This is an optimization exercise on Yosys and OpenROAD, whose aim is small area, not a production implementation.
RTL that was checked went through simulation tests only; none was proved equivalent to the original.
Some runs may be left out. An edit can pass the tests and still lose a function that they never use.
No functional check of the RTL was part of runs 5 to 7.

==> run_1/pdn.png <==
Pins as bars on the die edge.
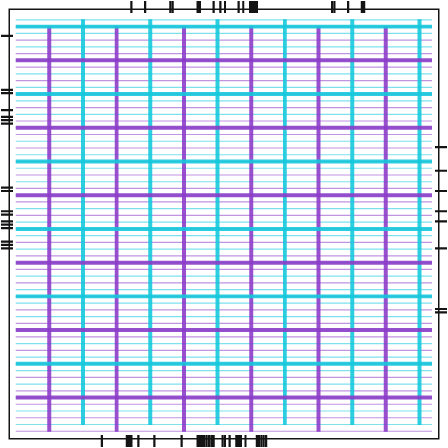
==> run_1/zoom.png <==
Region (18, 18) to (68, 68) um. Cells in gray, sequential cells in the stronger gray; small squares are vias.
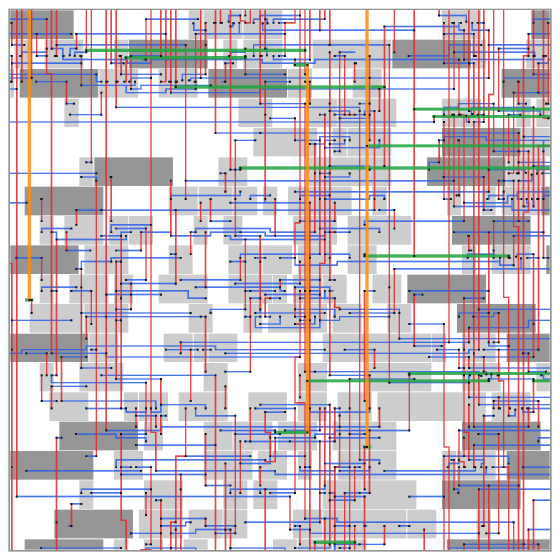
==> run_1/pins.png <==
Bar = 50 um. Pins as bars across the die edge, other pins in gray.
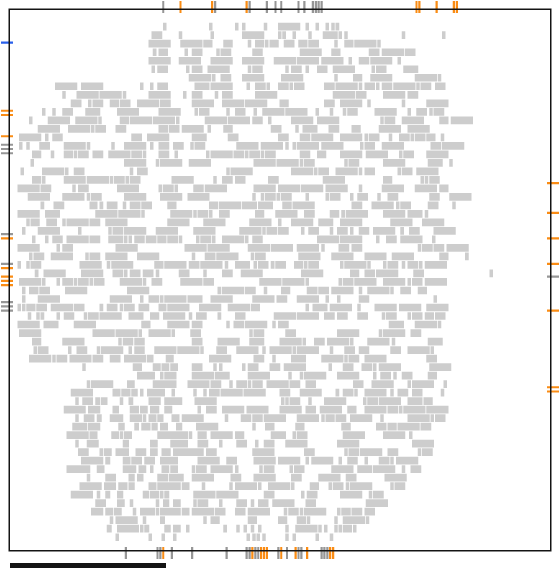
## flow/flow/run.sh

```bash
#!/bin/bash
# The standard layout, with two changes: the port buffers are the smallest
# buffer cell, and clock tree synthesis uses small clock buffers and adds no
# dummy loads.
set -euo pipefail
cd "$(dirname "$0")/.."
bash standard.sh \
  "BUFFER_PORTS_ARGS=-buffer_cell sky130_fd_sc_hd__buf_1" \
  "CTS_ARGS=-sink_clustering_enable -repair_clock_nets -dont_use_dummy_load -buf_list {sky130_fd_sc_hd__clkbuf_8} -sink_clustering_size 20 -sink_clustering_max_diameter 50" \
  finish > flow.log 2>&1
```

## flow/standard.sh

```bash
#!/bin/bash
# synth_recipe.tcl (not shown) runs the flow's synth.tcl, then flattens the netlist and writes it again
# the make line also repeats each setting of config.mk as NAME=value (left out here)
make -C /OpenROAD-flow-scripts/flow DESIGN_CONFIG=/design/flow/config.mk WORK_HOME=/design/flow/orfs CLKGATE_MAP_FILE= SYNTH_SCRIPT=/design/flow/synth_recipe.tcl "${@:-finish}"
```

## flow/config.mk

```make
export PLATFORM = sky130hd
export DESIGN_NAME = fifo_priority
export DESIGN_NICKNAME = fifo_priority
export VERILOG_FILES = /design/flow/design.v
export SDC_FILE = /design/flow/constraint.sdc
export NUM_CORES = 4
export LEC_CHECK = 0
export CAP_MARGIN = 20
export CORE_MARGIN = 2
export CORE_UTILIZATION = 40
export SLEW_MARGIN = 20
export SYNTH_HIERARCHICAL = 1
export SYNTH_MINIMUM_KEEP_SIZE = 0
```

## flow/constraint.sdc

```tcl
create_clock -name core_clock -period 5.0 [get_ports {clk}]
set_input_delay 1.0000 -clock core_clock [delete_from_list [all_inputs] [get_ports {clk}]]
set_output_delay 1.0000 -clock core_clock [all_outputs]
set_load 0.01 [all_outputs]
```

## flow/design.v

```verilog
module fifo_sel3
#(
  parameter int W = 32
)(
  input  logic         ld,
  input  logic         sh,
  input  logic         hd,
  input  logic [W-1:0] a,
  input  logic [W-1:0] b,
  input  logic [W-1:0] c,
  output logic [W-1:0] y
);
assign y = ({W{ld}} & a) | ({W{sh}} & b) | ({W{hd}} & c);
endmodule
module fifo_sel2
#(
  parameter int W = 32
)(
  input  logic         sa,
  input  logic         sb,
  input  logic [W-1:0] a,
  input  logic [W-1:0] b,
  output logic [W-1:0] y
);
assign y = ({W{sa}} & a) | ({W{sb}} & b);
endmodule
module fifo_priority
#(
  parameter int DW    = 33,
  parameter int DEPTH = 5
)
(
  input  logic                clk,
  input  logic                rst,
  input  logic[DW-1:0]      data_in,
  input  logic              vld_i,
  output logic              rdy_o,
  output logic[DW-1:0]   data_out,
  output logic              vld_o,
  input  logic              rdy_i
);
localparam int W   = DW - 1;          
localparam int NS  = 2 * DEPTH - 1;   
localparam int MID = DEPTH - 1;       
logic [DEPTH-1:0] h_occ, l_occ;
logic [W-1:0]     slot [NS];
logic h_ne, l_ne;
logic push, push_h, push_n, pop_h, pop_n;
assign h_ne = h_occ[0];
assign l_ne = l_occ[0];
assign rdy_o = !(h_occ[DEPTH-1] | l_occ[DEPTH-1]);
assign vld_o = h_ne | l_ne;
assign push   = vld_i & rdy_o;
assign push_h = push & data_in[DW-1];
assign push_n = push & !data_in[DW-1];
assign pop_h  = rdy_i & h_ne;
assign pop_n  = rdy_i & !h_ne & l_ne;
always_ff @(posedge clk) begin
  if (rst) begin
    h_occ <= '0;
    l_occ <= '0;
  end else begin
    if (push_h & !pop_h) h_occ <= {h_occ[DEPTH-2:0], 1'b1};
    else if (!push_h & pop_h) h_occ <= {1'b0, h_occ[DEPTH-1:1]};
    if (push_n & !pop_n) l_occ <= {l_occ[DEPTH-2:0], 1'b1};
    else if (!push_n & pop_n) l_occ <= {1'b0, l_occ[DEPTH-1:1]};
  end
end
function automatic logic is_cnt(input logic [DEPTH-1:0] occ, input int k);
  logic gt_km1, gt_k;
  gt_km1 = (k == 0) ? 1'b1 : occ[k-1];
  gt_k   = (k >= DEPTH) ? 1'b0 : occ[k];
  is_cnt = gt_km1 & !gt_k;
endfunction
logic [NS-1:0] ld, sh, hd;
always_comb begin
  for (int i = 0; i < MID; i++) begin
    ld[i] = push_h & (pop_h ? is_cnt(h_occ, i + 1) : is_cnt(h_occ, i));
    sh[i] = !ld[i] & rdy_i;
    ld[NS-1-i] = push_n & (pop_n ? is_cnt(l_occ, i + 1) : is_cnt(l_occ, i));
    sh[NS-1-i] = !ld[NS-1-i] & rdy_i & !h_ne;
  end
  ld[MID] = (push_h & !pop_h & is_cnt(h_occ, MID)) |
            (push_n & !pop_n & is_cnt(l_occ, MID));
  sh[MID] = 1'b0;
  hd = ~(ld | sh);
end
logic [W-1:0] slot_nxt [NS];
for (genvar i = 0; i < NS; i++) begin : g_slot
  if (i == MID) begin : g_mid
    fifo_sel2 #(.W(W)) u_sel (
      .sa(ld[i]), .sb(hd[i]),
      .a(data_in[W-1:0]), .b(slot[i]), .y(slot_nxt[i])
    );
  end else begin : g_end
    fifo_sel3 #(.W(W)) u_sel (
      .ld(ld[i]), .sh(sh[i]), .hd(hd[i]),
      .a(data_in[W-1:0]), .b(slot[i < MID ? i + 1 : i - 1]), .c(slot[i]),
      .y(slot_nxt[i])
    );
  end
end
always_ff @(posedge clk) begin
  for (int i = 0; i < NS; i++) slot[i] <= slot_nxt[i];
end
logic [W-1:0] front;
fifo_sel2 #(.W(W)) u_out (
  .sa(h_ne), .sb(!h_ne), .a(slot[0]), .b(slot[NS-1]), .y(front)
);
assign data_out = {h_ne, front};
endmodule
```

==> impl_results.md, run 1 <==
- EDFF count, synth: 0
- Critical Path RT: 4.00 ns
- Global-route wire length before repair: 50400 um
- CP Launch Point: h_occ[0]
- Max_cap viols: 0
- Reg2Reg Setup Slack: 2.52 ns
- Synth warnings: 10
- Actual slew at the worst max-slew pin: 1.12 ns
- Via Count: 8861
- FF-to-FF End: slot[7][9]
- Worst Reg-to-Reg Cells: 5
- First DRT Iteration DRCs: 1693
- Die area: 29800 sq um
- Largest net degree at the start of global routing: 43
- Outcome: timing/DRC/antenna clean
- Initial antenna violation count: 0
- Syn avg cell area: 10.7 sq um
- Post-CTS setup buffers: 0
- Crit Path Class: reg2out
- Dominant cell type by area after synthesis: dfxtp_1
- Average vias per placed instance: 6.03
- Placeable Area: 27900 sq um
- Cell Area, Synth: 11400 sq um
- Area after DPL: 11700 sq um
- Top-count cell post-synth: dfxtp_1
- Register Area: 5970 sq um
- HP Start: slot[2][19]
- Hold buffer count at CTS: 0
- Worst skew pair latency: 0.58 ns
- Row count: 61
- Startpoint Class: register
- Clock Pin Slew Worst Setup and Hold Paths: 0.10 ns
- Post-synthesis cell type count: 35
- Hold crit path type: reg2reg
- First-pass iteration count of the detailed router: 8
- Minimum clock period: 2.97 ns
Back to the opening pictures, pdn.png:
[cyan] VDD
[purple] VSS
signal pins: 72
met5 straps: 12
met4 straps: 12
rows: 61

Back to the opening pictures, zoom.png:
[green] met3
[red] met2
[blue] met1
[orange] met4
cells with their middle in the window: 145
netlist names of flops here include: slot (15), l_occ (5), h_occ (2)
most frequent: dfxtp_1 (21), buf_4 (17), inv_1 (16)
sequential cells in the window: 22

Back to the opening pictures, pins.png:
[blue] clk | pins: 1 | direction: input | edge: left
[orange] data_in | pins: 33 | direction: input | edge: 10 bottom, 8 top, 8 left, 7 right
all pins by edge: 27 bottom, 20 top, 17 left, 8 right
IO buf count: 71
Die W: 173 um

-- run 1: worst max path at each step --
stage                   endpoint  cells past startpoint
floorplan             slot[4][0]                      7
global placement     slot[8][11]                      7
detailed placement   slot[8][13]                      7
CTS                 data_out[16]                      4
global route          slot[7][2]                      5
finish              data_out[16]                      4
-- run 1: sequential cells by signal, summed over array words and instances (netlist names) --
signal  flops
l_occ       5
h_occ       5
slot      288
-- run 1: cell type report --
| class | count | area share |
|---|---|---|
| clock buffer | 28 | 0.0317 |
| inverter | 261 | 0.0809 |
| multi-input combinational | 410 | 0.318 |
| sequential | 298 | 0.490 |
| tap | 378 | 0.0389 |
| timing repair buffer | 95 | 0.0400 |
-- run 1: through the flow --
stage	hold WS (ns)	std cells	utilization	worst slack, ns
after floorplan	0.433	1061	-	2.30
after global placement	0.444	1440	0.421	1.55
after detailed placement	0.449	1440	0.421	1.48
after CTS	0.457	1468	0.435	1.96
after global routing	0.485	1470	0.437	1.83
final	0.458	1470	0.437	2.03
-- run 1: cell families (layout without fill, tap and decap cells) --
group / count (synthesis) / after routing / synth area share
buf+inv: 353 / 384 / 0.148
compound gates: 347 / 347 / 0.290
flops: 298 / 298 / 0.525
simple gates: 45 / 45 / 0.0207
mux: 16 / 16 / 0.0149
fa+ha+maj: 2 / 2 / 0.00220
-- run 1: per-layer routing --
metal / wire (um) / GRT usage / vias to the layer above
li1: - / - / 4144
met4: 596 / 0.0634 / 0
met5: 0 / 0 / -
met2: 15600 / 0.355 / 342
met3: 2070 / 0.0255 / 46
met1: 14200 / 0.273 / 4329
-- run 1: critical path: stages (launching register included) --
cell      delay [ns]
dfxtp_2         0.33
clkinv_1        0.26
buf_4           0.38
a22o_1          0.30
buf_1           0.14
-- run 1: cells in the final DEF (no fill, tap or decap), types with 4 or more instances in the layout --
cell      synthesis  final
a21oi_1          14      4
a21oi_2           0      5
a21oi_4           0      5
a222oi_1        256    256
a22o_1           60     60
a22o_2            4      4
buf_1             0     71
buf_4             2     22
clkbuf_8          1     28
dfxtp_1         298    297
inv_1           258    258
mux2_2            7      7
mux2i_1           9      9
nand2_1           8      8
nor2_1           15      9
nor2_2            0      6
nor2b_1           8      8
o21a_1            4      4
## Run 2: what changed since run 1
--- a/flow/design.v
+++ b/flow/design.v
@@ -10,7 +10,7 @@
   input  logic [W-1:0] c,
   output logic [W-1:0] y
 );
-assign y = ({W{ld}} & a) | ({W{sh}} & b) | ({W{hd}} & c);
+assign y = ~(({W{ld}} & a) | ({W{sh}} & b) | ({W{hd}} & c));
 endmodule
 module fifo_sel2
 #(
@@ -22,7 +22,20 @@
   input  logic [W-1:0] b,
   output logic [W-1:0] y
 );
-assign y = ({W{sa}} & a) | ({W{sb}} & b);
+assign y = ~(({W{sa}} & a) | ({W{sb}} & b));
+endmodule
+module fifo_front
+#(
+  parameter int W = 32
+)(
+  input  logic         sa,
+  input  logic         sb,
+  input  logic         inv,
+  input  logic [W-1:0] a,
+  input  logic [W-1:0] b,
+  output logic [W-1:0] y
+);
+assign y = (({W{sa}} & a) | ({W{sb}} & b)) ^ {W{inv}};
 endmodule
 module fifo_priority
 #(
@@ -43,6 +56,8 @@
 localparam int NS  = 2 * DEPTH - 1;   
 localparam int MID = DEPTH - 1;       
 logic [DEPTH-1:0] h_occ, l_occ;
+logic             pol;
+logic [W-1:0]     din_p;
 logic [W-1:0]     slot [NS];
 logic h_ne, l_ne;
 logic push, push_h, push_n, pop_h, pop_n;
@@ -55,6 +70,11 @@
 assign push_n = push & !data_in[DW-1];
 assign pop_h  = rdy_i & h_ne;
 assign pop_n  = rdy_i & !h_ne & l_ne;
+always_ff @(posedge clk) begin
+  if (rst) pol <= 1'b0;
+  else     pol <= !pol;
+end
+assign din_p = data_in[W-1:0] ^ {W{pol}};
 always_ff @(posedge clk) begin
   if (rst) begin
     h_occ <= '0;
@@ -90,12 +110,12 @@
   if (i == MID) begin : g_mid
     fifo_sel2 #(.W(W)) u_sel (
       .sa(ld[i]), .sb(hd[i]),
-      .a(data_in[W-1:0]), .b(slot[i]), .y(slot_nxt[i])
+      .a(din_p), .b(slot[i]), .y(slot_nxt[i])
     );
   end else begin : g_end
     fifo_sel3 #(.W(W)) u_sel (
       .ld(ld[i]), .sh(sh[i]), .hd(hd[i]),
-      .a(data_in[W-1:0]), .b(slot[i < MID ? i + 1 : i - 1]), .c(slot[i]),
+      .a(din_p), .b(slot[i < MID ? i + 1 : i - 1]), .c(slot[i]),
       .y(slot_nxt[i])
     );
   end
@@ -104,8 +124,8 @@
   for (int i = 0; i < NS; i++) slot[i] <= slot_nxt[i];
 end
 logic [W-1:0] front;
-fifo_sel2 #(.W(W)) u_out (
-  .sa(h_ne), .sb(!h_ne), .a(slot[0]), .b(slot[NS-1]), .y(front)
+fifo_front #(.W(W)) u_out (
+  .sa(h_ne), .sb(!h_ne), .inv(pol), .a(slot[0]), .b(slot[NS-1]), .y(front)
 );
 assign data_out = {h_ne, front};
 endmodule
--- a/flow/config.mk
+++ b/flow/config.mk
@@ -7,7 +7,7 @@
 export LEC_CHECK = 0
 export CAP_MARGIN = 20
 export CORE_MARGIN = 2
-export CORE_UTILIZATION = 40
+export CORE_UTILIZATION = 65
 export SLEW_MARGIN = 20
 export SYNTH_HIERARCHICAL = 1
 export SYNTH_MINIMUM_KEEP_SIZE = 0
==> run_2/zoom.png <==
Region (9, 9) to (59, 59) um. Cells in gray, sequential cells in the stronger gray; small squares are vias.
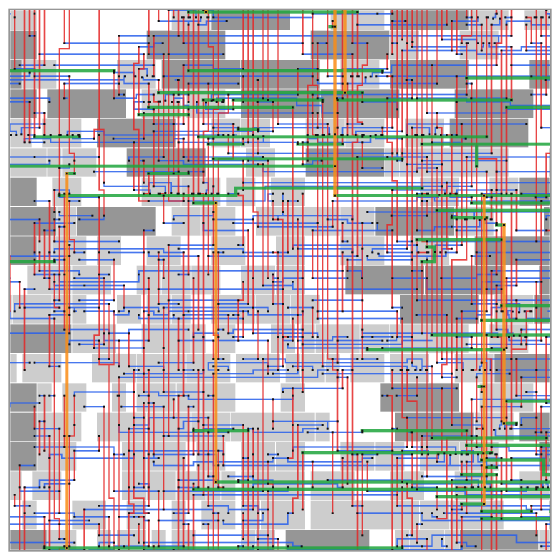
[red] met2
[green] met3
[orange] met4
[blue] met1
most frequent: a222oi_1 (27), dfxtp_1 (27), buf_4 (11)
sequential cells in the window: 28
cells with their middle in the window: 173
netlist names of flops here include: slot (24), l_occ (3)

==> run_2/clock_map.png <==
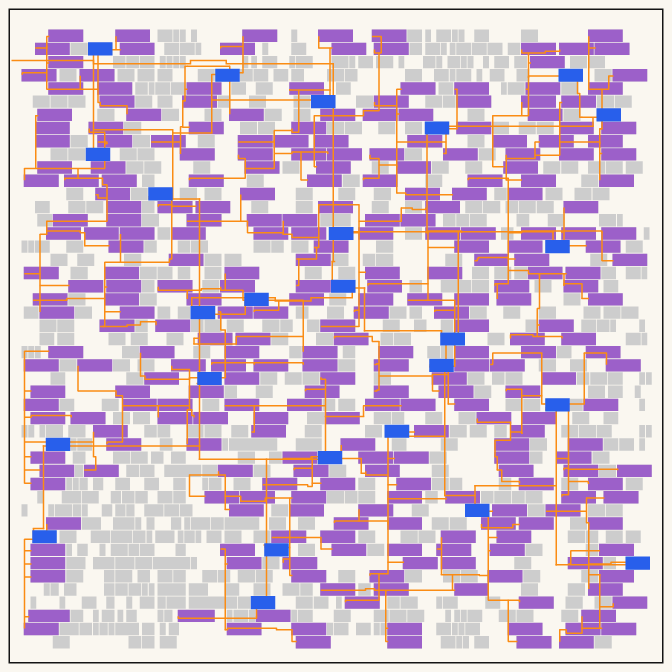
[blue] cells driving clock nets | count: 25
[purple] flip-flops | count: 299
[orange] clock wires | length: 2800 um
routed clock nets: 26
flops lie: spread over the die
worst skew pair latency: 0.58 ns
Setup Skew: 0.0551 ns

==> run_2/layout.png <==
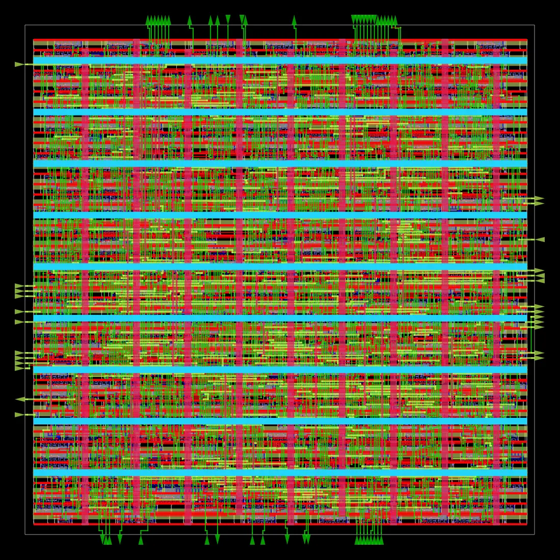
final wirelength: 32500 um
row count: 47
Final Cell Area: 11500 sq um
post-layout util: 0.690

==> run 2 against run 1 <==
Compared with the run above: still clean; global-route usage up 13 points; clock skew decreased by 0.0013 ns; via count up 2.1%; synthesized cell count down 17%; die area down 39%; critical path type unchanged; critical endpoint is now data_out[8]; largest cell class unchanged; highest routed layer unchanged.
==> impl_results.md, run 2 <==
- Actual slew at the worst max-slew pin: 1.10 ns
- CP most frequent cell: buf_4
- Post-synthesis mux area share: 0.0153
- Largest Register: slot
- Max FFs per register: 288
- Max_cap viols: 0
- First-pass iteration count of the detailed router: 13
- Hold buffer count at CTS: 0
- Placeable Area: 16600 sq um
- Post-Synth XOR/XNOR Area: 0.0506
- Dominant cell type by area after synthesis: dfxtp_1
- Reg2Reg Setup Slack: 1.36 ns
- CP Launch Point: h_occ[0]
- Post-synthesis cell type count: 36
- IO buf count: 71
- Minimum clock period: 4.27 ns
- Critical path endpoint: data_out[8]
- Hold crit path type: reg2reg
- Cell Area, Synth: 11100 sq um
- Register Area: 5990 sq um
- Die area: 18100 sq um
- WP buf/inv: 4
- Outcome: timing/DRC/antenna clean
- Worst-path cell chain: buf_4 -> clkinv_1 -> buf_4 -> a22oi_1 -> xnor2_1 -> buf_1
- Synth warnings: 10
- Slowest stage delay, CP: 0.75 ns
run 2: worst min-delay path by stage:
stage / startpoint / endpoint / slack, ns / cells past startpoint
after floorplan: slot[1][0] / slot[1][0] / 0.42 / 1
after global placement: slot[3][26] / slot[3][26] / 0.43 / 1
after detailed placement: slot[7][25] / slot[7][25] / 0.43 / 1
after CTS: slot[2][28] / slot[1][28] / 0.42 / 1
after global routing: slot[1][18] / slot[0][18] / 0.43 / 1
final: slot[1][26] / slot[0][26] / 0.43 / 1
run 2: logic make-up after synthesis:
family          count (synthesis)
buf+inv                       105
xor+xnor                       64
simple gates                   46
fa+ha+maj                       2
flops                         299
mux                            16
compound gates                347
run 2: routing by layer:
metal	wire [um]	vias up	global-route usage
li1	-	3824	-
met1	12800	4456	0.464
met2	15100	697	0.552
met3	3780	66	0.0619
met4	815	0	0.118
met5	0	-	0
run 2: cell type report:
| cell class | instances | share of cell area |
|---|---|---|
| Timing Repair Buffer | 98 | 0.0450 |
| Sequential cell | 299 | 0.522 |
| Multi-Input combinational cell | 475 | 0.377 |
| Inverter | 5 | 0.00207 |
| Tap cell | 220 | 0.0240 |
| Clock buffer | 25 | 0.0300 |
run 2: worst register-to-register path, stage by stage, from the launching register on:
cell and delay [ns]:
dfxtp_2 0.31, buf_4 0.48, clkinv_1 0.77, buf_4 0.49, a21oi_2 0.86, buf_4 0.42
a222oi_1 0.14
run 2: stage by stage:
stage | hold slack [ns] | setup slack (ns) | utilization | cell area (sq um) | instances
2_1_floorplan | 0.416 | 2.44 | - | 11100 | 879
3_3_place_gp | 0.426 | 1.33 | 0.664 | 11100 | 1094
3_5_place_dp | 0.430 | 1.19 | 0.664 | 11100 | 1094
4_1_cts | 0.420 | 0.844 | 0.685 | 11400 | 1119
5_1_grt | 0.434 | 0.702 | 0.690 | 11500 | 1122
6_report | 0.426 | 0.733 | 0.690 | 11500 | 1122
## Run 3: what changed since run 2
--- a/flow/config.mk
+++ b/flow/config.mk
@@ -7,7 +7,7 @@
 export LEC_CHECK = 0
 export CAP_MARGIN = 20
 export CORE_MARGIN = 2
-export CORE_UTILIZATION = 65
+export CORE_UTILIZATION = 40
 export SLEW_MARGIN = 20
 export SYNTH_HIERARCHICAL = 1
 export SYNTH_MINIMUM_KEEP_SIZE = 0
==> run_3/clock_map.png <==
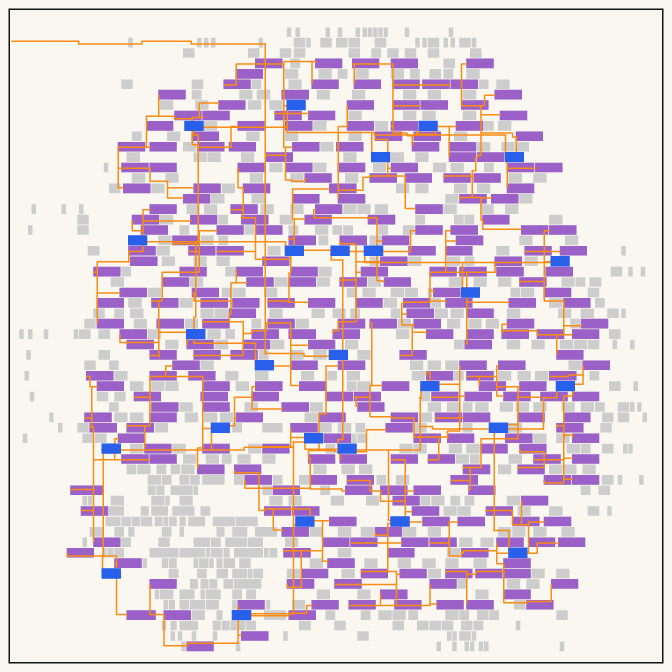
[purple] flip-flops | count: 299
[blue] cells driving clock nets | count: 26
[orange] clock wires | length: 3100 um
routed clock nets: 27
Setup Skew: 0.0629 ns
worst skew pair latency: 0.57 ns

==> run_3/layout.png <==
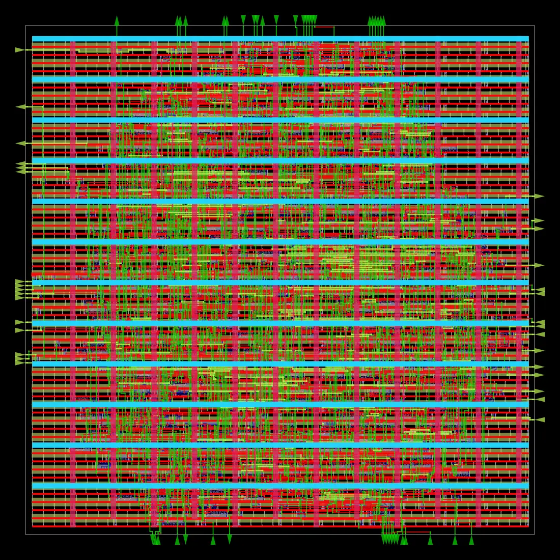
Die Span Y: 170 um
final wirelength: 31800 um
post-layout util: 0.431

==> run_3/pins.png <==
Bar = 50 um. Pins as bars across the die edge, other pins in gray.
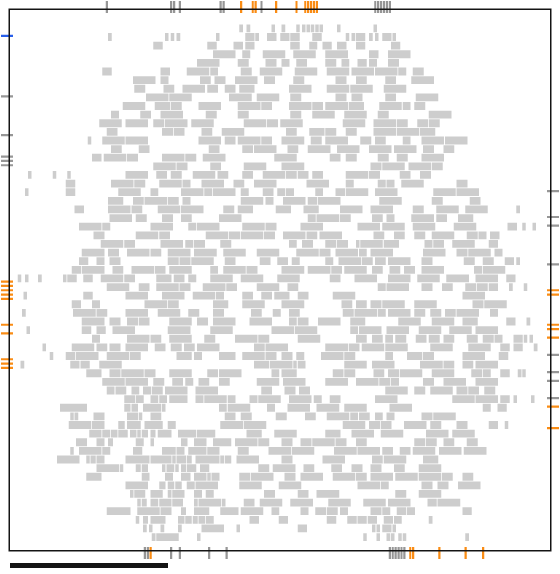
[blue] clk | pins: 1 | direction: input | edge: left
[orange] data_in | pins: 33 | direction: input | edge: 10 top, 10 left, 7 right, 6 bottom
all pins by edge: 23 top, 18 bottom, 16 left, 15 right

==> run 3 against run 2 <==
Compared with the run above: still clean; critical path depth decreased by 1; hold slack better by 0.0019 ns; count of clock-buffer cells in the layout grew 1; clock skew is 0.0078 ns higher; utilization decreased by 26 points; critical path type unchanged; highest routed layer unchanged.
==> impl_results.md, run 3 <==
- Dominant cell type by area after synthesis: dfxtp_1
- Final Worst Setup Slack: 1.68 ns
- GRT Max-Usage Layer: met2
- IO buf count: 71
- Actual slew at the worst max-slew pin: 1.18 ns
- Largest net degree at the start of global routing: 49
- Post-place setup slack: 1.50 ns
- Met1 usage: 0.298
- CP max-delay cell: dfxtp_2
- Critical Path RT: 4.00 ns
- Largest Register: slot
- Die W: 170 um
- Hold buffer count at CTS: 0
- Slowest stage delay, CP: 0.64 ns
- Syn avg cell area: 12.6 sq um
- Hold path endpoint: slot[0][5]
- Most frequent cells in the layout: dfxtp_1, a222oi_1, buf_1, a22oi_1
- Max FFs per register: 288
- Startpoint Class: register
- CP top delay family: flip-flops
- Clock Pin Slew Worst Setup and Hold Paths: 0.11 ns
- Outcome: timing/DRC/antenna clean
- Met2 Usage GRT: 0.339
- Reg2Reg Setup Slack: 2.37 ns
- Most common cell after layout, fill and taps aside: dfxtp_1
- Max_cap viols: 0
- Placeable Area: 27100 sq um
- Initial antenna violation count: 0
- Top-count cell post-synth: dfxtp_1
- DPL Wire Length: 17900 um
- WP buf/inv: 3
- Worst Reg-to-Reg Cells: 7
- First DRT Iteration DRCs: 1928
- Die area: 29000 sq um
- FF-to-FF End: slot[1][7]
- Regs by FF count: slot: 288 flops, h_occ: 5 flops, l_occ: 5 flops
- Via Count: 8665
- Hold path cells: 1
- #FFs+latches synth: 299
- Global-route wire length before repair: 49000 um
- EDFF count, synth: 0
- Minimum clock period: 3.32 ns
- Crit Path Class: reg2out
- Clk buf depth: 3
- Setup total negative slack: 0 ns
- Nets: 941
- First-pass iteration count of the detailed router: 8
- Row count: 60
- CP Data Arrival Time: 2.32 ns
- HP Start: slot[1][5]
-- run 3: worst max-delay path by stage --
stage                      startpoint            to  slack [ns]  cells past startpoint
final                        h_occ[0]  data_out[30]        1.68                      5
after global routing         h_occ[0]  data_out[30]        1.55                      5
after CTS                    h_occ[0]  data_out[30]        1.64                      5
after detailed placement        rdy_i   slot[7][28]        1.50                      4
after global placement          rdy_i   slot[7][19]        1.57                      4
after floorplan           data_in[32]    slot[4][0]        2.44                      7
-- run 3: cell families (layout without fill, tap and decap cells) --
family	Yosys count	in the layout	synth area share
multiplexers	16	16	0.0153
flip-flops	299	299	0.541
XOR/XNOR	64	64	0.0506
adder cells (fa/ha/maj)	2	2	0.00226
buffers and inverters	105	126	0.0790
AND/OR/NAND/NOR	46	46	0.0218
AO/OA/AOI/OAI	347	347	0.290
-- run 3: worst register-to-register path: cells and delay by family, from the launching register on --
kind | cells | cell delay [ns]
simple gates | 4 | 1.23
buf+inv | 2 | 0.75
flops | 1 | 0.36
compound gates | 1 | 0.15
-- run 3: cell type report --
type,instances,area [sq um],area share
clock buffers,26,358,0.0307
inverters,5,23.8,0.00204
multi-input cells,475,4380,0.375
flip-flops and latches,299,5990,0.513
well taps,372,465,0.0399
repair buffers,95,454,0.0389
-- run 3: through the flow --
step / util / cell area [sq um] / hold slack [ns] / cells
detailed placement: 0.417 / 11300 / 0.430 / 1245
global route: 0.431 / 11700 / 0.450 / 1272
floorplan: - / 11100 / 0.416 / 879
CTS: 0.430 / 11700 / 0.422 / 1271
global placement: 0.417 / 11300 / 0.426 / 1245
finish: 0.431 / 11700 / 0.428 / 1272
-- run 3: layer usage --
| metal | part of all wire | up-vias |
|---|---|---|
| li1 | - | 3831 |
| met1 | 0.45 | 4369 |
| met2 | 0.45 | 427 |
| met3 | 0.082 | 38 |
| met4 | 0.016 | 0 |
| met5 | 0 | - |
==> run_3/zoom.png <==
Region (18, 18) to (68, 68) um. Cells in gray, sequential cells in the stronger gray; small squares are vias.
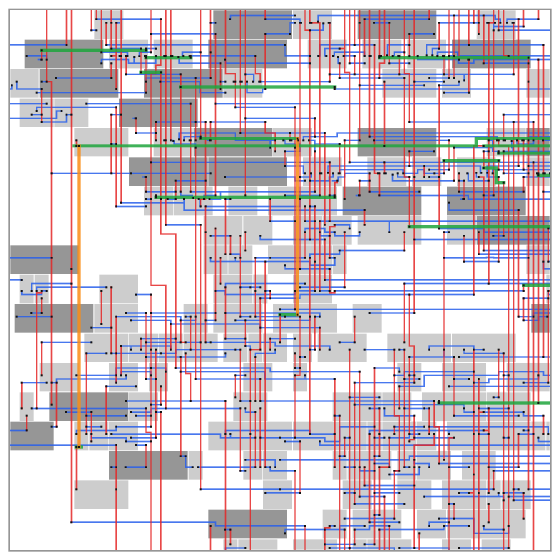

## Run 4: what changed since run 3
==> flow/flow/run.sh (replaced) <==
#!/bin/bash
# The standard layout, with two changes: the port buffers are the smallest
# buffer cell, and clock tree synthesis uses small clock buffers and adds no
# dummy loads.
set -euo pipefail
cd "$(dirname "$0")/.."
bash standard.sh \
  "BUFFER_PORTS_ARGS=-buffer_cell sky130_fd_sc_hd__buf_1" \
  "CTS_ARGS=-sink_clustering_enable -repair_clock_nets -dont_use_dummy_load -buf_list {sky130_fd_sc_hd__clkbuf_8} -sink_clustering_size 20 -sink_clustering_max_diameter 90" \
  finish > flow.log 2>&1
==> run_4/zoom.png <==
Region (18, 18) to (68, 68) um. Cells in gray, sequential cells in the stronger gray; small squares are vias.
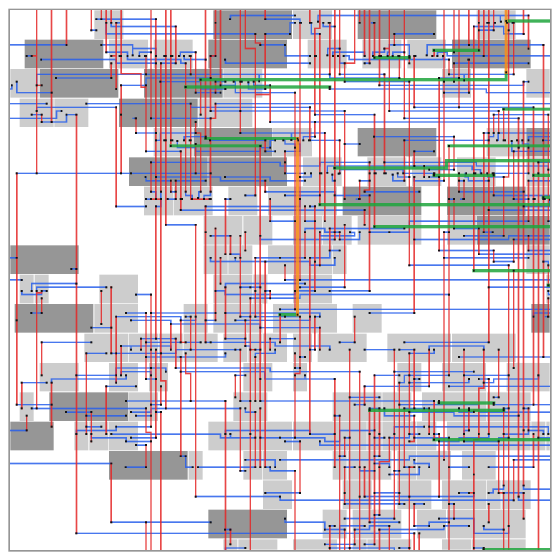
[orange] met4
[red] met2
[blue] met1
[green] met3
cells with their middle in the window: 126
sequential cells in the window: 21
most frequent: dfxtp_1 (20), a222oi_1 (16), buf_4 (11)
netlist names of flops here include: slot (15), h_occ (4)

==> run_4/layout.png <==
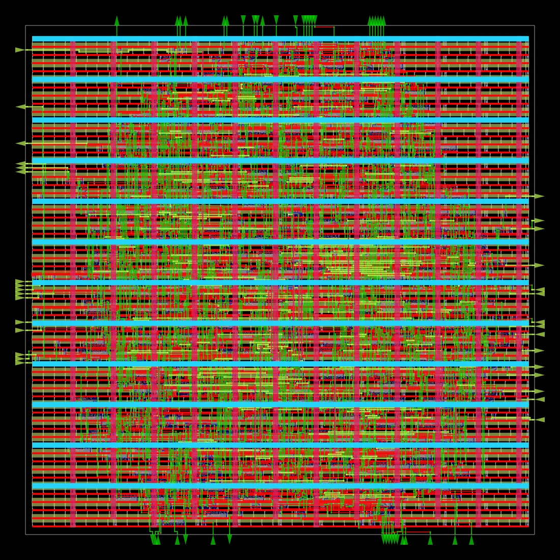
I/O Pins: 72
Final Cell Area: 11600 sq um
row count: 60
final wirelength: 31900 um

==> run 4 against run 3 <==
Compared with the run above: still clean; first-iteration DRC count fell by 2.3%; die area did not move; critical path depth did not move; synthesized area did not move; final cell count fell by 0.55%; hold slack improved by 0.018 ns.
==> impl_results.md, run 4 <==
- EDFF count, synth: 0
- Startpoint Class: register
- Post-synthesis cell type count: 36
- Routability-driven placement congestion ratio: 0.733
- Hold buffer count at CTS: 0
- Clock Pin Slew Worst Setup and Hold Paths: 0.12 ns
- CP top delay family: flip-flops
- Die area: 29000 sq um
- Clk buf depth: 3
- Hold crit path type: reg2reg
- IO buf count: 71
- Most common cell after layout, fill and taps aside: dfxtp_1
- Critical Path RT: 4.00 ns
- DPL Wire Length: 17900 um
- Largest Register: slot
- Dominant cell type by area after synthesis: dfxtp_1
- Nets: 934
- Cell Area, Synth: 11100 sq um
- FF-to-FF End: slot[1][10]
- Outcome: timing/DRC/antenna clean
- Most frequent cells in the layout: dfxtp_1, a222oi_1, buf_1, a22oi_1
- Placeable Area: 27100 sq um
- Critical path endpoint: data_out[30]
- Average vias per placed instance: 6.83
- Initial cell density of the core: 0.408
- Regs by FF count: slot: 288 flops, h_occ: 5 flops, l_occ: 5 flops
- Crit Path Class: reg2out
- CP Depth: 5
- First DRT Iteration DRCs: 1883
- WP buf/inv: 3
- CP max-delay cell: dfxtp_2
- CP Launch Point: h_occ[0]
- Post-CTS setup buffers: 0
- Max_cap viols: 0
- Die Span Y: 170 um
- Worst Reg-to-Reg Cells: 7
- Worst-path cell chain: clkinv_1 -> buf_4 -> a22oi_1 -> xnor2_1 -> buf_1
- Slowest stage delay, CP: 0.68 ns
- CP Data Arrival Time: 2.38 ns
- Worst hold slack: 0.446 ns
- Setup total negative slack: 0 ns
- Die W: 170 um
- Final ANT Viol Nets: 0
- Global-route wire length before repair: 49000 um
- GRT overflow: 0
- Largest net degree at the start of global routing: 49
- Most instantiated cells after synthesis: dfxtp_1, a222oi_1, a22oi_1
- First-pass iteration count of the detailed router: 14
- Max FFs per register: 288
- Reg2Reg Setup Slack: 2.33 ns
- Actual slew at the worst max-slew pin: 1.15 ns
- Minimum clock period: 3.38 ns
- #FFs+latches synth: 299
==> run_4/clock_map.png <==
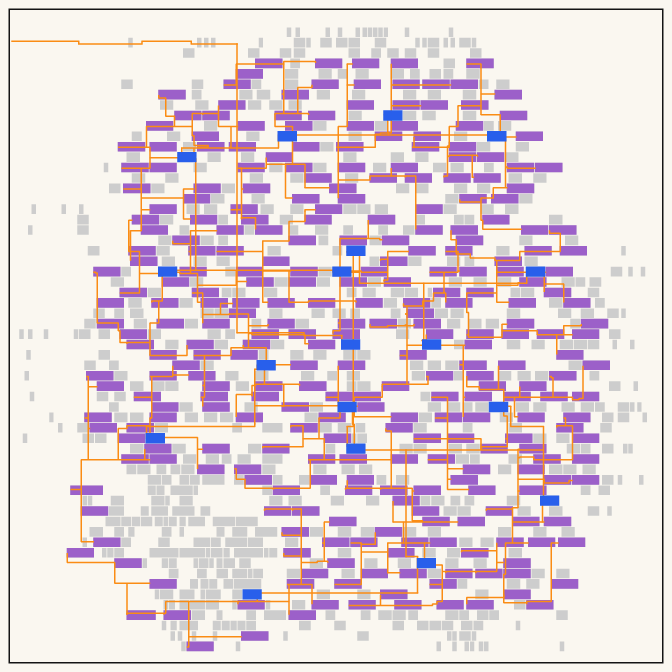
[purple] flip-flops | count: 299
[blue] cells driving clock nets | count: 18
[orange] clock wires | length: 3100 um
routed clock nets: 19
worst skew pair latency: 0.53 ns
Setup Skew: 0.00826 ns

[run 4: cell counts after synthesis]
No cell type changed its count.
[run 4: metal layers]
| metal | vias to the layer above | global-route usage | part of all wire |
|---|---|---|---|
| met5 | - | 0 | 0 |
| met4 | 0 | 0.0524 | 0.013 |
| met3 | 34 | 0.0351 | 0.084 |
| met2 | 421 | 0.340 | 0.46 |
| met1 | 4361 | 0.299 | 0.45 |
| li1 | 3818 | - | - |
[run 4: cell type report]
class                   count  area (sq um)
repair buffers             96           469
multi-input cells         475          4380
flip-flops and latches    299          5990
clock buffers              18           248
fillers                  2589         15500
inverters                   5          23.8
well taps                 372           465
[run 4: cells by family after synthesis]
family,count (synthesis),share of synthesized area
xor+xnor,64,0.0506
buf+inv,105,0.0790
compound gates,347,0.290
flops,299,0.541
fa+ha+maj,2,0.00226
mux,16,0.0153
simple gates,46,0.0218
[run 4: how the worst min path moves through the flow]
stage,start,slack [ns],endpoint,depth (start not counted)
final,slot[0][22],0.45,slot[0][22],1
after global routing,slot[2][30],0.46,slot[1][30],1
after CTS,slot[5][27],0.45,slot[5][27],1
after detailed placement,slot[5][27],0.43,slot[5][27],1
after global placement,slot[5][1],0.43,slot[5][1],1
after floorplan,slot[1][0],0.42,slot[1][0],1
[run 4: metrics by stage]
stage          cells  cell area, sq um  worst slack [ns]   util
3_3_place_gp    1245             11300              1.57  0.417
2_1_floorplan    879             11100              2.44      -
3_5_place_dp    1245             11300              1.50  0.417
6_report        1265             11600              1.62  0.427
4_1_cts         1263             11500              1.58  0.426
5_1_grt         1265             11600              1.47  0.427
## Run 5: what changed since run 4
==> flow/design.v (replaced) <==
module fifo_sel3
#(
  parameter int W = 32
)(
  input  logic         ld,
  input  logic         sh,
  input  logic         hd,
  input  logic [W-1:0] a,
  input  logic [W-1:0] b,
  input  logic [W-1:0] c,
  output logic [W-1:0] y
);
assign y = ({W{ld}} & a) | ({W{sh}} & b) | ({W{hd}} & c);
endmodule
module fifo_sel2
#(
  parameter int W = 32
)(
  input  logic         sa,
  input  logic         sb,
  input  logic [W-1:0] a,
  input  logic [W-1:0] b,
  output logic [W-1:0] y
);
assign y = ({W{sa}} & a) | ({W{sb}} & b);
endmodule
module fifo_priority
#(
  parameter int DW    = 33,
  parameter int DEPTH = 5
)
(
  input  logic                clk,
  input  logic                rst,
  input  logic[DW-1:0]      data_in,
  input  logic              vld_i,
  output logic              rdy_o,
  output logic[DW-1:0]   data_out,
  output logic              vld_o,
  input  logic              rdy_i
);
localparam int W   = DW - 1;          
localparam int NS  = 2 * DEPTH - 1;   
localparam int MID = DEPTH - 1;       
logic [DEPTH-1:0] h_occ, l_occ;
logic [W-1:0]     slot [NS];
logic h_ne, l_ne, h_full, l_full;
logic push, push_h, push_n, pop_h, pop_n;
logic wr_h, wr_n;
assign h_ne   = h_occ[0];
assign l_ne   = l_occ[0];
assign h_full = h_occ[DEPTH-1];
assign l_full = l_occ[DEPTH-1];
assign rdy_o = !(h_full | l_full);
assign vld_o = h_ne | l_ne;
assign push   = vld_i & rdy_o;
assign push_h = push & data_in[DW-1];
assign push_n = push & !data_in[DW-1];
assign pop_h  = rdy_i & h_ne;
assign wr_h   = push_h & !rst;
assign wr_n   = push_n & !rst;
assign pop_n  = rdy_i & !h_ne & l_ne;
always_ff @(posedge clk) begin
  if (rst) begin
    h_occ <= '0;
    l_occ <= '0;
  end else begin
    if (push_h & !pop_h) h_occ <= {h_occ[DEPTH-2:0], 1'b1};
    else if (!push_h & pop_h) h_occ <= {1'b0, h_occ[DEPTH-1:1]};
    if (push_n & !pop_n) l_occ <= {l_occ[DEPTH-2:0], 1'b1};
    else if (!push_n & pop_n) l_occ <= {1'b0, l_occ[DEPTH-1:1]};
  end
end
function automatic logic is_cnt(input logic [DEPTH-1:0] occ, input int k);
  logic gt_km1, gt_k;
  gt_km1 = (k == 0) ? 1'b1 : occ[k-1];
  gt_k   = (k >= DEPTH) ? 1'b0 : occ[k];
  is_cnt = gt_km1 & !gt_k;
endfunction
logic [NS-1:0] ld, sh, hd;
always_comb begin
  for (int i = 0; i < MID; i++) begin
    ld[i] = wr_h & (pop_h ? is_cnt(h_occ, i + 1) : is_cnt(h_occ, i));
    sh[i] = !rst & rdy_i;
    hd[i] = !rst & !rdy_i;
    ld[NS-1-i] = wr_n & (pop_n ? is_cnt(l_occ, i + 1) : is_cnt(l_occ, i));
    sh[NS-1-i] = !rst & rdy_i & !h_ne;
    hd[NS-1-i] = !rst & !(rdy_i & !h_ne);
  end
  sh[MID-1] = !rst & rdy_i & !l_full;
  ld[MID] = (wr_h & !pop_h & is_cnt(h_occ, MID)) |
            (wr_n & !pop_n & is_cnt(l_occ, MID));
  sh[MID] = 1'b0;
  hd[MID] = !rst & !(rdy_i & (h_full | (l_full & !h_ne)));
end
logic [W-1:0] slot_nxt [NS];
for (genvar i = 0; i < NS; i++) begin : g_slot
  if (i == MID) begin : g_mid
    fifo_sel2 #(.W(W)) u_sel (
      .sa(ld[i]), .sb(hd[i]),
      .a(data_in[W-1:0]), .b(slot[i]), .y(slot_nxt[i])
    );
  end else begin : g_end
    fifo_sel3 #(.W(W)) u_sel (
      .ld(ld[i]), .sh(sh[i]), .hd(hd[i]),
      .a(data_in[W-1:0]), .b(slot[i < MID ? i + 1 : i - 1]), .c(slot[i]),
      .y(slot_nxt[i])
    );
  end
end
always_ff @(posedge clk) begin
  for (int i = 0; i < NS; i++) slot[i] <= slot_nxt[i];
end
logic [W-1:0] front;
fifo_sel2 #(.W(W)) u_out (
  .sa(h_ne), .sb(!h_ne), .a(slot[0]), .b(slot[NS-1]), .y(front)
);
assign data_out = {h_ne, front};
endmodule
==> flow/flow/run.sh (replaced) <==
#!/bin/bash
# The standard layout, with two changes: the port buffers are the smallest
# buffer cell, and clock tree synthesis uses small clock buffers and adds no
# dummy loads.
set -euo pipefail
cd "$(dirname "$0")/.."
bash standard.sh \
  "BUFFER_PORTS_ARGS=-buffer_cell sky130_fd_sc_hd__buf_1" \
  "CTS_ARGS=-sink_clustering_enable -repair_clock_nets -dont_use_dummy_load -buf_list {sky130_fd_sc_hd__clkbuf_8} -sink_clustering_size 20 -sink_clustering_max_diameter 50" \
  finish > flow.log 2>&1
==> run 5 against run 4 <==
Compared with the run above: still clean; synthesized cell count up 18%; critical path depth unchanged; hold slack better by 0.018 ns; global-route usage down 1.7 points; register-to-register slack worse by 0.44 ns; setup slack better by 0.27 ns; final cell count up 15%; critical path type unchanged; largest cell class unchanged.
==> impl_results.md, run 5 <==
- Worst skew pair latency: 0.60 ns
- Max FFs per register: 288
- Critical Path RT: 4.00 ns
- Startpoint Class: register
- Clock Pin Slew Worst Setup and Hold Paths: 0.07 ns
- Global-route wire length before repair: 46100 um
- Post-synthesis cell type count: 32
- Dominant cell type by area after synthesis: dfxtp_1
- GRT overflow: 0
- Final wirelength: 29600 um
- Layout Cells excl Fill: 1454
- Post-CTS setup buffers: 0
- I/O Pins: 72
- Initial cell density of the core: 0.405
- Dpl cells: 1422
- Top-count cell post-synth: dfxtp_1
- IO buf count: 71
- Minimum clock period: 3.11 ns
- CP max-delay cell: inv_1
- Cell Area, Synth: 11300 sq um
- CP Launch Point: h_occ[0]
- Largest net degree at the start of global routing: 129
- Via Count: 8711
- Actual slew at the worst max-slew pin: 1.09 ns
- Die W: 172 um
- Outcome: timing/DRC/antenna clean
- Setup total negative slack: 0 ns
- HP Start: slot[6][19]
- Row count: 61
- Placeable Area: 27800 sq um
- Initial antenna violation count: 1
## run 5: cell families (layout without fill, tap and decap cells)
| group | after synthesis | in the layout | share of synthesized area |
|---|---|---|---|
| and+or+nand+nor | 48 | 48 | 0.0256 |
| buffers and inverters | 346 | 381 | 0.145 |
| AOI/OAI and AO/OA | 333 | 333 | 0.284 |
| adders and majority gates | 2 | 2 | 0.00222 |
| muxes | 13 | 13 | 0.0127 |
| DFF | 298 | 298 | 0.530 |
| other | 0 | 1 | 0 |
## run 5: worst max-delay path by stage
stage,to,depth (start not counted)
3_5_place_dp,slot[5][30],7
5_1_grt,slot[5][30],6
6_report,data_out[15],5
2_1_floorplan,slot[5][30],5
3_3_place_gp,slot[8][30],7
4_1_cts,data_out[15],5
## run 5: layer usage
metal  GRT usage  share of wire  vias up
met1       0.263           0.44     4242
met4      0.0563          0.022        0
li1            -              -     4077
met2       0.327           0.47      344
met3      0.0251          0.066       48
met5           0              0        -
## run 5: metrics by stage
stage               hold WS, ns  area, sq um  utilization
finish                    0.465        12100        0.435
global route              0.489        12100        0.435
CTS                       0.467        12100        0.434
detailed placement        0.451        11600        0.419
global placement          0.444        11600        0.418
floorplan                 0.433        11300            -
## run 5: worst max-delay path, delay by kind of cell (launching register included)
| family | cells | cell delay, ns |
|---|---|---|
| buffers and inverters | 4 | 1.00 |
| flip-flops | 1 | 0.31 |
| AO/OA/AOI/OAI | 1 | 0.23 |
## run 5: area by class of cell
| class | count | area [sq um] | share of cell area |
|---|---|---|---|
| timing repair buffer | 94 | 497 | 0.0411 |
| sequential | 298 | 5970 | 0.494 |
| inverter | 257 | 965 | 0.0799 |
| tap | 378 | 473 | 0.0392 |
| clock buffer | 30 | 413 | 0.0342 |
| multi-input combinational | 396 | 3760 | 0.311 |
| antenna | 1 | 2.50 | 0.000207 |
==> run_5/zoom.png <==
Region (18, 18) to (68, 68) um. Cells in gray, sequential cells in the stronger gray; small squares are vias.
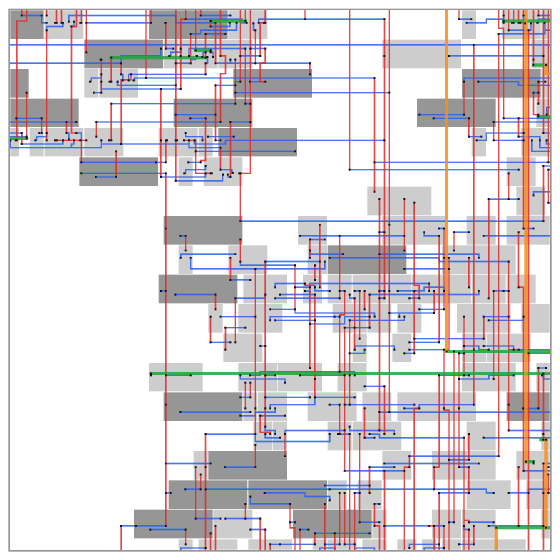
[red] met2
[green] met3
[blue] met1
[orange] met4
netlist names of flops here include: slot (10), l_occ (5), h_occ (4)
most frequent: dfxtp_1 (19)
sequential cells in the window: 19
cells with their middle in the window: 97

==> run_5/pdn.png <==
Pins as bars on the die edge.
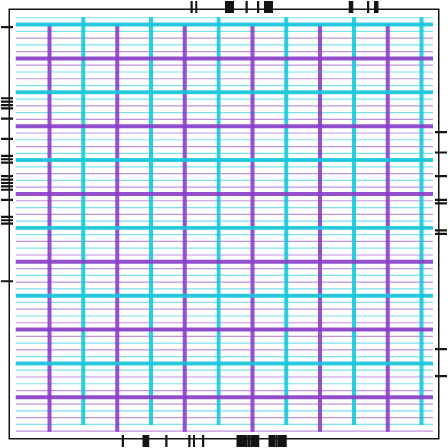
[purple] VSS
[cyan] VDD
met1 rails: 62
met5 straps: 12
rows: 61
met4 straps: 12
signal pins: 72

==> run_5/pins.png <==
Bar = 50 um. Pins as bars across the die edge, other pins in gray.
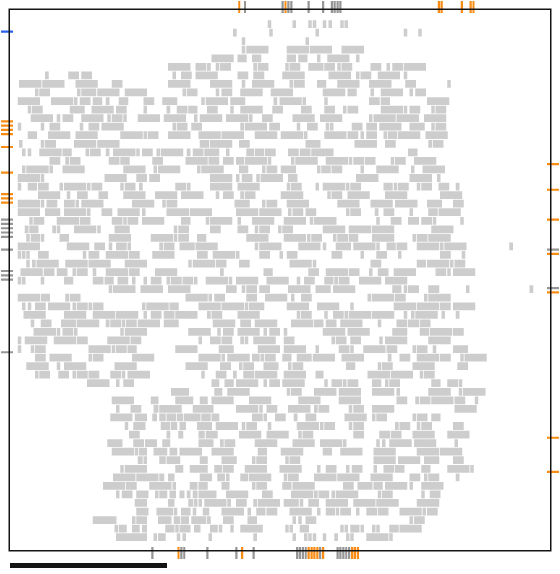
[blue] clk | pins: 1 | direction: input | edge: left
[orange] data_in | pins: 33 | direction: input | edge: 10 bottom, 9 left, 7 right, 7 top
all pins by edge: 26 bottom, 20 left, 17 top, 9 right

## Run 6: what changed since run 5
==> flow/design.v (replaced) <==
module fifo_sel3
#(
  parameter int W = 32
)(
  input  logic         ld,
  input  logic         sh,
  input  logic         hd,
  input  logic [W-1:0] a,
  input  logic [W-1:0] b,
  input  logic [W-1:0] c,
  output logic [W-1:0] y
);
assign y = ({W{ld}} & a) | ({W{sh}} & b) | ({W{hd}} & c);
endmodule
module fifo_priority
#(
  parameter int DW    = 33,
  parameter int DEPTH = 5
)
(
  input  logic                clk,
  input  logic                rst,
  input  logic[DW-1:0]      data_in,
  input  logic              vld_i,
  output logic              rdy_o,
  output logic[DW-1:0]   data_out,
  output logic              vld_o,
  input  logic              rdy_i
);
localparam int W  = DW - 1;           
localparam int NS = 2 * DEPTH - 1;    
localparam int MID = DEPTH - 1;       
localparam int CW = $clog2(DEPTH + 1);
logic [CW-1:0] h_cnt, l_cnt;
logic [W-1:0]  slot [NS];
logic h_ne, l_ne, h_full, l_full;
logic push, push_h, push_n, pop_h, pop_n;
assign h_ne   = (h_cnt != '0);
assign l_ne   = (l_cnt != '0);
assign h_full = (h_cnt == CW'(DEPTH));
assign l_full = (l_cnt == CW'(DEPTH));
assign rdy_o = !(h_full | l_full);
assign vld_o = h_ne | l_ne;
assign push   = vld_i & rdy_o;
assign push_h = push & data_in[DW-1];
assign push_n = push & !data_in[DW-1];
assign pop_h  = rdy_i & h_ne;
assign pop_n  = rdy_i & !h_ne & l_ne;
always_ff @(posedge clk) begin
  if (rst) begin
    h_cnt <= '0;
    l_cnt <= '0;
  end else begin
    if (push_h & !pop_h) h_cnt <= h_cnt + 1'b1;
    else if (!push_h & pop_h) h_cnt <= h_cnt - 1'b1;
    if (push_n & !pop_n) l_cnt <= l_cnt + 1'b1;
    else if (!push_n & pop_n) l_cnt <= l_cnt - 1'b1;
  end
end
logic [NS-1:0] ld, sh, hd;
always_comb begin
  for (int i = 0; i < MID; i++) begin
    ld[i] = push_h & (pop_h ? (h_cnt == CW'(i + 1)) : (h_cnt == CW'(i)));
    sh[i] = !ld[i] & rdy_i;
    ld[NS-1-i] = push_n & (pop_n ? (l_cnt == CW'(i + 1)) : (l_cnt == CW'(i)));
    sh[NS-1-i] = !ld[NS-1-i] & rdy_i & !h_ne;
  end
  ld[MID] = (push_h & !pop_h & (h_cnt == CW'(MID))) |
            (push_n & !pop_n & (l_cnt == CW'(MID)));
  sh[MID] = 1'b0;
  hd = ~(ld | sh);
end
logic [W-1:0] slot_nxt [NS];
for (genvar i = 0; i < NS; i++) begin : g_slot
  if (i == MID) begin : g_mid
    fifo_sel3 #(.W(W)) u_sel (
      .ld(ld[i]), .sh(1'b0), .hd(hd[i]),
      .a(data_in[W-1:0]), .b(slot[i]), .c(slot[i]), .y(slot_nxt[i])
    );
  end else begin : g_end
    fifo_sel3 #(.W(W)) u_sel (
      .ld(ld[i]), .sh(sh[i]), .hd(hd[i]),
      .a(data_in[W-1:0]), .b(slot[i < MID ? i + 1 : i - 1]), .c(slot[i]),
      .y(slot_nxt[i])
    );
  end
end
always_ff @(posedge clk) begin
  for (int i = 0; i < NS; i++) slot[i] <= slot_nxt[i];
end
assign data_out = {h_ne, h_ne ? slot[0] : slot[NS-1]};
endmodule
==> flow/run.sh (new file) <==
#!/bin/bash
# synth_recipe.tcl (not shown) runs the flow's synth.tcl, then flattens the netlist and writes it again
# the make line also repeats each setting of config.mk as NAME=value (left out here)
make -C /OpenROAD-flow-scripts/flow DESIGN_CONFIG=/design/flow/config.mk WORK_HOME=/design/flow/orfs CLKGATE_MAP_FILE= SYNTH_SCRIPT=/design/flow/synth_recipe.tcl finish
removed: flow/flow/run.sh
removed: flow/standard.sh
==> run_6/zoom.png <==
Region (19, 19) to (69, 69) um. Cells in gray, sequential cells in the stronger gray; small squares are vias.
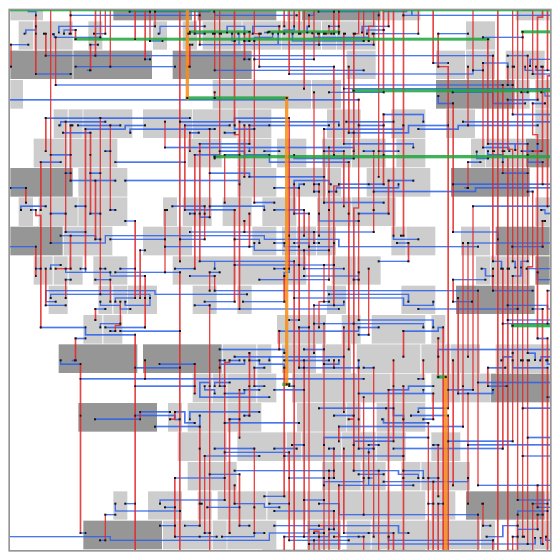
[red] met2
[orange] met4
[blue] met1
[green] met3
cells with their middle in the window: 153
sequential cells in the window: 15
netlist names of flops here include: slot (9), h_cnt (3), l_cnt (3)
most frequent: inv_1 (22), buf_4 (17)

==> run_6/pins.png <==
Bar = 50 um. Pins as bars across the die edge, other pins in gray.
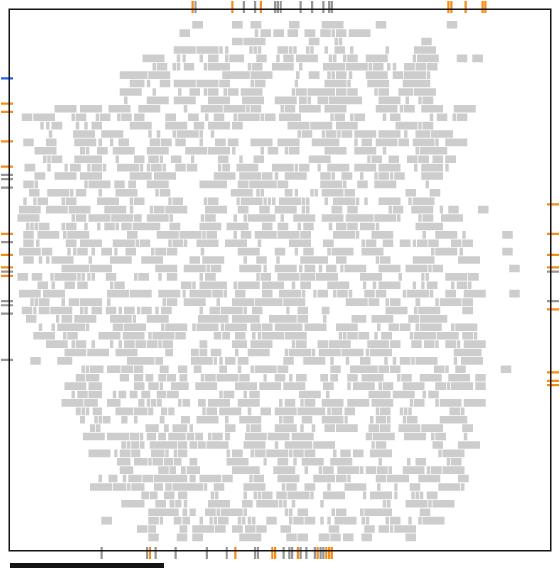
[orange] data_in | pins: 33 | direction: input | edge: 9 bottom, 8 right, 8 top, 8 left
[blue] clk | pins: 1 | direction: input | edge: left
Die Span Y: 175 um
Die W: 175 um

==> run_6/clock_map.png <==
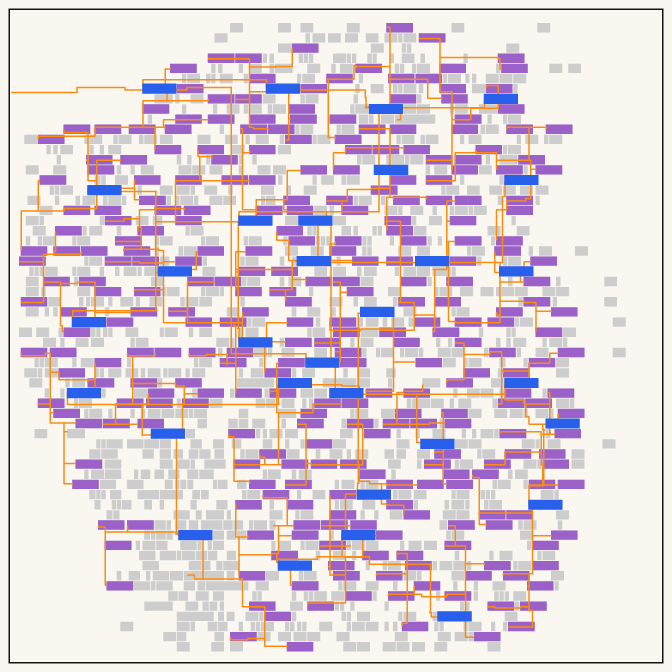
[purple] flip-flops | count: 294
[orange] clock wires | length: 3450 um
[blue] cells driving clock nets | count: 30
routed clock nets: 31
worst skew pair latency: 0.55 ns

==> run 6 against run 5 <==
Compared with the run above: final cell count up 12%; sequential share of layout area down 6.2 points; die area up 3.5%; critical path depth up 2; via count up 9.8%; utilization up 3.9 points; global-route usage up 2.3 points; register-to-register slack worse by 0.26 ns; critical path type unchanged; critical endpoint is now data_out[12].
==> impl_results.md, run 6 <==
- Post-CTS setup buffers: 0
- Setup total negative slack: 0 ns
- CP max-delay cell: nor2b_4
- Hold crit path type: reg2reg
- Initial antenna violation count: 0
- Hold buffer count at CTS: 0
- Initial cell density of the core: 0.406
- Final-layout fill cell count: 2725
- #FFs+latches synth: 294
- Most frequent cells in the layout: inv_1, dfxtp_1, a222oi_1, nand2_1, clkdlybuf4s50_1
- Global-route wire length before repair: 53600 um
- Most common cell after layout, fill and taps aside: inv_1
- Final wirelength: 34200 um
- Placeable Area: 28700 sq um
- Max FFs per register: 288
- Startpoint Class: register
- Die area: 30500 sq um
- Regs by FF count: slot: 288 flops, h_cnt: 3 flops, l_cnt: 3 flops
- GRT overflow: 0
- Synth warnings: 10
- Setup Skew: 0.00812 ns
- Via Count: 9568
- Minimum clock period: 4.09 ns
- Clk buf depth: 3
- Largest net degree at the start of global routing: 38
- Slowest stage delay, CP: 0.58 ns
- CP top delay family: buffers and inverters
- I/O Pins: 72
- Largest family of logic cells by synthesized area: compound AO/OA/AOI/OAI gates
- Dominant cell type by area after synthesis: dfxtp_1
- CP Data Arrival Time: 3.09 ns
- Most instantiated cells after synthesis: inv_1, dfxtp_1, a222oi_1
- Critical Path RT: 4.00 ns
- Worst-path cell chain: inv_1 -> ha_1 -> nor2b_4 -> inv_4 -> nand2_1 -> nand2_1 -> clkdlybuf4s50_1
- Actual slew at the worst max-slew pin: 1.15 ns
- CP most frequent cell: nand2_1
- Clock Pin Slew Worst Setup and Hold Paths: 0.06 ns
- First-pass iteration count of the detailed router: 10
- Syn avg cell area: 9.95 sq um
- Post-synthesis cell type count: 36
- Nets: 1269
- DPL Wire Length: 20200 um
- Area share of fa/ha/maj cells after synthesis: 0.0161
- Max_cap viols: 0
- Outcome: timing/DRC/antenna clean
- Antenna Cells: 0
- Routability-driven placement congestion ratio: 0.780
- Row count: 62
- Final ANT Viol Nets: 0
- Top-count cell post-synth: inv_1
run 6: cell count changes after synthesis, moves of 9 or more:
cell | previous run | this run
ha_1 | 2 | 15
inv_1 | 257 | 299
buf_2 | 48 | 60
nand2_1 | 7 | 100
a222oi_1 | 256 | 288
a22o_1 | 60 | 0
buf_6 | 36 | 27
a21oi_1 | 10 | 20
run 6: final timing paths:
check                                 start  cells after the start  slack [ns]           end
worst max-delay path               h_cnt[0]                      7        0.91  data_out[12]
worst max register to register     h_cnt[0]                     12        1.63   slot[4][13]
worst min register to register  slot[0][23]                      2        0.46   slot[0][23]
worst min-delay path            slot[0][23]                      2        0.46   slot[0][23]
run 6: stage by stage:
stage	utilization	hold slack, ns	setup WS (ns)	instance area, sq um	instances
5_1_grt	0.474	0.477	0.712	13600	1623
4_1_cts	0.474	0.463	0.814	13600	1623
3_5_place_dp	0.439	0.448	1.20	12600	1569
3_3_place_gp	0.437	0.443	1.08	12500	1567
6_report	0.474	0.459	0.905	13600	1623
2_1_floorplan	-	0.433	2.42	11700	1176
run 6: metal layers:
metal,global-route usage,vias up,part of all wire
li1,-,4490,-
met1,0.300,4647,0.44
met2,0.367,393,0.47
met3,0.0283,38,0.082
met4,0.0479,0,0.015
met5,0,-,0
run 6: cell type report:
type	instances	area (sq um)	area share
flip-flops and latches	294	5890	0.432
multi-input cells	488	4120	0.302
inverters	300	1130	0.0829
repair buffers	103	991	0.0728
clock buffers	49	933	0.0686
well taps	384	480	0.0353
clock inverters	5	75.1	0.00552
run 6: worst register-to-register path, stage by stage (launching register included):
cell and delay (ns):
dfxtp_1 0.34, inv_1 0.11, ha_1 0.32, nor2b_4 0.58, inv_4 0.37, nand2_1 0.17, ha_1 0.25, nand3_1 0.09
and2_1 0.20, inv_1 0.44, buf_16 0.23, a222oi_1 0.12, inv_1 0.07
## Run 7: what changed since run 6
==> flow/design.v (replaced) <==
module fifo
#(
  parameter int N = 4,  
  parameter int M = 16  
)(
  input  logic         clk,
  input  logic         rst,
  input  logic [M-1:0] din,
  input  logic         write,
  output logic         full,
  output logic [M-1:0] dout,
  output logic         empty,
  input  logic         read
);
localparam W = $clog2(N);
logic[N-1:0][M-1:0] mem;
logic[W-1:0]        head, tail;
logic[W:0]          items;
logic[W-1:0]        head_nxt, tail_nxt;
assign head_nxt = (head == W'(N-1)) ? 'd0 : head + 'd1;
assign tail_nxt = (tail == W'(N-1)) ? 'd0 : tail + 'd1;
logic[1:0] cmd;
assign cmd = {write, read}; 
always_ff @(posedge clk) begin
  if (rst) begin
    head  <= 'd0;
    tail  <= 'd0;
    items <= 'd0;
    mem   <= 'd0;
  end else begin
    case (cmd)
      2'b00: begin 
      end
      2'b01: begin
        if (!empty) begin  
          head  <= head_nxt;
          items <= items - 'd1;
        end
      end
      2'b10: begin
        if (!full) begin  
          mem[tail] <= din;
          tail      <= tail_nxt;
          items     <= items + 'd1;
        end
      end
      2'b11: begin  
        if (!full) begin
          mem[tail] <= din;
          tail      <= tail_nxt;
        end
        if (!empty) begin
          head <= head_nxt;
        end
      end
      default: begin
        head  <= 'd0;
        tail  <= 'd0;
        items <= 'd0;
      end
    endcase
  end
end
assign dout = mem[head]; 
assign full = (items == N); 
assign empty = (items == 0);
endmodule
module fifo_priority
#(
  parameter int DW    = 33,
  parameter int DEPTH = 5
)
(
  input  logic                clk,
  input  logic                rst,
  input  logic[DW-1:0]      data_in,
  input  logic              vld_i,
  output logic              rdy_o,
  output logic[DW-1:0]   data_out,
  output logic              vld_o,
  input  logic              rdy_i
);
logic[DW-1:0] hp_data, hp_data_out;
logic[DW-1:0] np_data, np_data_out;
logic hp_full, hp_empty;
logic np_full, np_empty;
logic hp_push, hp_pop;
logic np_push, np_pop;
assign hp_data = data_in;
assign np_data = data_in;
assign hp_push = vld_i & !hp_full & !np_full & data_in[DW-1];
assign np_push = vld_i & !hp_full & !np_full & !data_in[DW-1];
assign hp_pop = rdy_i & !hp_empty;
assign np_pop = rdy_i & !np_empty & hp_empty;
assign data_out = hp_empty ? np_data_out : hp_data_out;
fifo #(
  .N (DEPTH),
  .M (DW)
)
fifo_hp (
  .*,
  .din   (hp_data),
  .write (hp_push),
  .full  (hp_full),
  .dout  (hp_data_out),
  .empty (hp_empty),
  .read  (hp_pop)
);
fifo #(
  .N (DEPTH),
  .M (DW)
)
fifo_np (
  .*,
  .din   (np_data),
  .write (np_push),
  .full  (np_full),
  .dout  (np_data_out),
  .empty (np_empty),
  .read  (np_pop)
);
assign rdy_o = !(hp_full | np_full);
assign vld_o = (!hp_empty) | (!np_empty);
endmodule
--- a/flow/config.mk
+++ b/flow/config.mk
@@ -9,5 +9,3 @@
 export CORE_MARGIN = 2
 export CORE_UTILIZATION = 40
 export SLEW_MARGIN = 20
-export SYNTH_HIERARCHICAL = 1
-export SYNTH_MINIMUM_KEEP_SIZE = 0
==> run_7/pins.png <==
Bar = 50 um. Pins as bars across the die edge, other pins in gray.
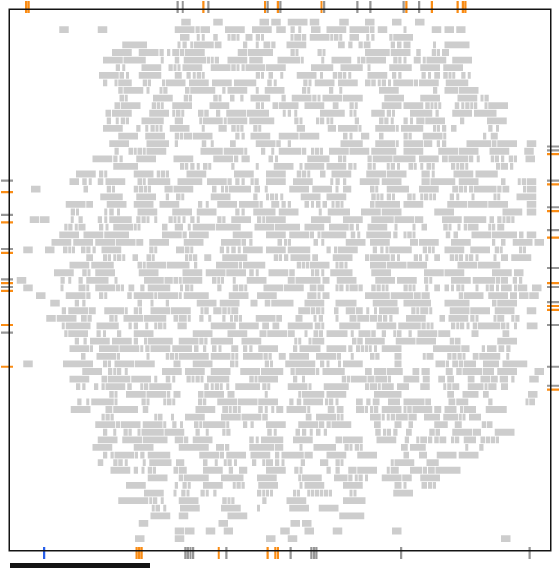
[blue] clk | pins: 1 | direction: input | edge: bottom
[orange] data_in | pins: 33 | direction: input | edge: 11 top, 8 right, 7 left, 7 bottom
Die W: 193 um
Die Span Y: 193 um

==> run_7/pdn.png <==
Pins as bars on the die edge.
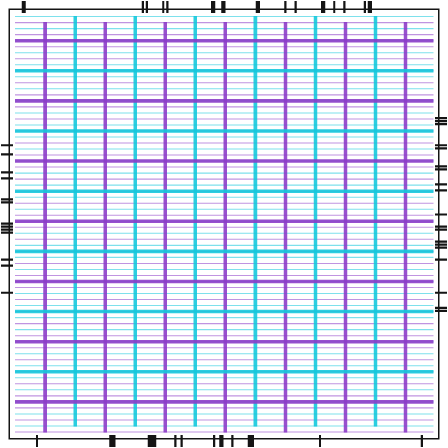
[purple] VSS
[cyan] VDD
met5 straps: 13
met4 straps: 13
rows: 69
met1 rails: 70
Placeable Area: 35500 sq um

==> run 7 against run 6 <==
Compared with the run above: count of clock-buffer cells in the layout rose by 2; clock skew up 0.0054 ns; critical path type unchanged; critical endpoint is now data_out[1]; largest cell class unchanged.
==> impl_results.md, run 7 <==
- Worst-path cell chain: nor3_2 -> buf_4 -> a221oi_1 -> a21oi_1 -> clkdlybuf4s50_1
- Syn avg cell area: 8.87 sq um
- Final wirelength: 41800 um
- CP max-delay cell: nor3_2
- First-pass iteration count of the detailed router: 6
- DPL Wire Length: 25100 um
- Row count: 69
- Global-route wire length before repair: 66200 um
- Die area: 37400 sq um
- I/O Pins: 72
- Top-count cell post-synth: nand2_1
- Synth warnings: 1
- Final ANT Viol Nets: 0
- Outcome: timing/DRC/antenna clean
- GRT overflow: 0
- Initial cell density of the core: 0.404
- Clk buf depth: 3
- Most instantiated cells after synthesis: nand2_1, dfxtp_1, o21ai_0
- Layout Cells excl Fill: 2125
- Final Worst Setup Slack: 0.848 ns
- Clock Pin Slew Worst Setup and Hold Paths: 0.06 ns
- Post-place setup slack: 1.36 ns
- Post-CTS setup buffers: 0
- Dpl cells: 2062
- Most frequent cells in the layout: nand2_1, dfxtp_1, o21ai_0, a21oi_1, clkdlybuf4s50_1
- Hold buffer count at CTS: 0
- Initial antenna violation count: 1
- IO buf count: 71
- Regs by FF count: fifo_hp.mem: 165 flops, fifo_np.mem: 165 flops
- Minimum clock period: 4.15 ns
- Dominant cell type by area after synthesis: dfxtp_1
- Most common cell after layout, fill and taps aside: nand2_1
- Startpoint Class: register
- Max_cap viols: 0
- Critical Path RT: 4.00 ns
- Cell Area, Synth: 14300 sq um
- Slowest stage delay, CP: 0.66 ns
==> run_7/clock_map.png <==
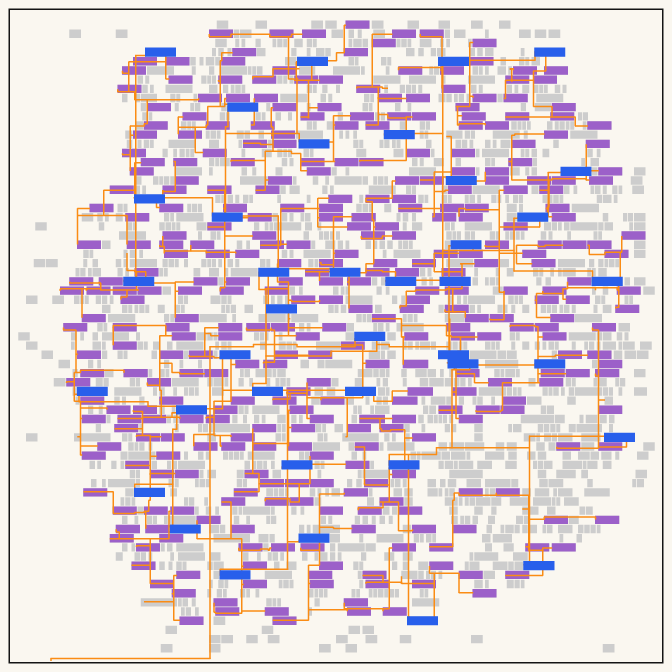
[purple] flip-flops | count: 350
[blue] cells driving clock nets | count: 38
[orange] clock wires | length: 4230 um
routed clock nets: 39
worst skew pair latency: 0.52 ns
Setup Skew: 0.0135 ns

[run 7: kinds of logic (layout without fill, tap and decap cells)]
group,count (synthesis),after routing,share of synthesized area
AND/OR/NAND/NOR,578,578,0.170
AO/OA/AOI/OAI,461,461,0.178
flip-flops,350,350,0.488
buffers and inverters,136,182,0.0374
multiplexers,69,69,0.106
adder cells (fa/ha/maj),20,20,0.0180
XOR/XNOR,4,4,0.00244
[run 7: worst paths after layout]
check | from | endpoint | slack, ns | depth (start not counted)
setup / recovery | fifo_hp.head[0] | data_out[1] | 0.85 | 5
hold / removal | fifo_np.mem[1] | fifo_np.mem[1] | 0.45 | 2
setup reg to reg | fifo_hp.tail[0] | fifo_hp.mem[140] | 1.71 | 8
hold reg to reg | fifo_np.mem[1] | fifo_np.mem[1] | 0.45 | 2
[run 7: layout make-up]
| type | instances | area (sq um) |
|---|---|---|
| flip-flops and latches | 350 | 7010 |
| well taps | 461 | 577 |
| clock buffers | 51 | 1060 |
| clock inverters | 11 | 196 |
| fillers | 3354 | 18600 |
| repair buffers | 110 | 1080 |
| multi-input cells | 1132 | 6910 |
| inverters | 10 | 37.5 |
[run 7: metrics by stage]
step           hold slack, ns  utilization  area [sq um]
2_1_floorplan           0.420            -         14300
3_3_place_gp            0.429        0.437         15500
3_5_place_dp            0.437        0.439         15600
4_1_cts                 0.451        0.475         16800
5_1_grt                 0.467        0.476         16900
6_report                0.449        0.476         16900
[run 7: routing by layer]
layer | wire (um) | vias up | share of wire | track usage
li1 | - | 5687 | - | -
met1 | 18500 | 5844 | 0.44 | 0.296
met2 | 19900 | 358 | 0.48 | 0.370
met3 | 2390 | 77 | 0.057 | 0.0319
met4 | 908 | 2 | 0.022 | 0.0642
met5 | 13 | - | 0.00031 | 0
[run 7: critical path, delay by kind of cell (launching register included)]
| family | cells | cell delay [ns] |
|---|---|---|
| buffers and inverters | 2 | 1.08 |
| AND/OR/NAND/NOR | 1 | 0.66 |
| AO/OA/AOI/OAI | 2 | 0.44 |
| flip-flops | 1 | 0.45 |
## Run 8: files that changed since run 7, shown whole
removed: flow/run.sh
==> flow/design.v <==
module fifo_sel3
#(
  parameter int W = 32
)(
  input  logic         ld,
  input  logic         sh,
  input  logic         hd,
  input  logic [W-1:0] a,
  input  logic [W-1:0] b,
  input  logic [W-1:0] c,
  output logic [W-1:0] y
);
assign y = ~(({W{ld}} & a) | ({W{sh}} & b) | ({W{hd}} & c));
endmodule
module fifo_sel2
#(
  parameter int W = 32
)(
  input  logic         sa,
  input  logic         sb,
  input  logic [W-1:0] a,
  input  logic [W-1:0] b,
  output logic [W-1:0] y
);
assign y = ~(({W{sa}} & a) | ({W{sb}} & b));
endmodule
module fifo_front
#(
  parameter int W = 32
)(
  input  logic         sa,
  input  logic         sb,
  input  logic         inv,
  input  logic [W-1:0] a,
  input  logic [W-1:0] b,
  output logic [W-1:0] y
);
assign y = (({W{sa}} & a) | ({W{sb}} & b)) ^ {W{inv}};
endmodule
module fifo_slot_ctl (
  input  logic wr,
  input  logic r,
  input  logic a,
  input  logic b,
  output logic ld,
  output logic sh,
  output logic hd
);
assign ld = wr & (r ? a : b);
assign sh = r & !ld;
assign hd = !r & !ld;
endmodule
module fifo_priority
#(
  parameter int DW    = 33,
  parameter int DEPTH = 5
)
(
  input  logic                clk,
  input  logic                rst,
  input  logic[DW-1:0]      data_in,
  input  logic              vld_i,
  output logic              rdy_o,
  output logic[DW-1:0]   data_out,
  output logic              vld_o,
  input  logic              rdy_i
);
localparam int W   = DW - 1;          
localparam int NS  = 2 * DEPTH - 1;   
localparam int MID = DEPTH - 1;       
logic [DEPTH-1:0] h_occ, l_occ;
logic             pol;
logic [W-1:0]     din_p;
logic [W-1:0]     slot [NS];
logic h_ne, l_ne;
logic push, push_h, push_n, pop_h, pop_n;
assign h_ne = h_occ[0];
assign l_ne = l_occ[0];
assign rdy_o = !(h_occ[DEPTH-1] | l_occ[DEPTH-1]);
assign vld_o = h_ne | l_ne;
assign push   = vld_i & rdy_o;
assign push_h = push & data_in[DW-1];
assign push_n = push & !data_in[DW-1];
assign pop_h  = rdy_i & h_ne;
assign pop_n  = rdy_i & !h_ne & l_ne;
always_ff @(posedge clk) begin
  if (rst) pol <= 1'b0;
  else     pol <= !pol;
end
assign din_p = data_in[W-1:0] ^ {W{pol}};
logic inc_h, dec_h, inc_n, dec_n;
logic [DEPTH-1:0] h_occ_nxt, l_occ_nxt;
assign inc_h = push_h & !pop_h;
assign dec_h = pop_h & !push_h;
assign inc_n = push_n & !pop_n;
assign dec_n = pop_n & !push_n;
always_comb begin
  for (int k = 0; k < DEPTH; k++) begin
    h_occ_nxt[k] = (h_occ[k] & ((k + 1 < DEPTH ? h_occ[k+1] : 1'b0) | !dec_h)) |
                   (inc_h & (k > 0 ? h_occ[k-1] : 1'b1));
    l_occ_nxt[k] = (l_occ[k] & ((k + 1 < DEPTH ? l_occ[k+1] : 1'b0) | !dec_n)) |
                   (inc_n & (k > 0 ? l_occ[k-1] : 1'b1));
  end
end
always_ff @(posedge clk) begin
  if (rst) begin
    h_occ <= '0;
    l_occ <= '0;
  end else begin
    h_occ <= h_occ_nxt;
    l_occ <= l_occ_nxt;
  end
end
function automatic logic is_cnt(input logic [DEPTH-1:0] occ, input int k);
  logic gt_km1, gt_k;
  gt_km1 = (k == 0) ? 1'b1 : occ[k-1];
  gt_k   = (k >= DEPTH) ? 1'b0 : occ[k];
  is_cnt = gt_km1 & !gt_k;
endfunction
logic [NS-1:0] ld, sh, hd;
logic r_n;
logic [MID-1:0] h_at_r, h_at_s, l_at_r, l_at_s;
assign r_n = rdy_i & !h_ne;
always_comb begin
  for (int i = 0; i < MID; i++) begin
    h_at_r[i] = (i == 0) ? !h_occ[1] : is_cnt(h_occ, i + 1);
    h_at_s[i] = is_cnt(h_occ, i);
    l_at_r[i] = (i == 0) ? !l_occ[1] : is_cnt(l_occ, i + 1);
    l_at_s[i] = is_cnt(l_occ, i);
  end
end
for (genvar i = 0; i < MID; i++) begin : g_ctl
  fifo_slot_ctl u_h (
    .wr(push_h), .r(rdy_i), .a(h_at_r[i]), .b(h_at_s[i]),
    .ld(ld[i]), .sh(sh[i]), .hd(hd[i])
  );
  fifo_slot_ctl u_n (
    .wr(push_n), .r(r_n), .a(l_at_r[i]), .b(l_at_s[i]),
    .ld(ld[NS-1-i]), .sh(sh[NS-1-i]), .hd(hd[NS-1-i])
  );
end
assign ld[MID] = (push_h & !rdy_i & is_cnt(h_occ, MID)) |
                 (push_n & !r_n & is_cnt(l_occ, MID));
assign sh[MID] = 1'b0;
assign hd[MID] = !ld[MID];
logic [W-1:0] slot_nxt [NS];
for (genvar i = 0; i < NS; i++) begin : g_slot
  if (i == MID) begin : g_mid
    fifo_sel2 #(.W(W)) u_sel (
      .sa(ld[i]), .sb(hd[i]),
      .a(din_p), .b(slot[i]), .y(slot_nxt[i])
    );
  end else begin : g_end
    fifo_sel3 #(.W(W)) u_sel (
      .ld(ld[i]), .sh(sh[i]), .hd(hd[i]),
      .a(din_p), .b(slot[i < MID ? i + 1 : i - 1]), .c(slot[i]),
      .y(slot_nxt[i])
    );
  end
end
always_ff @(posedge clk) begin
  for (int i = 0; i < NS; i++) slot[i] <= slot_nxt[i];
end
logic [W-1:0] front;
fifo_front #(.W(W)) u_out (
  .sa(h_ne), .sb(!h_ne), .inv(pol), .a(slot[0]), .b(slot[NS-1]), .y(front)
);
assign data_out = {h_ne, front};
endmodule
==> flow/flow/run.sh <==
#!/bin/bash
# The standard layout, with two changes: the port buffers are the smallest
# buffer cell, and clock tree synthesis uses small clock buffers and adds no
# dummy loads.
set -euo pipefail
cd "$(dirname "$0")/.."
bash standard.sh \
  "BUFFER_PORTS_ARGS=-buffer_cell sky130_fd_sc_hd__buf_1" \
  "CTS_ARGS=-sink_clustering_enable -repair_clock_nets -dont_use_dummy_load -buf_list {sky130_fd_sc_hd__clkbuf_8} -sink_clustering_size 18 -sink_clustering_max_diameter 90" \
  finish > flow.log 2>&1
==> flow/standard.sh <==
#!/bin/bash
# synth_recipe.tcl (not shown) runs the flow's synth.tcl, then flattens the netlist and writes it again
# the make line also repeats each setting of config.mk as NAME=value (left out here)
make -C /OpenROAD-flow-scripts/flow DESIGN_CONFIG=/design/flow/config.mk WORK_HOME=/design/flow/orfs CLKGATE_MAP_FILE= SYNTH_SCRIPT=/design/flow/synth_recipe.tcl "${@:-finish}"
==> flow/config.mk <==
export PLATFORM = sky130hd
export DESIGN_NAME = fifo_priority
export DESIGN_NICKNAME = fifo_priority
export VERILOG_FILES = /design/flow/design.v
export SDC_FILE = /design/flow/constraint.sdc
export NUM_CORES = 4
export LEC_CHECK = 0
export CAP_MARGIN = 20
export CORE_MARGIN = 2
export CORE_UTILIZATION = 75
export SLEW_MARGIN = 20
export SYNTH_HIERARCHICAL = 1
export SYNTH_MINIMUM_KEEP_SIZE = 0
==> run 8 against run 7 <==
Compared with the run above: still clean; non-clock buffer count down 10; sequential cell count down 51; routed wire length down 23%; critical path depth unchanged; fmax up 5.0%; global-route usage up 17 points; clock skew up 0.017 ns; synthesized cell count down 46%; cell area down 33%; count of clock-buffer cells in the layout down 31; hold slack worse by 0.0027 ns; largest cell class unchanged; highest routed layer is now met4.
==> impl_results.md, run 8 <==
- Hold buffer count at CTS: 0
- Global-route wire length before repair: 49200 um
- Hold crit path type: reg2reg
- Setup Skew: 0.0301 ns
- Outcome: timing/DRC/antenna clean
- Post-CTS setup buffers: 0
- Dominant cell type by area after synthesis: dfxtp_1
- Initial cell density of the core: 0.763
- Max_cap viols: 0
- Final ANT Viol Nets: 0
- H-tree levels: 1
- Met2 Usage GRT: 0.605
- Post-synthesis cell type count: 35
- Largest Register: slot
- Setup total negative slack: 0 ns
- Average vias per placed instance: 8.58
- Startpoint Class: register
- Most instantiated cells after synthesis: dfxtp_1, a222oi_1, a22oi_1
- EDFF count, synth: 0
- Most common cell after layout, fill and taps aside: dfxtp_1
- I/O Pins: 72
- WL met2: 14500 um
- Post-place setup slack: 1.44 ns
- Most frequent cells in the layout: dfxtp_1, a222oi_1, buf_1, a22oi_1
- Syn avg cell area: 12.7 sq um
- Via Count: 9227
- Minimum clock period: 3.95 ns
- Actual slew at the worst max-slew pin: 1.12 ns
- Synth warnings: 10
- GRT overflow: 0
- Max FFs per register: 288
- Initial antenna violation count: 0
- Met1 WL: 11800 um
- Nature of the critical path endpoint: output pin
- Critical Path RT: 4.00 ns
- Met1 usage: 0.527
- Regs by FF count: slot: 288 flops, h_occ: 5 flops, l_occ: 5 flops
- Clock Pin Slew Worst Setup and Hold Paths: 0.11 ns
- Met3 WL: 4600 um
- #FFs+latches synth: 299
- Cell Area, Synth: 11000 sq um
- Final Worst Setup Slack: 1.05 ns
- Placeable Area: 14400 sq um
- Reg2Reg Setup Slack: 1.66 ns
- First-pass iteration count of the detailed router: 11
- GRT Max-Usage Layer: met2
- Top-count cell post-synth: dfxtp_1
- Crit Path Class: reg2out
- Top layer in use: met4
- First DRT Iteration DRCs: 2808
- CP Data Arrival Time: 2.95 ns
- Layout Cells excl Fill: 1076
- Final hold violation count: 0
- Routability-driven placement congestion ratio: 0.868
## run 8: cell types whose count changed after synthesis, sizes merged, moves of 31 or more
cell and change:
o21ai -200, dfxtp -51, a221oi -33, clkbuf -96, nand2 -460, mux4 -66, xor2 +31, a21oi -165
a22oi +32, buf +66, a222oi +256
## run 8: worst max-delay path, stage by stage (launching register included)
cell,delay (ns)
dfxtp_1,0.78
inv_1,0.64
buf_4,0.40
a22oi_1,0.25
xnor2_1,0.15
buf_1,0.18
## run 8: modules after synthesis, one instance, submodules excluded, excerpt
module	times used	cells inside	cell area (sq um)
fifo_priority	1	396	6670
fifo_slot_ctl	8	4	28.8
## run 8: cell type report
cell class	count	area [sq um]
inverter	6	22.5
sequential	299	5990
timing repair buffer	100	488
tap	184	230
multi-input combinational	467	4280
fill	934	3140
clock buffer	20	275
## run 8: kinds of logic (layout without fill, tap and decap cells)
group | count (synthesis) | in the layout | share of synthesized area
multiplexers | 8 | 8 | 0.00728
flip-flops | 299 | 299 | 0.544
AND/OR/NAND/NOR | 38 | 38 | 0.0212
AO/OA/AOI/OAI | 357 | 357 | 0.299
buffers and inverters | 102 | 126 | 0.0773
XOR/XNOR | 64 | 64 | 0.0509
## run 8: through the flow
| stage | util | hold WS [ns] | cell area [sq um] |
|---|---|---|---|
| 2_1_floorplan | - | 0.416 | 11000 |
| 5_1_grt | 0.782 | 0.458 | 11300 |
| 4_1_cts | 0.782 | 0.446 | 11300 |
| 6_report | 0.782 | 0.447 | 11300 |
| 3_5_place_dp | 0.763 | 0.431 | 11000 |
| 3_3_place_gp | 0.762 | 0.426 | 11000 |
## run 8: path summary, 6_finish.rpt
| check | start | endpoint | depth (start not counted) |
|---|---|---|---|
| max | h_occ[0] | data_out[25] | 5 |
| min | slot[1][3] | slot[1][3] | 1 |
| max reg2reg | h_occ[0] | slot[1][12] | 6 |
| min reg2reg | slot[1][3] | slot[1][3] | 1 |
==> run_8/pins.png <==
Bar = 50 um. Pins as bars across the die edge, other pins in gray.
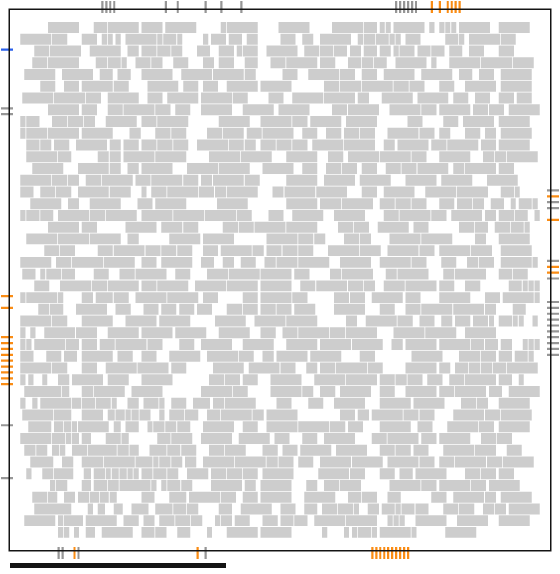
[orange] data_in | pins: 33 | direction: input | edge: 12 bottom, 11 left, 6 top, 4 right
[blue] clk | pins: 1 | direction: input | edge: left
Die W: 125 um
Die Span Y: 125 um

==> run_8/layout.png <==
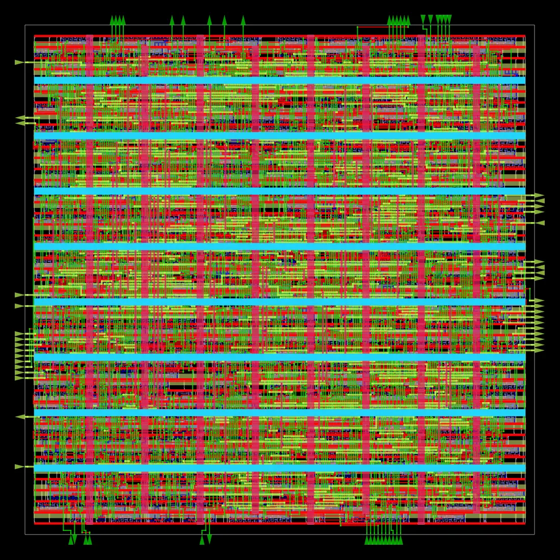
final wirelength: 32300 um
row count: 44
post-layout util: 0.782
Final Cell Area: 11300 sq um
die area: 15700 sq um

==> run_8/zoom.png <==
Region (6, 6) to (56, 56) um. Cells in gray, sequential cells in the stronger gray; small squares are vias.
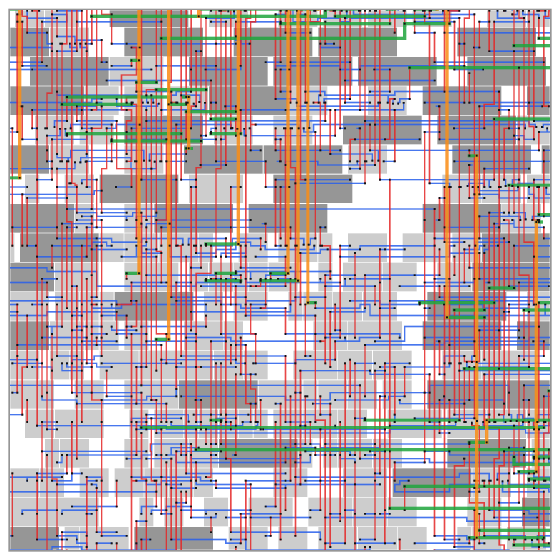
[blue] met1
[red] met2
[orange] met4
[green] met3
netlist names of flops here include: slot (32), l_occ (4), h_occ (3)
sequential cells in the window: 40
most frequent: dfxtp_1 (39), a222oi_1 (33), buf_4 (16)
cells with their middle in the window: 189

## Run 9: what changed since run 8
--- a/flow/config.mk
+++ b/flow/config.mk
@@ -7,7 +7,7 @@
 export LEC_CHECK = 0
 export CAP_MARGIN = 20
 export CORE_MARGIN = 2
-export CORE_UTILIZATION = 75
+export CORE_UTILIZATION = 65
 export SLEW_MARGIN = 20
 export SYNTH_HIERARCHICAL = 1
 export SYNTH_MINIMUM_KEEP_SIZE = 0
==> run_9/clock_map.png <==
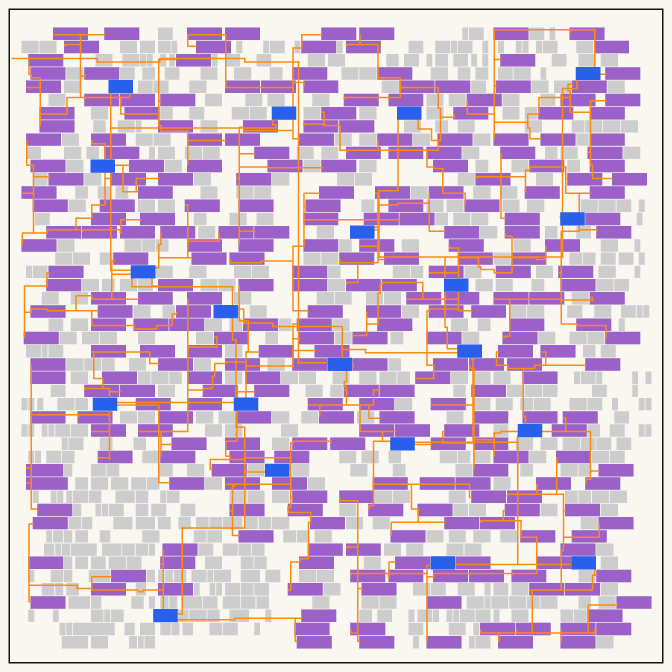
[orange] clock wires | length: 2780 um
[blue] cells driving clock nets | count: 20
[purple] flip-flops | count: 299
flops lie: spread over the die
worst skew pair latency: 0.54 ns

==> run_9/pins.png <==
Bar = 50 um. Pins as bars across the die edge, other pins in gray.
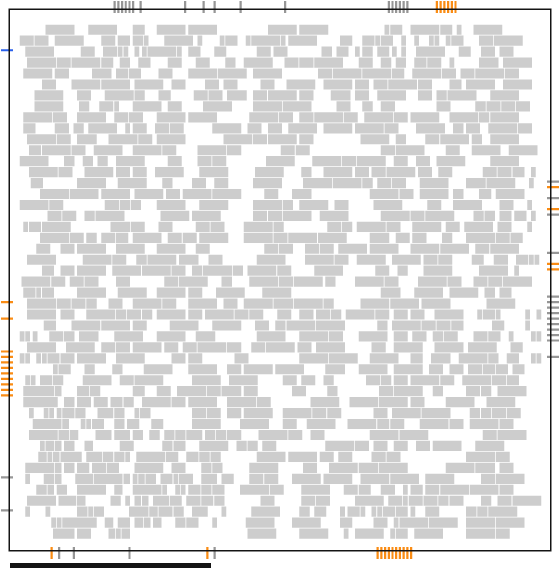
[blue] clk | pins: 1 | direction: input | edge: left
[orange] data_in | pins: 33 | direction: input | edge: 12 bottom, 11 left, 6 top, 4 right
all pins by edge: 24 top, 18 right, 16 bottom, 14 left
Die Span Y: 134 um
Die W: 134 um

==> run_9/pdn.png <==
Pins as bars on the die edge.
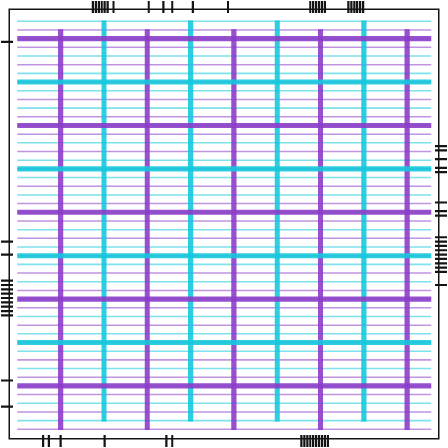
[purple] VSS
[cyan] VDD
met1 rails: 48
signal pins: 72

==> run 9 against run 8 <==
Compared with the run above: clock skew shrank 0.00091 ns; still clean on timing, DRC and antenna; synthesized area is the same; largest cell class unchanged.
==> impl_results.md, run 9 <==
- Outcome: timing/DRC/antenna clean
- Antenna Cells: 0
- Global-route wire length before repair: 49200 um
- IO buf count: 71
- Most frequent cells in the layout: dfxtp_1, a222oi_1, buf_1, a22oi_1
- Nature of the critical path endpoint: output pin
- R2R Path Start: h_occ[0]
- I/O Pins: 72
- Hold buffer count at CTS: 0
- Post-layout util: 0.682
- Largest net degree at the start of global routing: 45
- Syn avg cell area: 12.7 sq um
- HP Start: slot[6][10]
- Most common cell after layout, fill and taps aside: dfxtp_1
- Regs by FF count: slot: 288 flops, h_occ: 5 flops, l_occ: 5 flops
- Largest Register: slot
- Register Area: 5990 sq um
- Final-layout fill cell count: 1275
- Initial antenna violation count: 0
- Top-count cell post-synth: dfxtp_1
- Nets: 933
- Critical Path RT: 4.00 ns
- H-tree levels: 1
- Final wirelength: 32400 um
- Average vias per placed instance: 8.11
- Dominant cell type by area after synthesis: dfxtp_1
- Hold path cells: 1
- DPL Wire Length: 17700 um
- Setup total negative slack: 0 ns
- Multi-input gate area: 4250 sq um
- Clk buf depth: 3
- Via Count: 9036
- Final hold violation count: 0
- Max_cap viols: 0
- Area after DPL: 11000 sq um
- Minimum clock period: 3.55 ns
- Crit Path Class: reg2out
- Placeable Area: 16600 sq um
[run 9: final cells by class]
class | count | area share
Tap cell | 220 | 0.0243
Inverter | 6 | 0.00199
Clock buffer | 20 | 0.0243
Timing Repair Buffer | 102 | 0.0441
Multi-Input combinational cell | 467 | 0.376
Sequential cell | 299 | 0.529
[run 9: modules after synthesis, one instance, submodules excluded, excerpt]
module,cells inside,flip-flops and latches
fifo_priority,396,299
fifo_slot_ctl,4,0
[run 9: routing by layer]
| metal | routed length, um | share of wire | vias to the layer above | GRT usage |
|---|---|---|---|---|
| met5 | 0 | 0 | - | 0 |
| li1 | - | - | 3817 | - |
| met3 | 3950 | 0.12 | 89 | 0.0608 |
| met4 | 882 | 0.027 | 0 | 0.122 |
| met1 | 12400 | 0.38 | 4402 | 0.467 |
| met2 | 15200 | 0.47 | 728 | 0.560 |
[run 9: worst max path at each step]
stage	from	to	slack (ns)	cells after the start
floorplan	data_in[32]	slot[5][10]	2.56	4
global placement	data_in[32]	slot[0][30]	1.98	6
detailed placement	data_in[32]	slot[0][15]	1.90	6
CTS	h_occ[0]	data_out[3]	1.50	5
global route	h_occ[0]	data_out[3]	1.41	5
finish	h_occ[0]	data_out[3]	1.45	5
[run 9: metrics by stage]
step                      std cells  hold slack, ns  setup slack, ns
after floorplan                 868           0.416             2.56
after global placement         1094           0.426             1.98
after detailed placement       1094           0.430             1.90
after CTS                      1114           0.442             1.50
after global routing           1114           0.461             1.41
final                          1114           0.444             1.45
[run 9: worst max-delay path, cell delays in order, from the launching register on]
cell and delay [ns]:
dfxtp_2 0.33, inv_1 0.74, buf_4 0.37, a22oi_1 0.17, xnor2_1 0.22, buf_1 0.17
[run 9: cells by family after synthesis]
kind of cell | synth area share
AOI/OAI and AO/OA | 0.299
and+or+nand+nor | 0.0212
DFF | 0.544
buffers and inverters | 0.0773
xor gates and xnor gates | 0.0509
muxes | 0.00728
==> run_9/layout.png <==
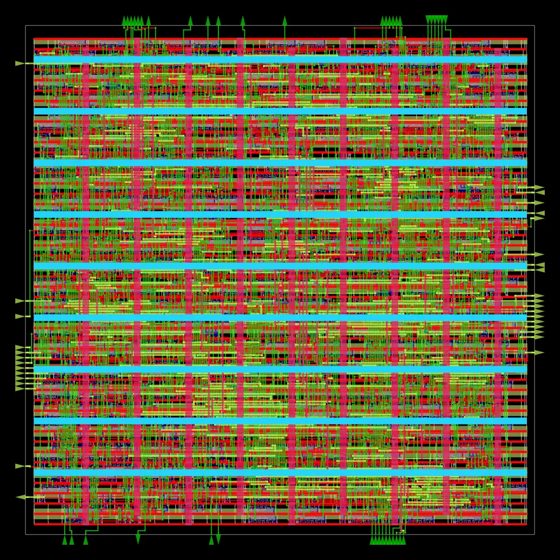

## Run 10: what changed since run 9
==> flow/flow/run.sh (replaced) <==
#!/bin/bash
# The standard layout, with two changes: the port buffers are the smallest
# buffer cell, and clock tree synthesis uses small clock buffers and adds no
# dummy loads.
set -euo pipefail
cd "$(dirname "$0")/.."
bash standard.sh \
  "BUFFER_PORTS_ARGS=-buffer_cell sky130_fd_sc_hd__buf_1" \
  "CTS_ARGS=-sink_clustering_enable -repair_clock_nets -dont_use_dummy_load -buf_list {sky130_fd_sc_hd__clkbuf_8} -sink_clustering_size 20 -sink_clustering_max_diameter 90" \
  finish > flow.log 2>&1
==> run_10/layout.png <==
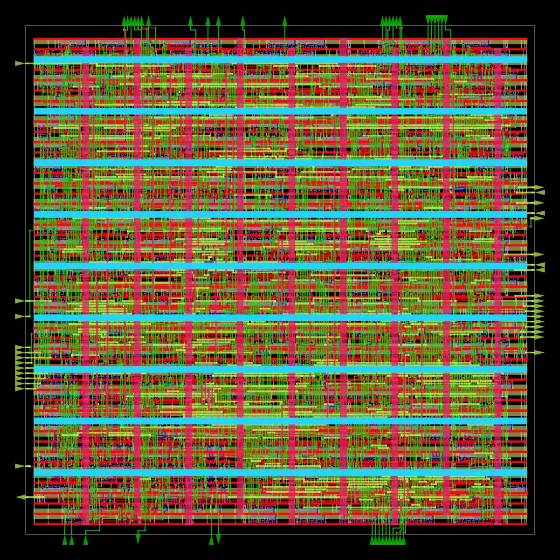
final wirelength: 32300 um
post-layout util: 0.681
row count: 47

==> run_10/clock_map.png <==
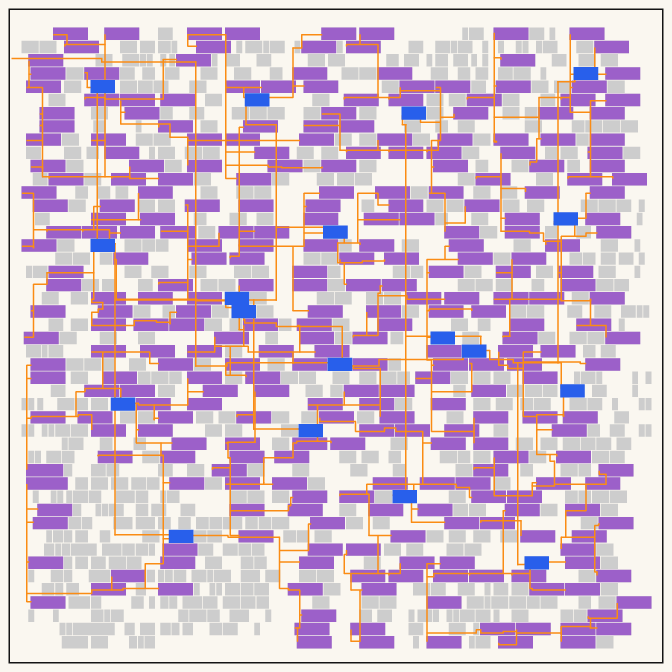
[blue] cells driving clock nets | count: 18
[purple] flip-flops | count: 299
[orange] clock wires | length: 2810 um
routed clock nets: 19

==> run 10 against run 9 <==
Compared with the run above: hold slack improved by 0.0047 ns; final cell count decreased by 0.18%; cell area down 0.24%; synthesized cell count stayed put; fmax up 0.30%; setup slack improved by 0.011 ns; first-iteration DRC count decreased by 1.7%; still clean on timing, DRC and antenna; register-to-register slack improved by 0.04 ns; synthesized area is the same.
==> impl_results.md, run 10 <==
- Outcome: timing/DRC/antenna clean
- Area share of fa/ha/maj cells after synthesis: 0
- Compound-Gate Fraction of Synth Area: 0.299
- FF-to-FF End: slot[0][15]
- Final ANT Viol Nets: 0
- Max_cap viols: 0
- Most frequent cells in the layout: dfxtp_1, a222oi_1, buf_1, a22oi_1
- HP Start: slot[5][16]
- Nature of the critical path endpoint: output pin
- Die W: 134 um
- Most common cell after layout, fill and taps aside: dfxtp_1
- Routability-driven placement congestion ratio: 0.848
- Cell Area, Synth: 11000 sq um
- Startpoint Class: register
- Syn avg cell area: 12.7 sq um
- Minimum clock period: 3.54 ns
- Initial cell density of the core: 0.663
- CP Launch Point: h_occ[0]
- Final Worst Setup Slack: 1.46 ns
- Reg2Reg Setup Slack: 2.25 ns
- Die Span Y: 134 um
- Regs by FF count: slot: 288 flops, h_occ: 5 flops, l_occ: 5 flops
- Average vias per placed instance: 8.13
- GRT overflow: 0
- Setup Skew: 0.0221 ns
- Nets: 931
- I/O Pins: 72
- Post-CTS setup buffers: 0
- Most instantiated cells after synthesis: dfxtp_1, a222oi_1, a22oi_1
- Synth warnings: 10
==> run_10/zoom.png <==
Region (9, 9) to (59, 59) um. Cells in gray, sequential cells in the stronger gray; small squares are vias.
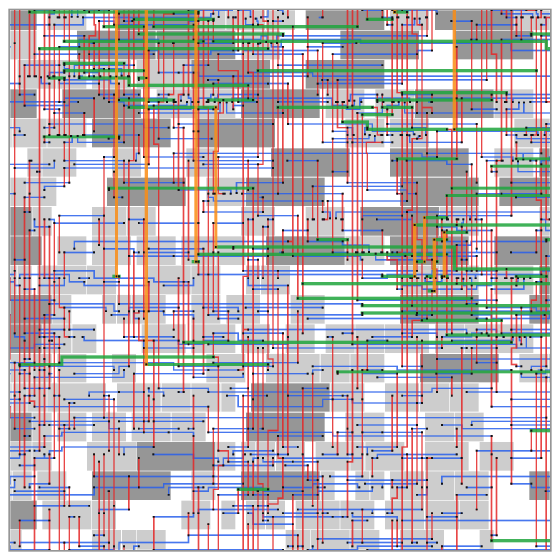
[red] met2
[green] met3
[blue] met1
[orange] met4
netlist names of flops here include: slot (26), l_occ (5)
sequential cells in the window: 32
cells with their middle in the window: 172
most frequent: dfxtp_1 (32), buf_4 (27), a222oi_1 (25)

[run 10: cell counts after synthesis]
No cell type changed its count.
[run 10: layer usage]
| layer | vias up | track usage | part of all wire |
|---|---|---|---|
| met5 | - | 0 | 0 |
| met4 | 0 | 0.133 | 0.030 |
| met3 | 79 | 0.0559 | 0.12 |
| met2 | 723 | 0.554 | 0.46 |
| met1 | 4430 | 0.466 | 0.39 |
| li1 | 3812 | - | - |
[run 10: Yosys stat by module (local to each module, per instance), a selection]
module / area [sq um] / cells
fifo_priority: 6670 / 396
fifo_slot_ctl: 28.8 / 4
[run 10: cells by family (layout without fill, tap and decap cells)]
family	after synthesis	in the layout
AO/OA/AOI/OAI	357	357
flip-flops	299	299
buffers and inverters	102	126
XOR/XNOR	64	64
AND/OR/NAND/NOR	38	38
multiplexers	8	8
[run 10: worst max-delay path by stage]
stage                        to  slack (ns)
global placement    slot[0][30]        1.98
detailed placement  slot[0][15]        1.90
floorplan           slot[5][10]        2.56
CTS                 data_out[3]        1.50
global route        data_out[3]        1.40
finish              data_out[3]        1.46
[run 10: area by class of cell]
cell class / count / area, sq um
clock buffer: 18 / 248
fill: 1282 / 5300
inverter: 6 / 22.5
multi-input combinational: 467 / 4250
sequential: 299 / 5990
tap: 220 / 275
timing repair buffer: 102 / 499
[run 10: worst max-delay path: stages, from the launching register on]
cell	delay, ns
dfxtp_2	0.33
inv_1	0.74
buf_4	0.37
a22oi_1	0.16
xnor2_1	0.22
buf_1	0.17
[run 10: per-stage QoR]
step	hold WS (ns)	std cells
final	0.449	1112
after global placement	0.426	1094
after detailed placement	0.430	1094
after CTS	0.446	1112
after floorplan	0.416	868
after global routing	0.463	1112

## re-timing with driven ports
Ports are ideal in the flow. The routed layouts listed here were re-timed in OpenROAD. Step 1: set_driving_cell puts a clkbuf_16 on clk and a buf_2 on each other input, an assumption about the parent block. Step 2 also shifts input and output timing later by t, the mid clock arrival at the registers, as if the neighbouring blocks saw the same clock. Three values: ideal, step 1, step 2; two values: the first two.
| run | t, ns | slack for setup (ns) | latest minus earliest clock arrival (ns) | worst register clock-pin slew, ns | worst data-port slew with drivers (ns) |
|---|---|---|---|---|---|
| run 1 | 0.599 | 2.033 / 1.990 / 1.457 | 0.057 / 0.056 | 0.10 / 0.10 | 0.08 |
| run 2 | 0.591 | 0.733 / 0.693 / 0.993 | 0.056 / 0.055 | 0.12 / 0.12 | 0.04 |
| run 3 | 0.584 | 1.679 / 1.633 / 1.507 | 0.063 / 0.063 | 0.11 / 0.11 | 0.04 |
| run 4 | 0.575 | 1.618 / 1.573 / 1.484 | 0.009 / 0.009 | 0.12 / 0.12 | 0.04 |
| run 5 | 0.617 | 1.888 / 1.844 / 1.470 | 0.052 / 0.052 | 0.10 / 0.10 | 0.10 |
| run 6 | 0.597 | 0.905 / 0.856 / 1.174 | 0.013 / 0.013 | 0.06 / 0.06 | 0.04 |
| run 7 | 0.568 | 0.848 / 0.794 / 1.327 | 0.014 / 0.014 | 0.06 / 0.06 | 0.06 |
| run 8 | 0.568 | 1.046 / 1.006 / 1.336 | 0.031 / 0.030 | 0.11 / 0.11 | 0.04 |
| run 9 | 0.565 | 1.453 / 1.412 / 1.811 | 0.029 / 0.030 | 0.11 / 0.11 | 0.04 |
| run 10 | 0.574 | 1.464 / 1.421 / 1.842 | 0.024 / 0.024 | 0.12 / 0.12 | 0.04 |
After both steps setup and hold are still met in every run listed. The setup slack of run 1, which loses most, moves by -0.043 ns with the drivers and by -0.576 ns with both steps.
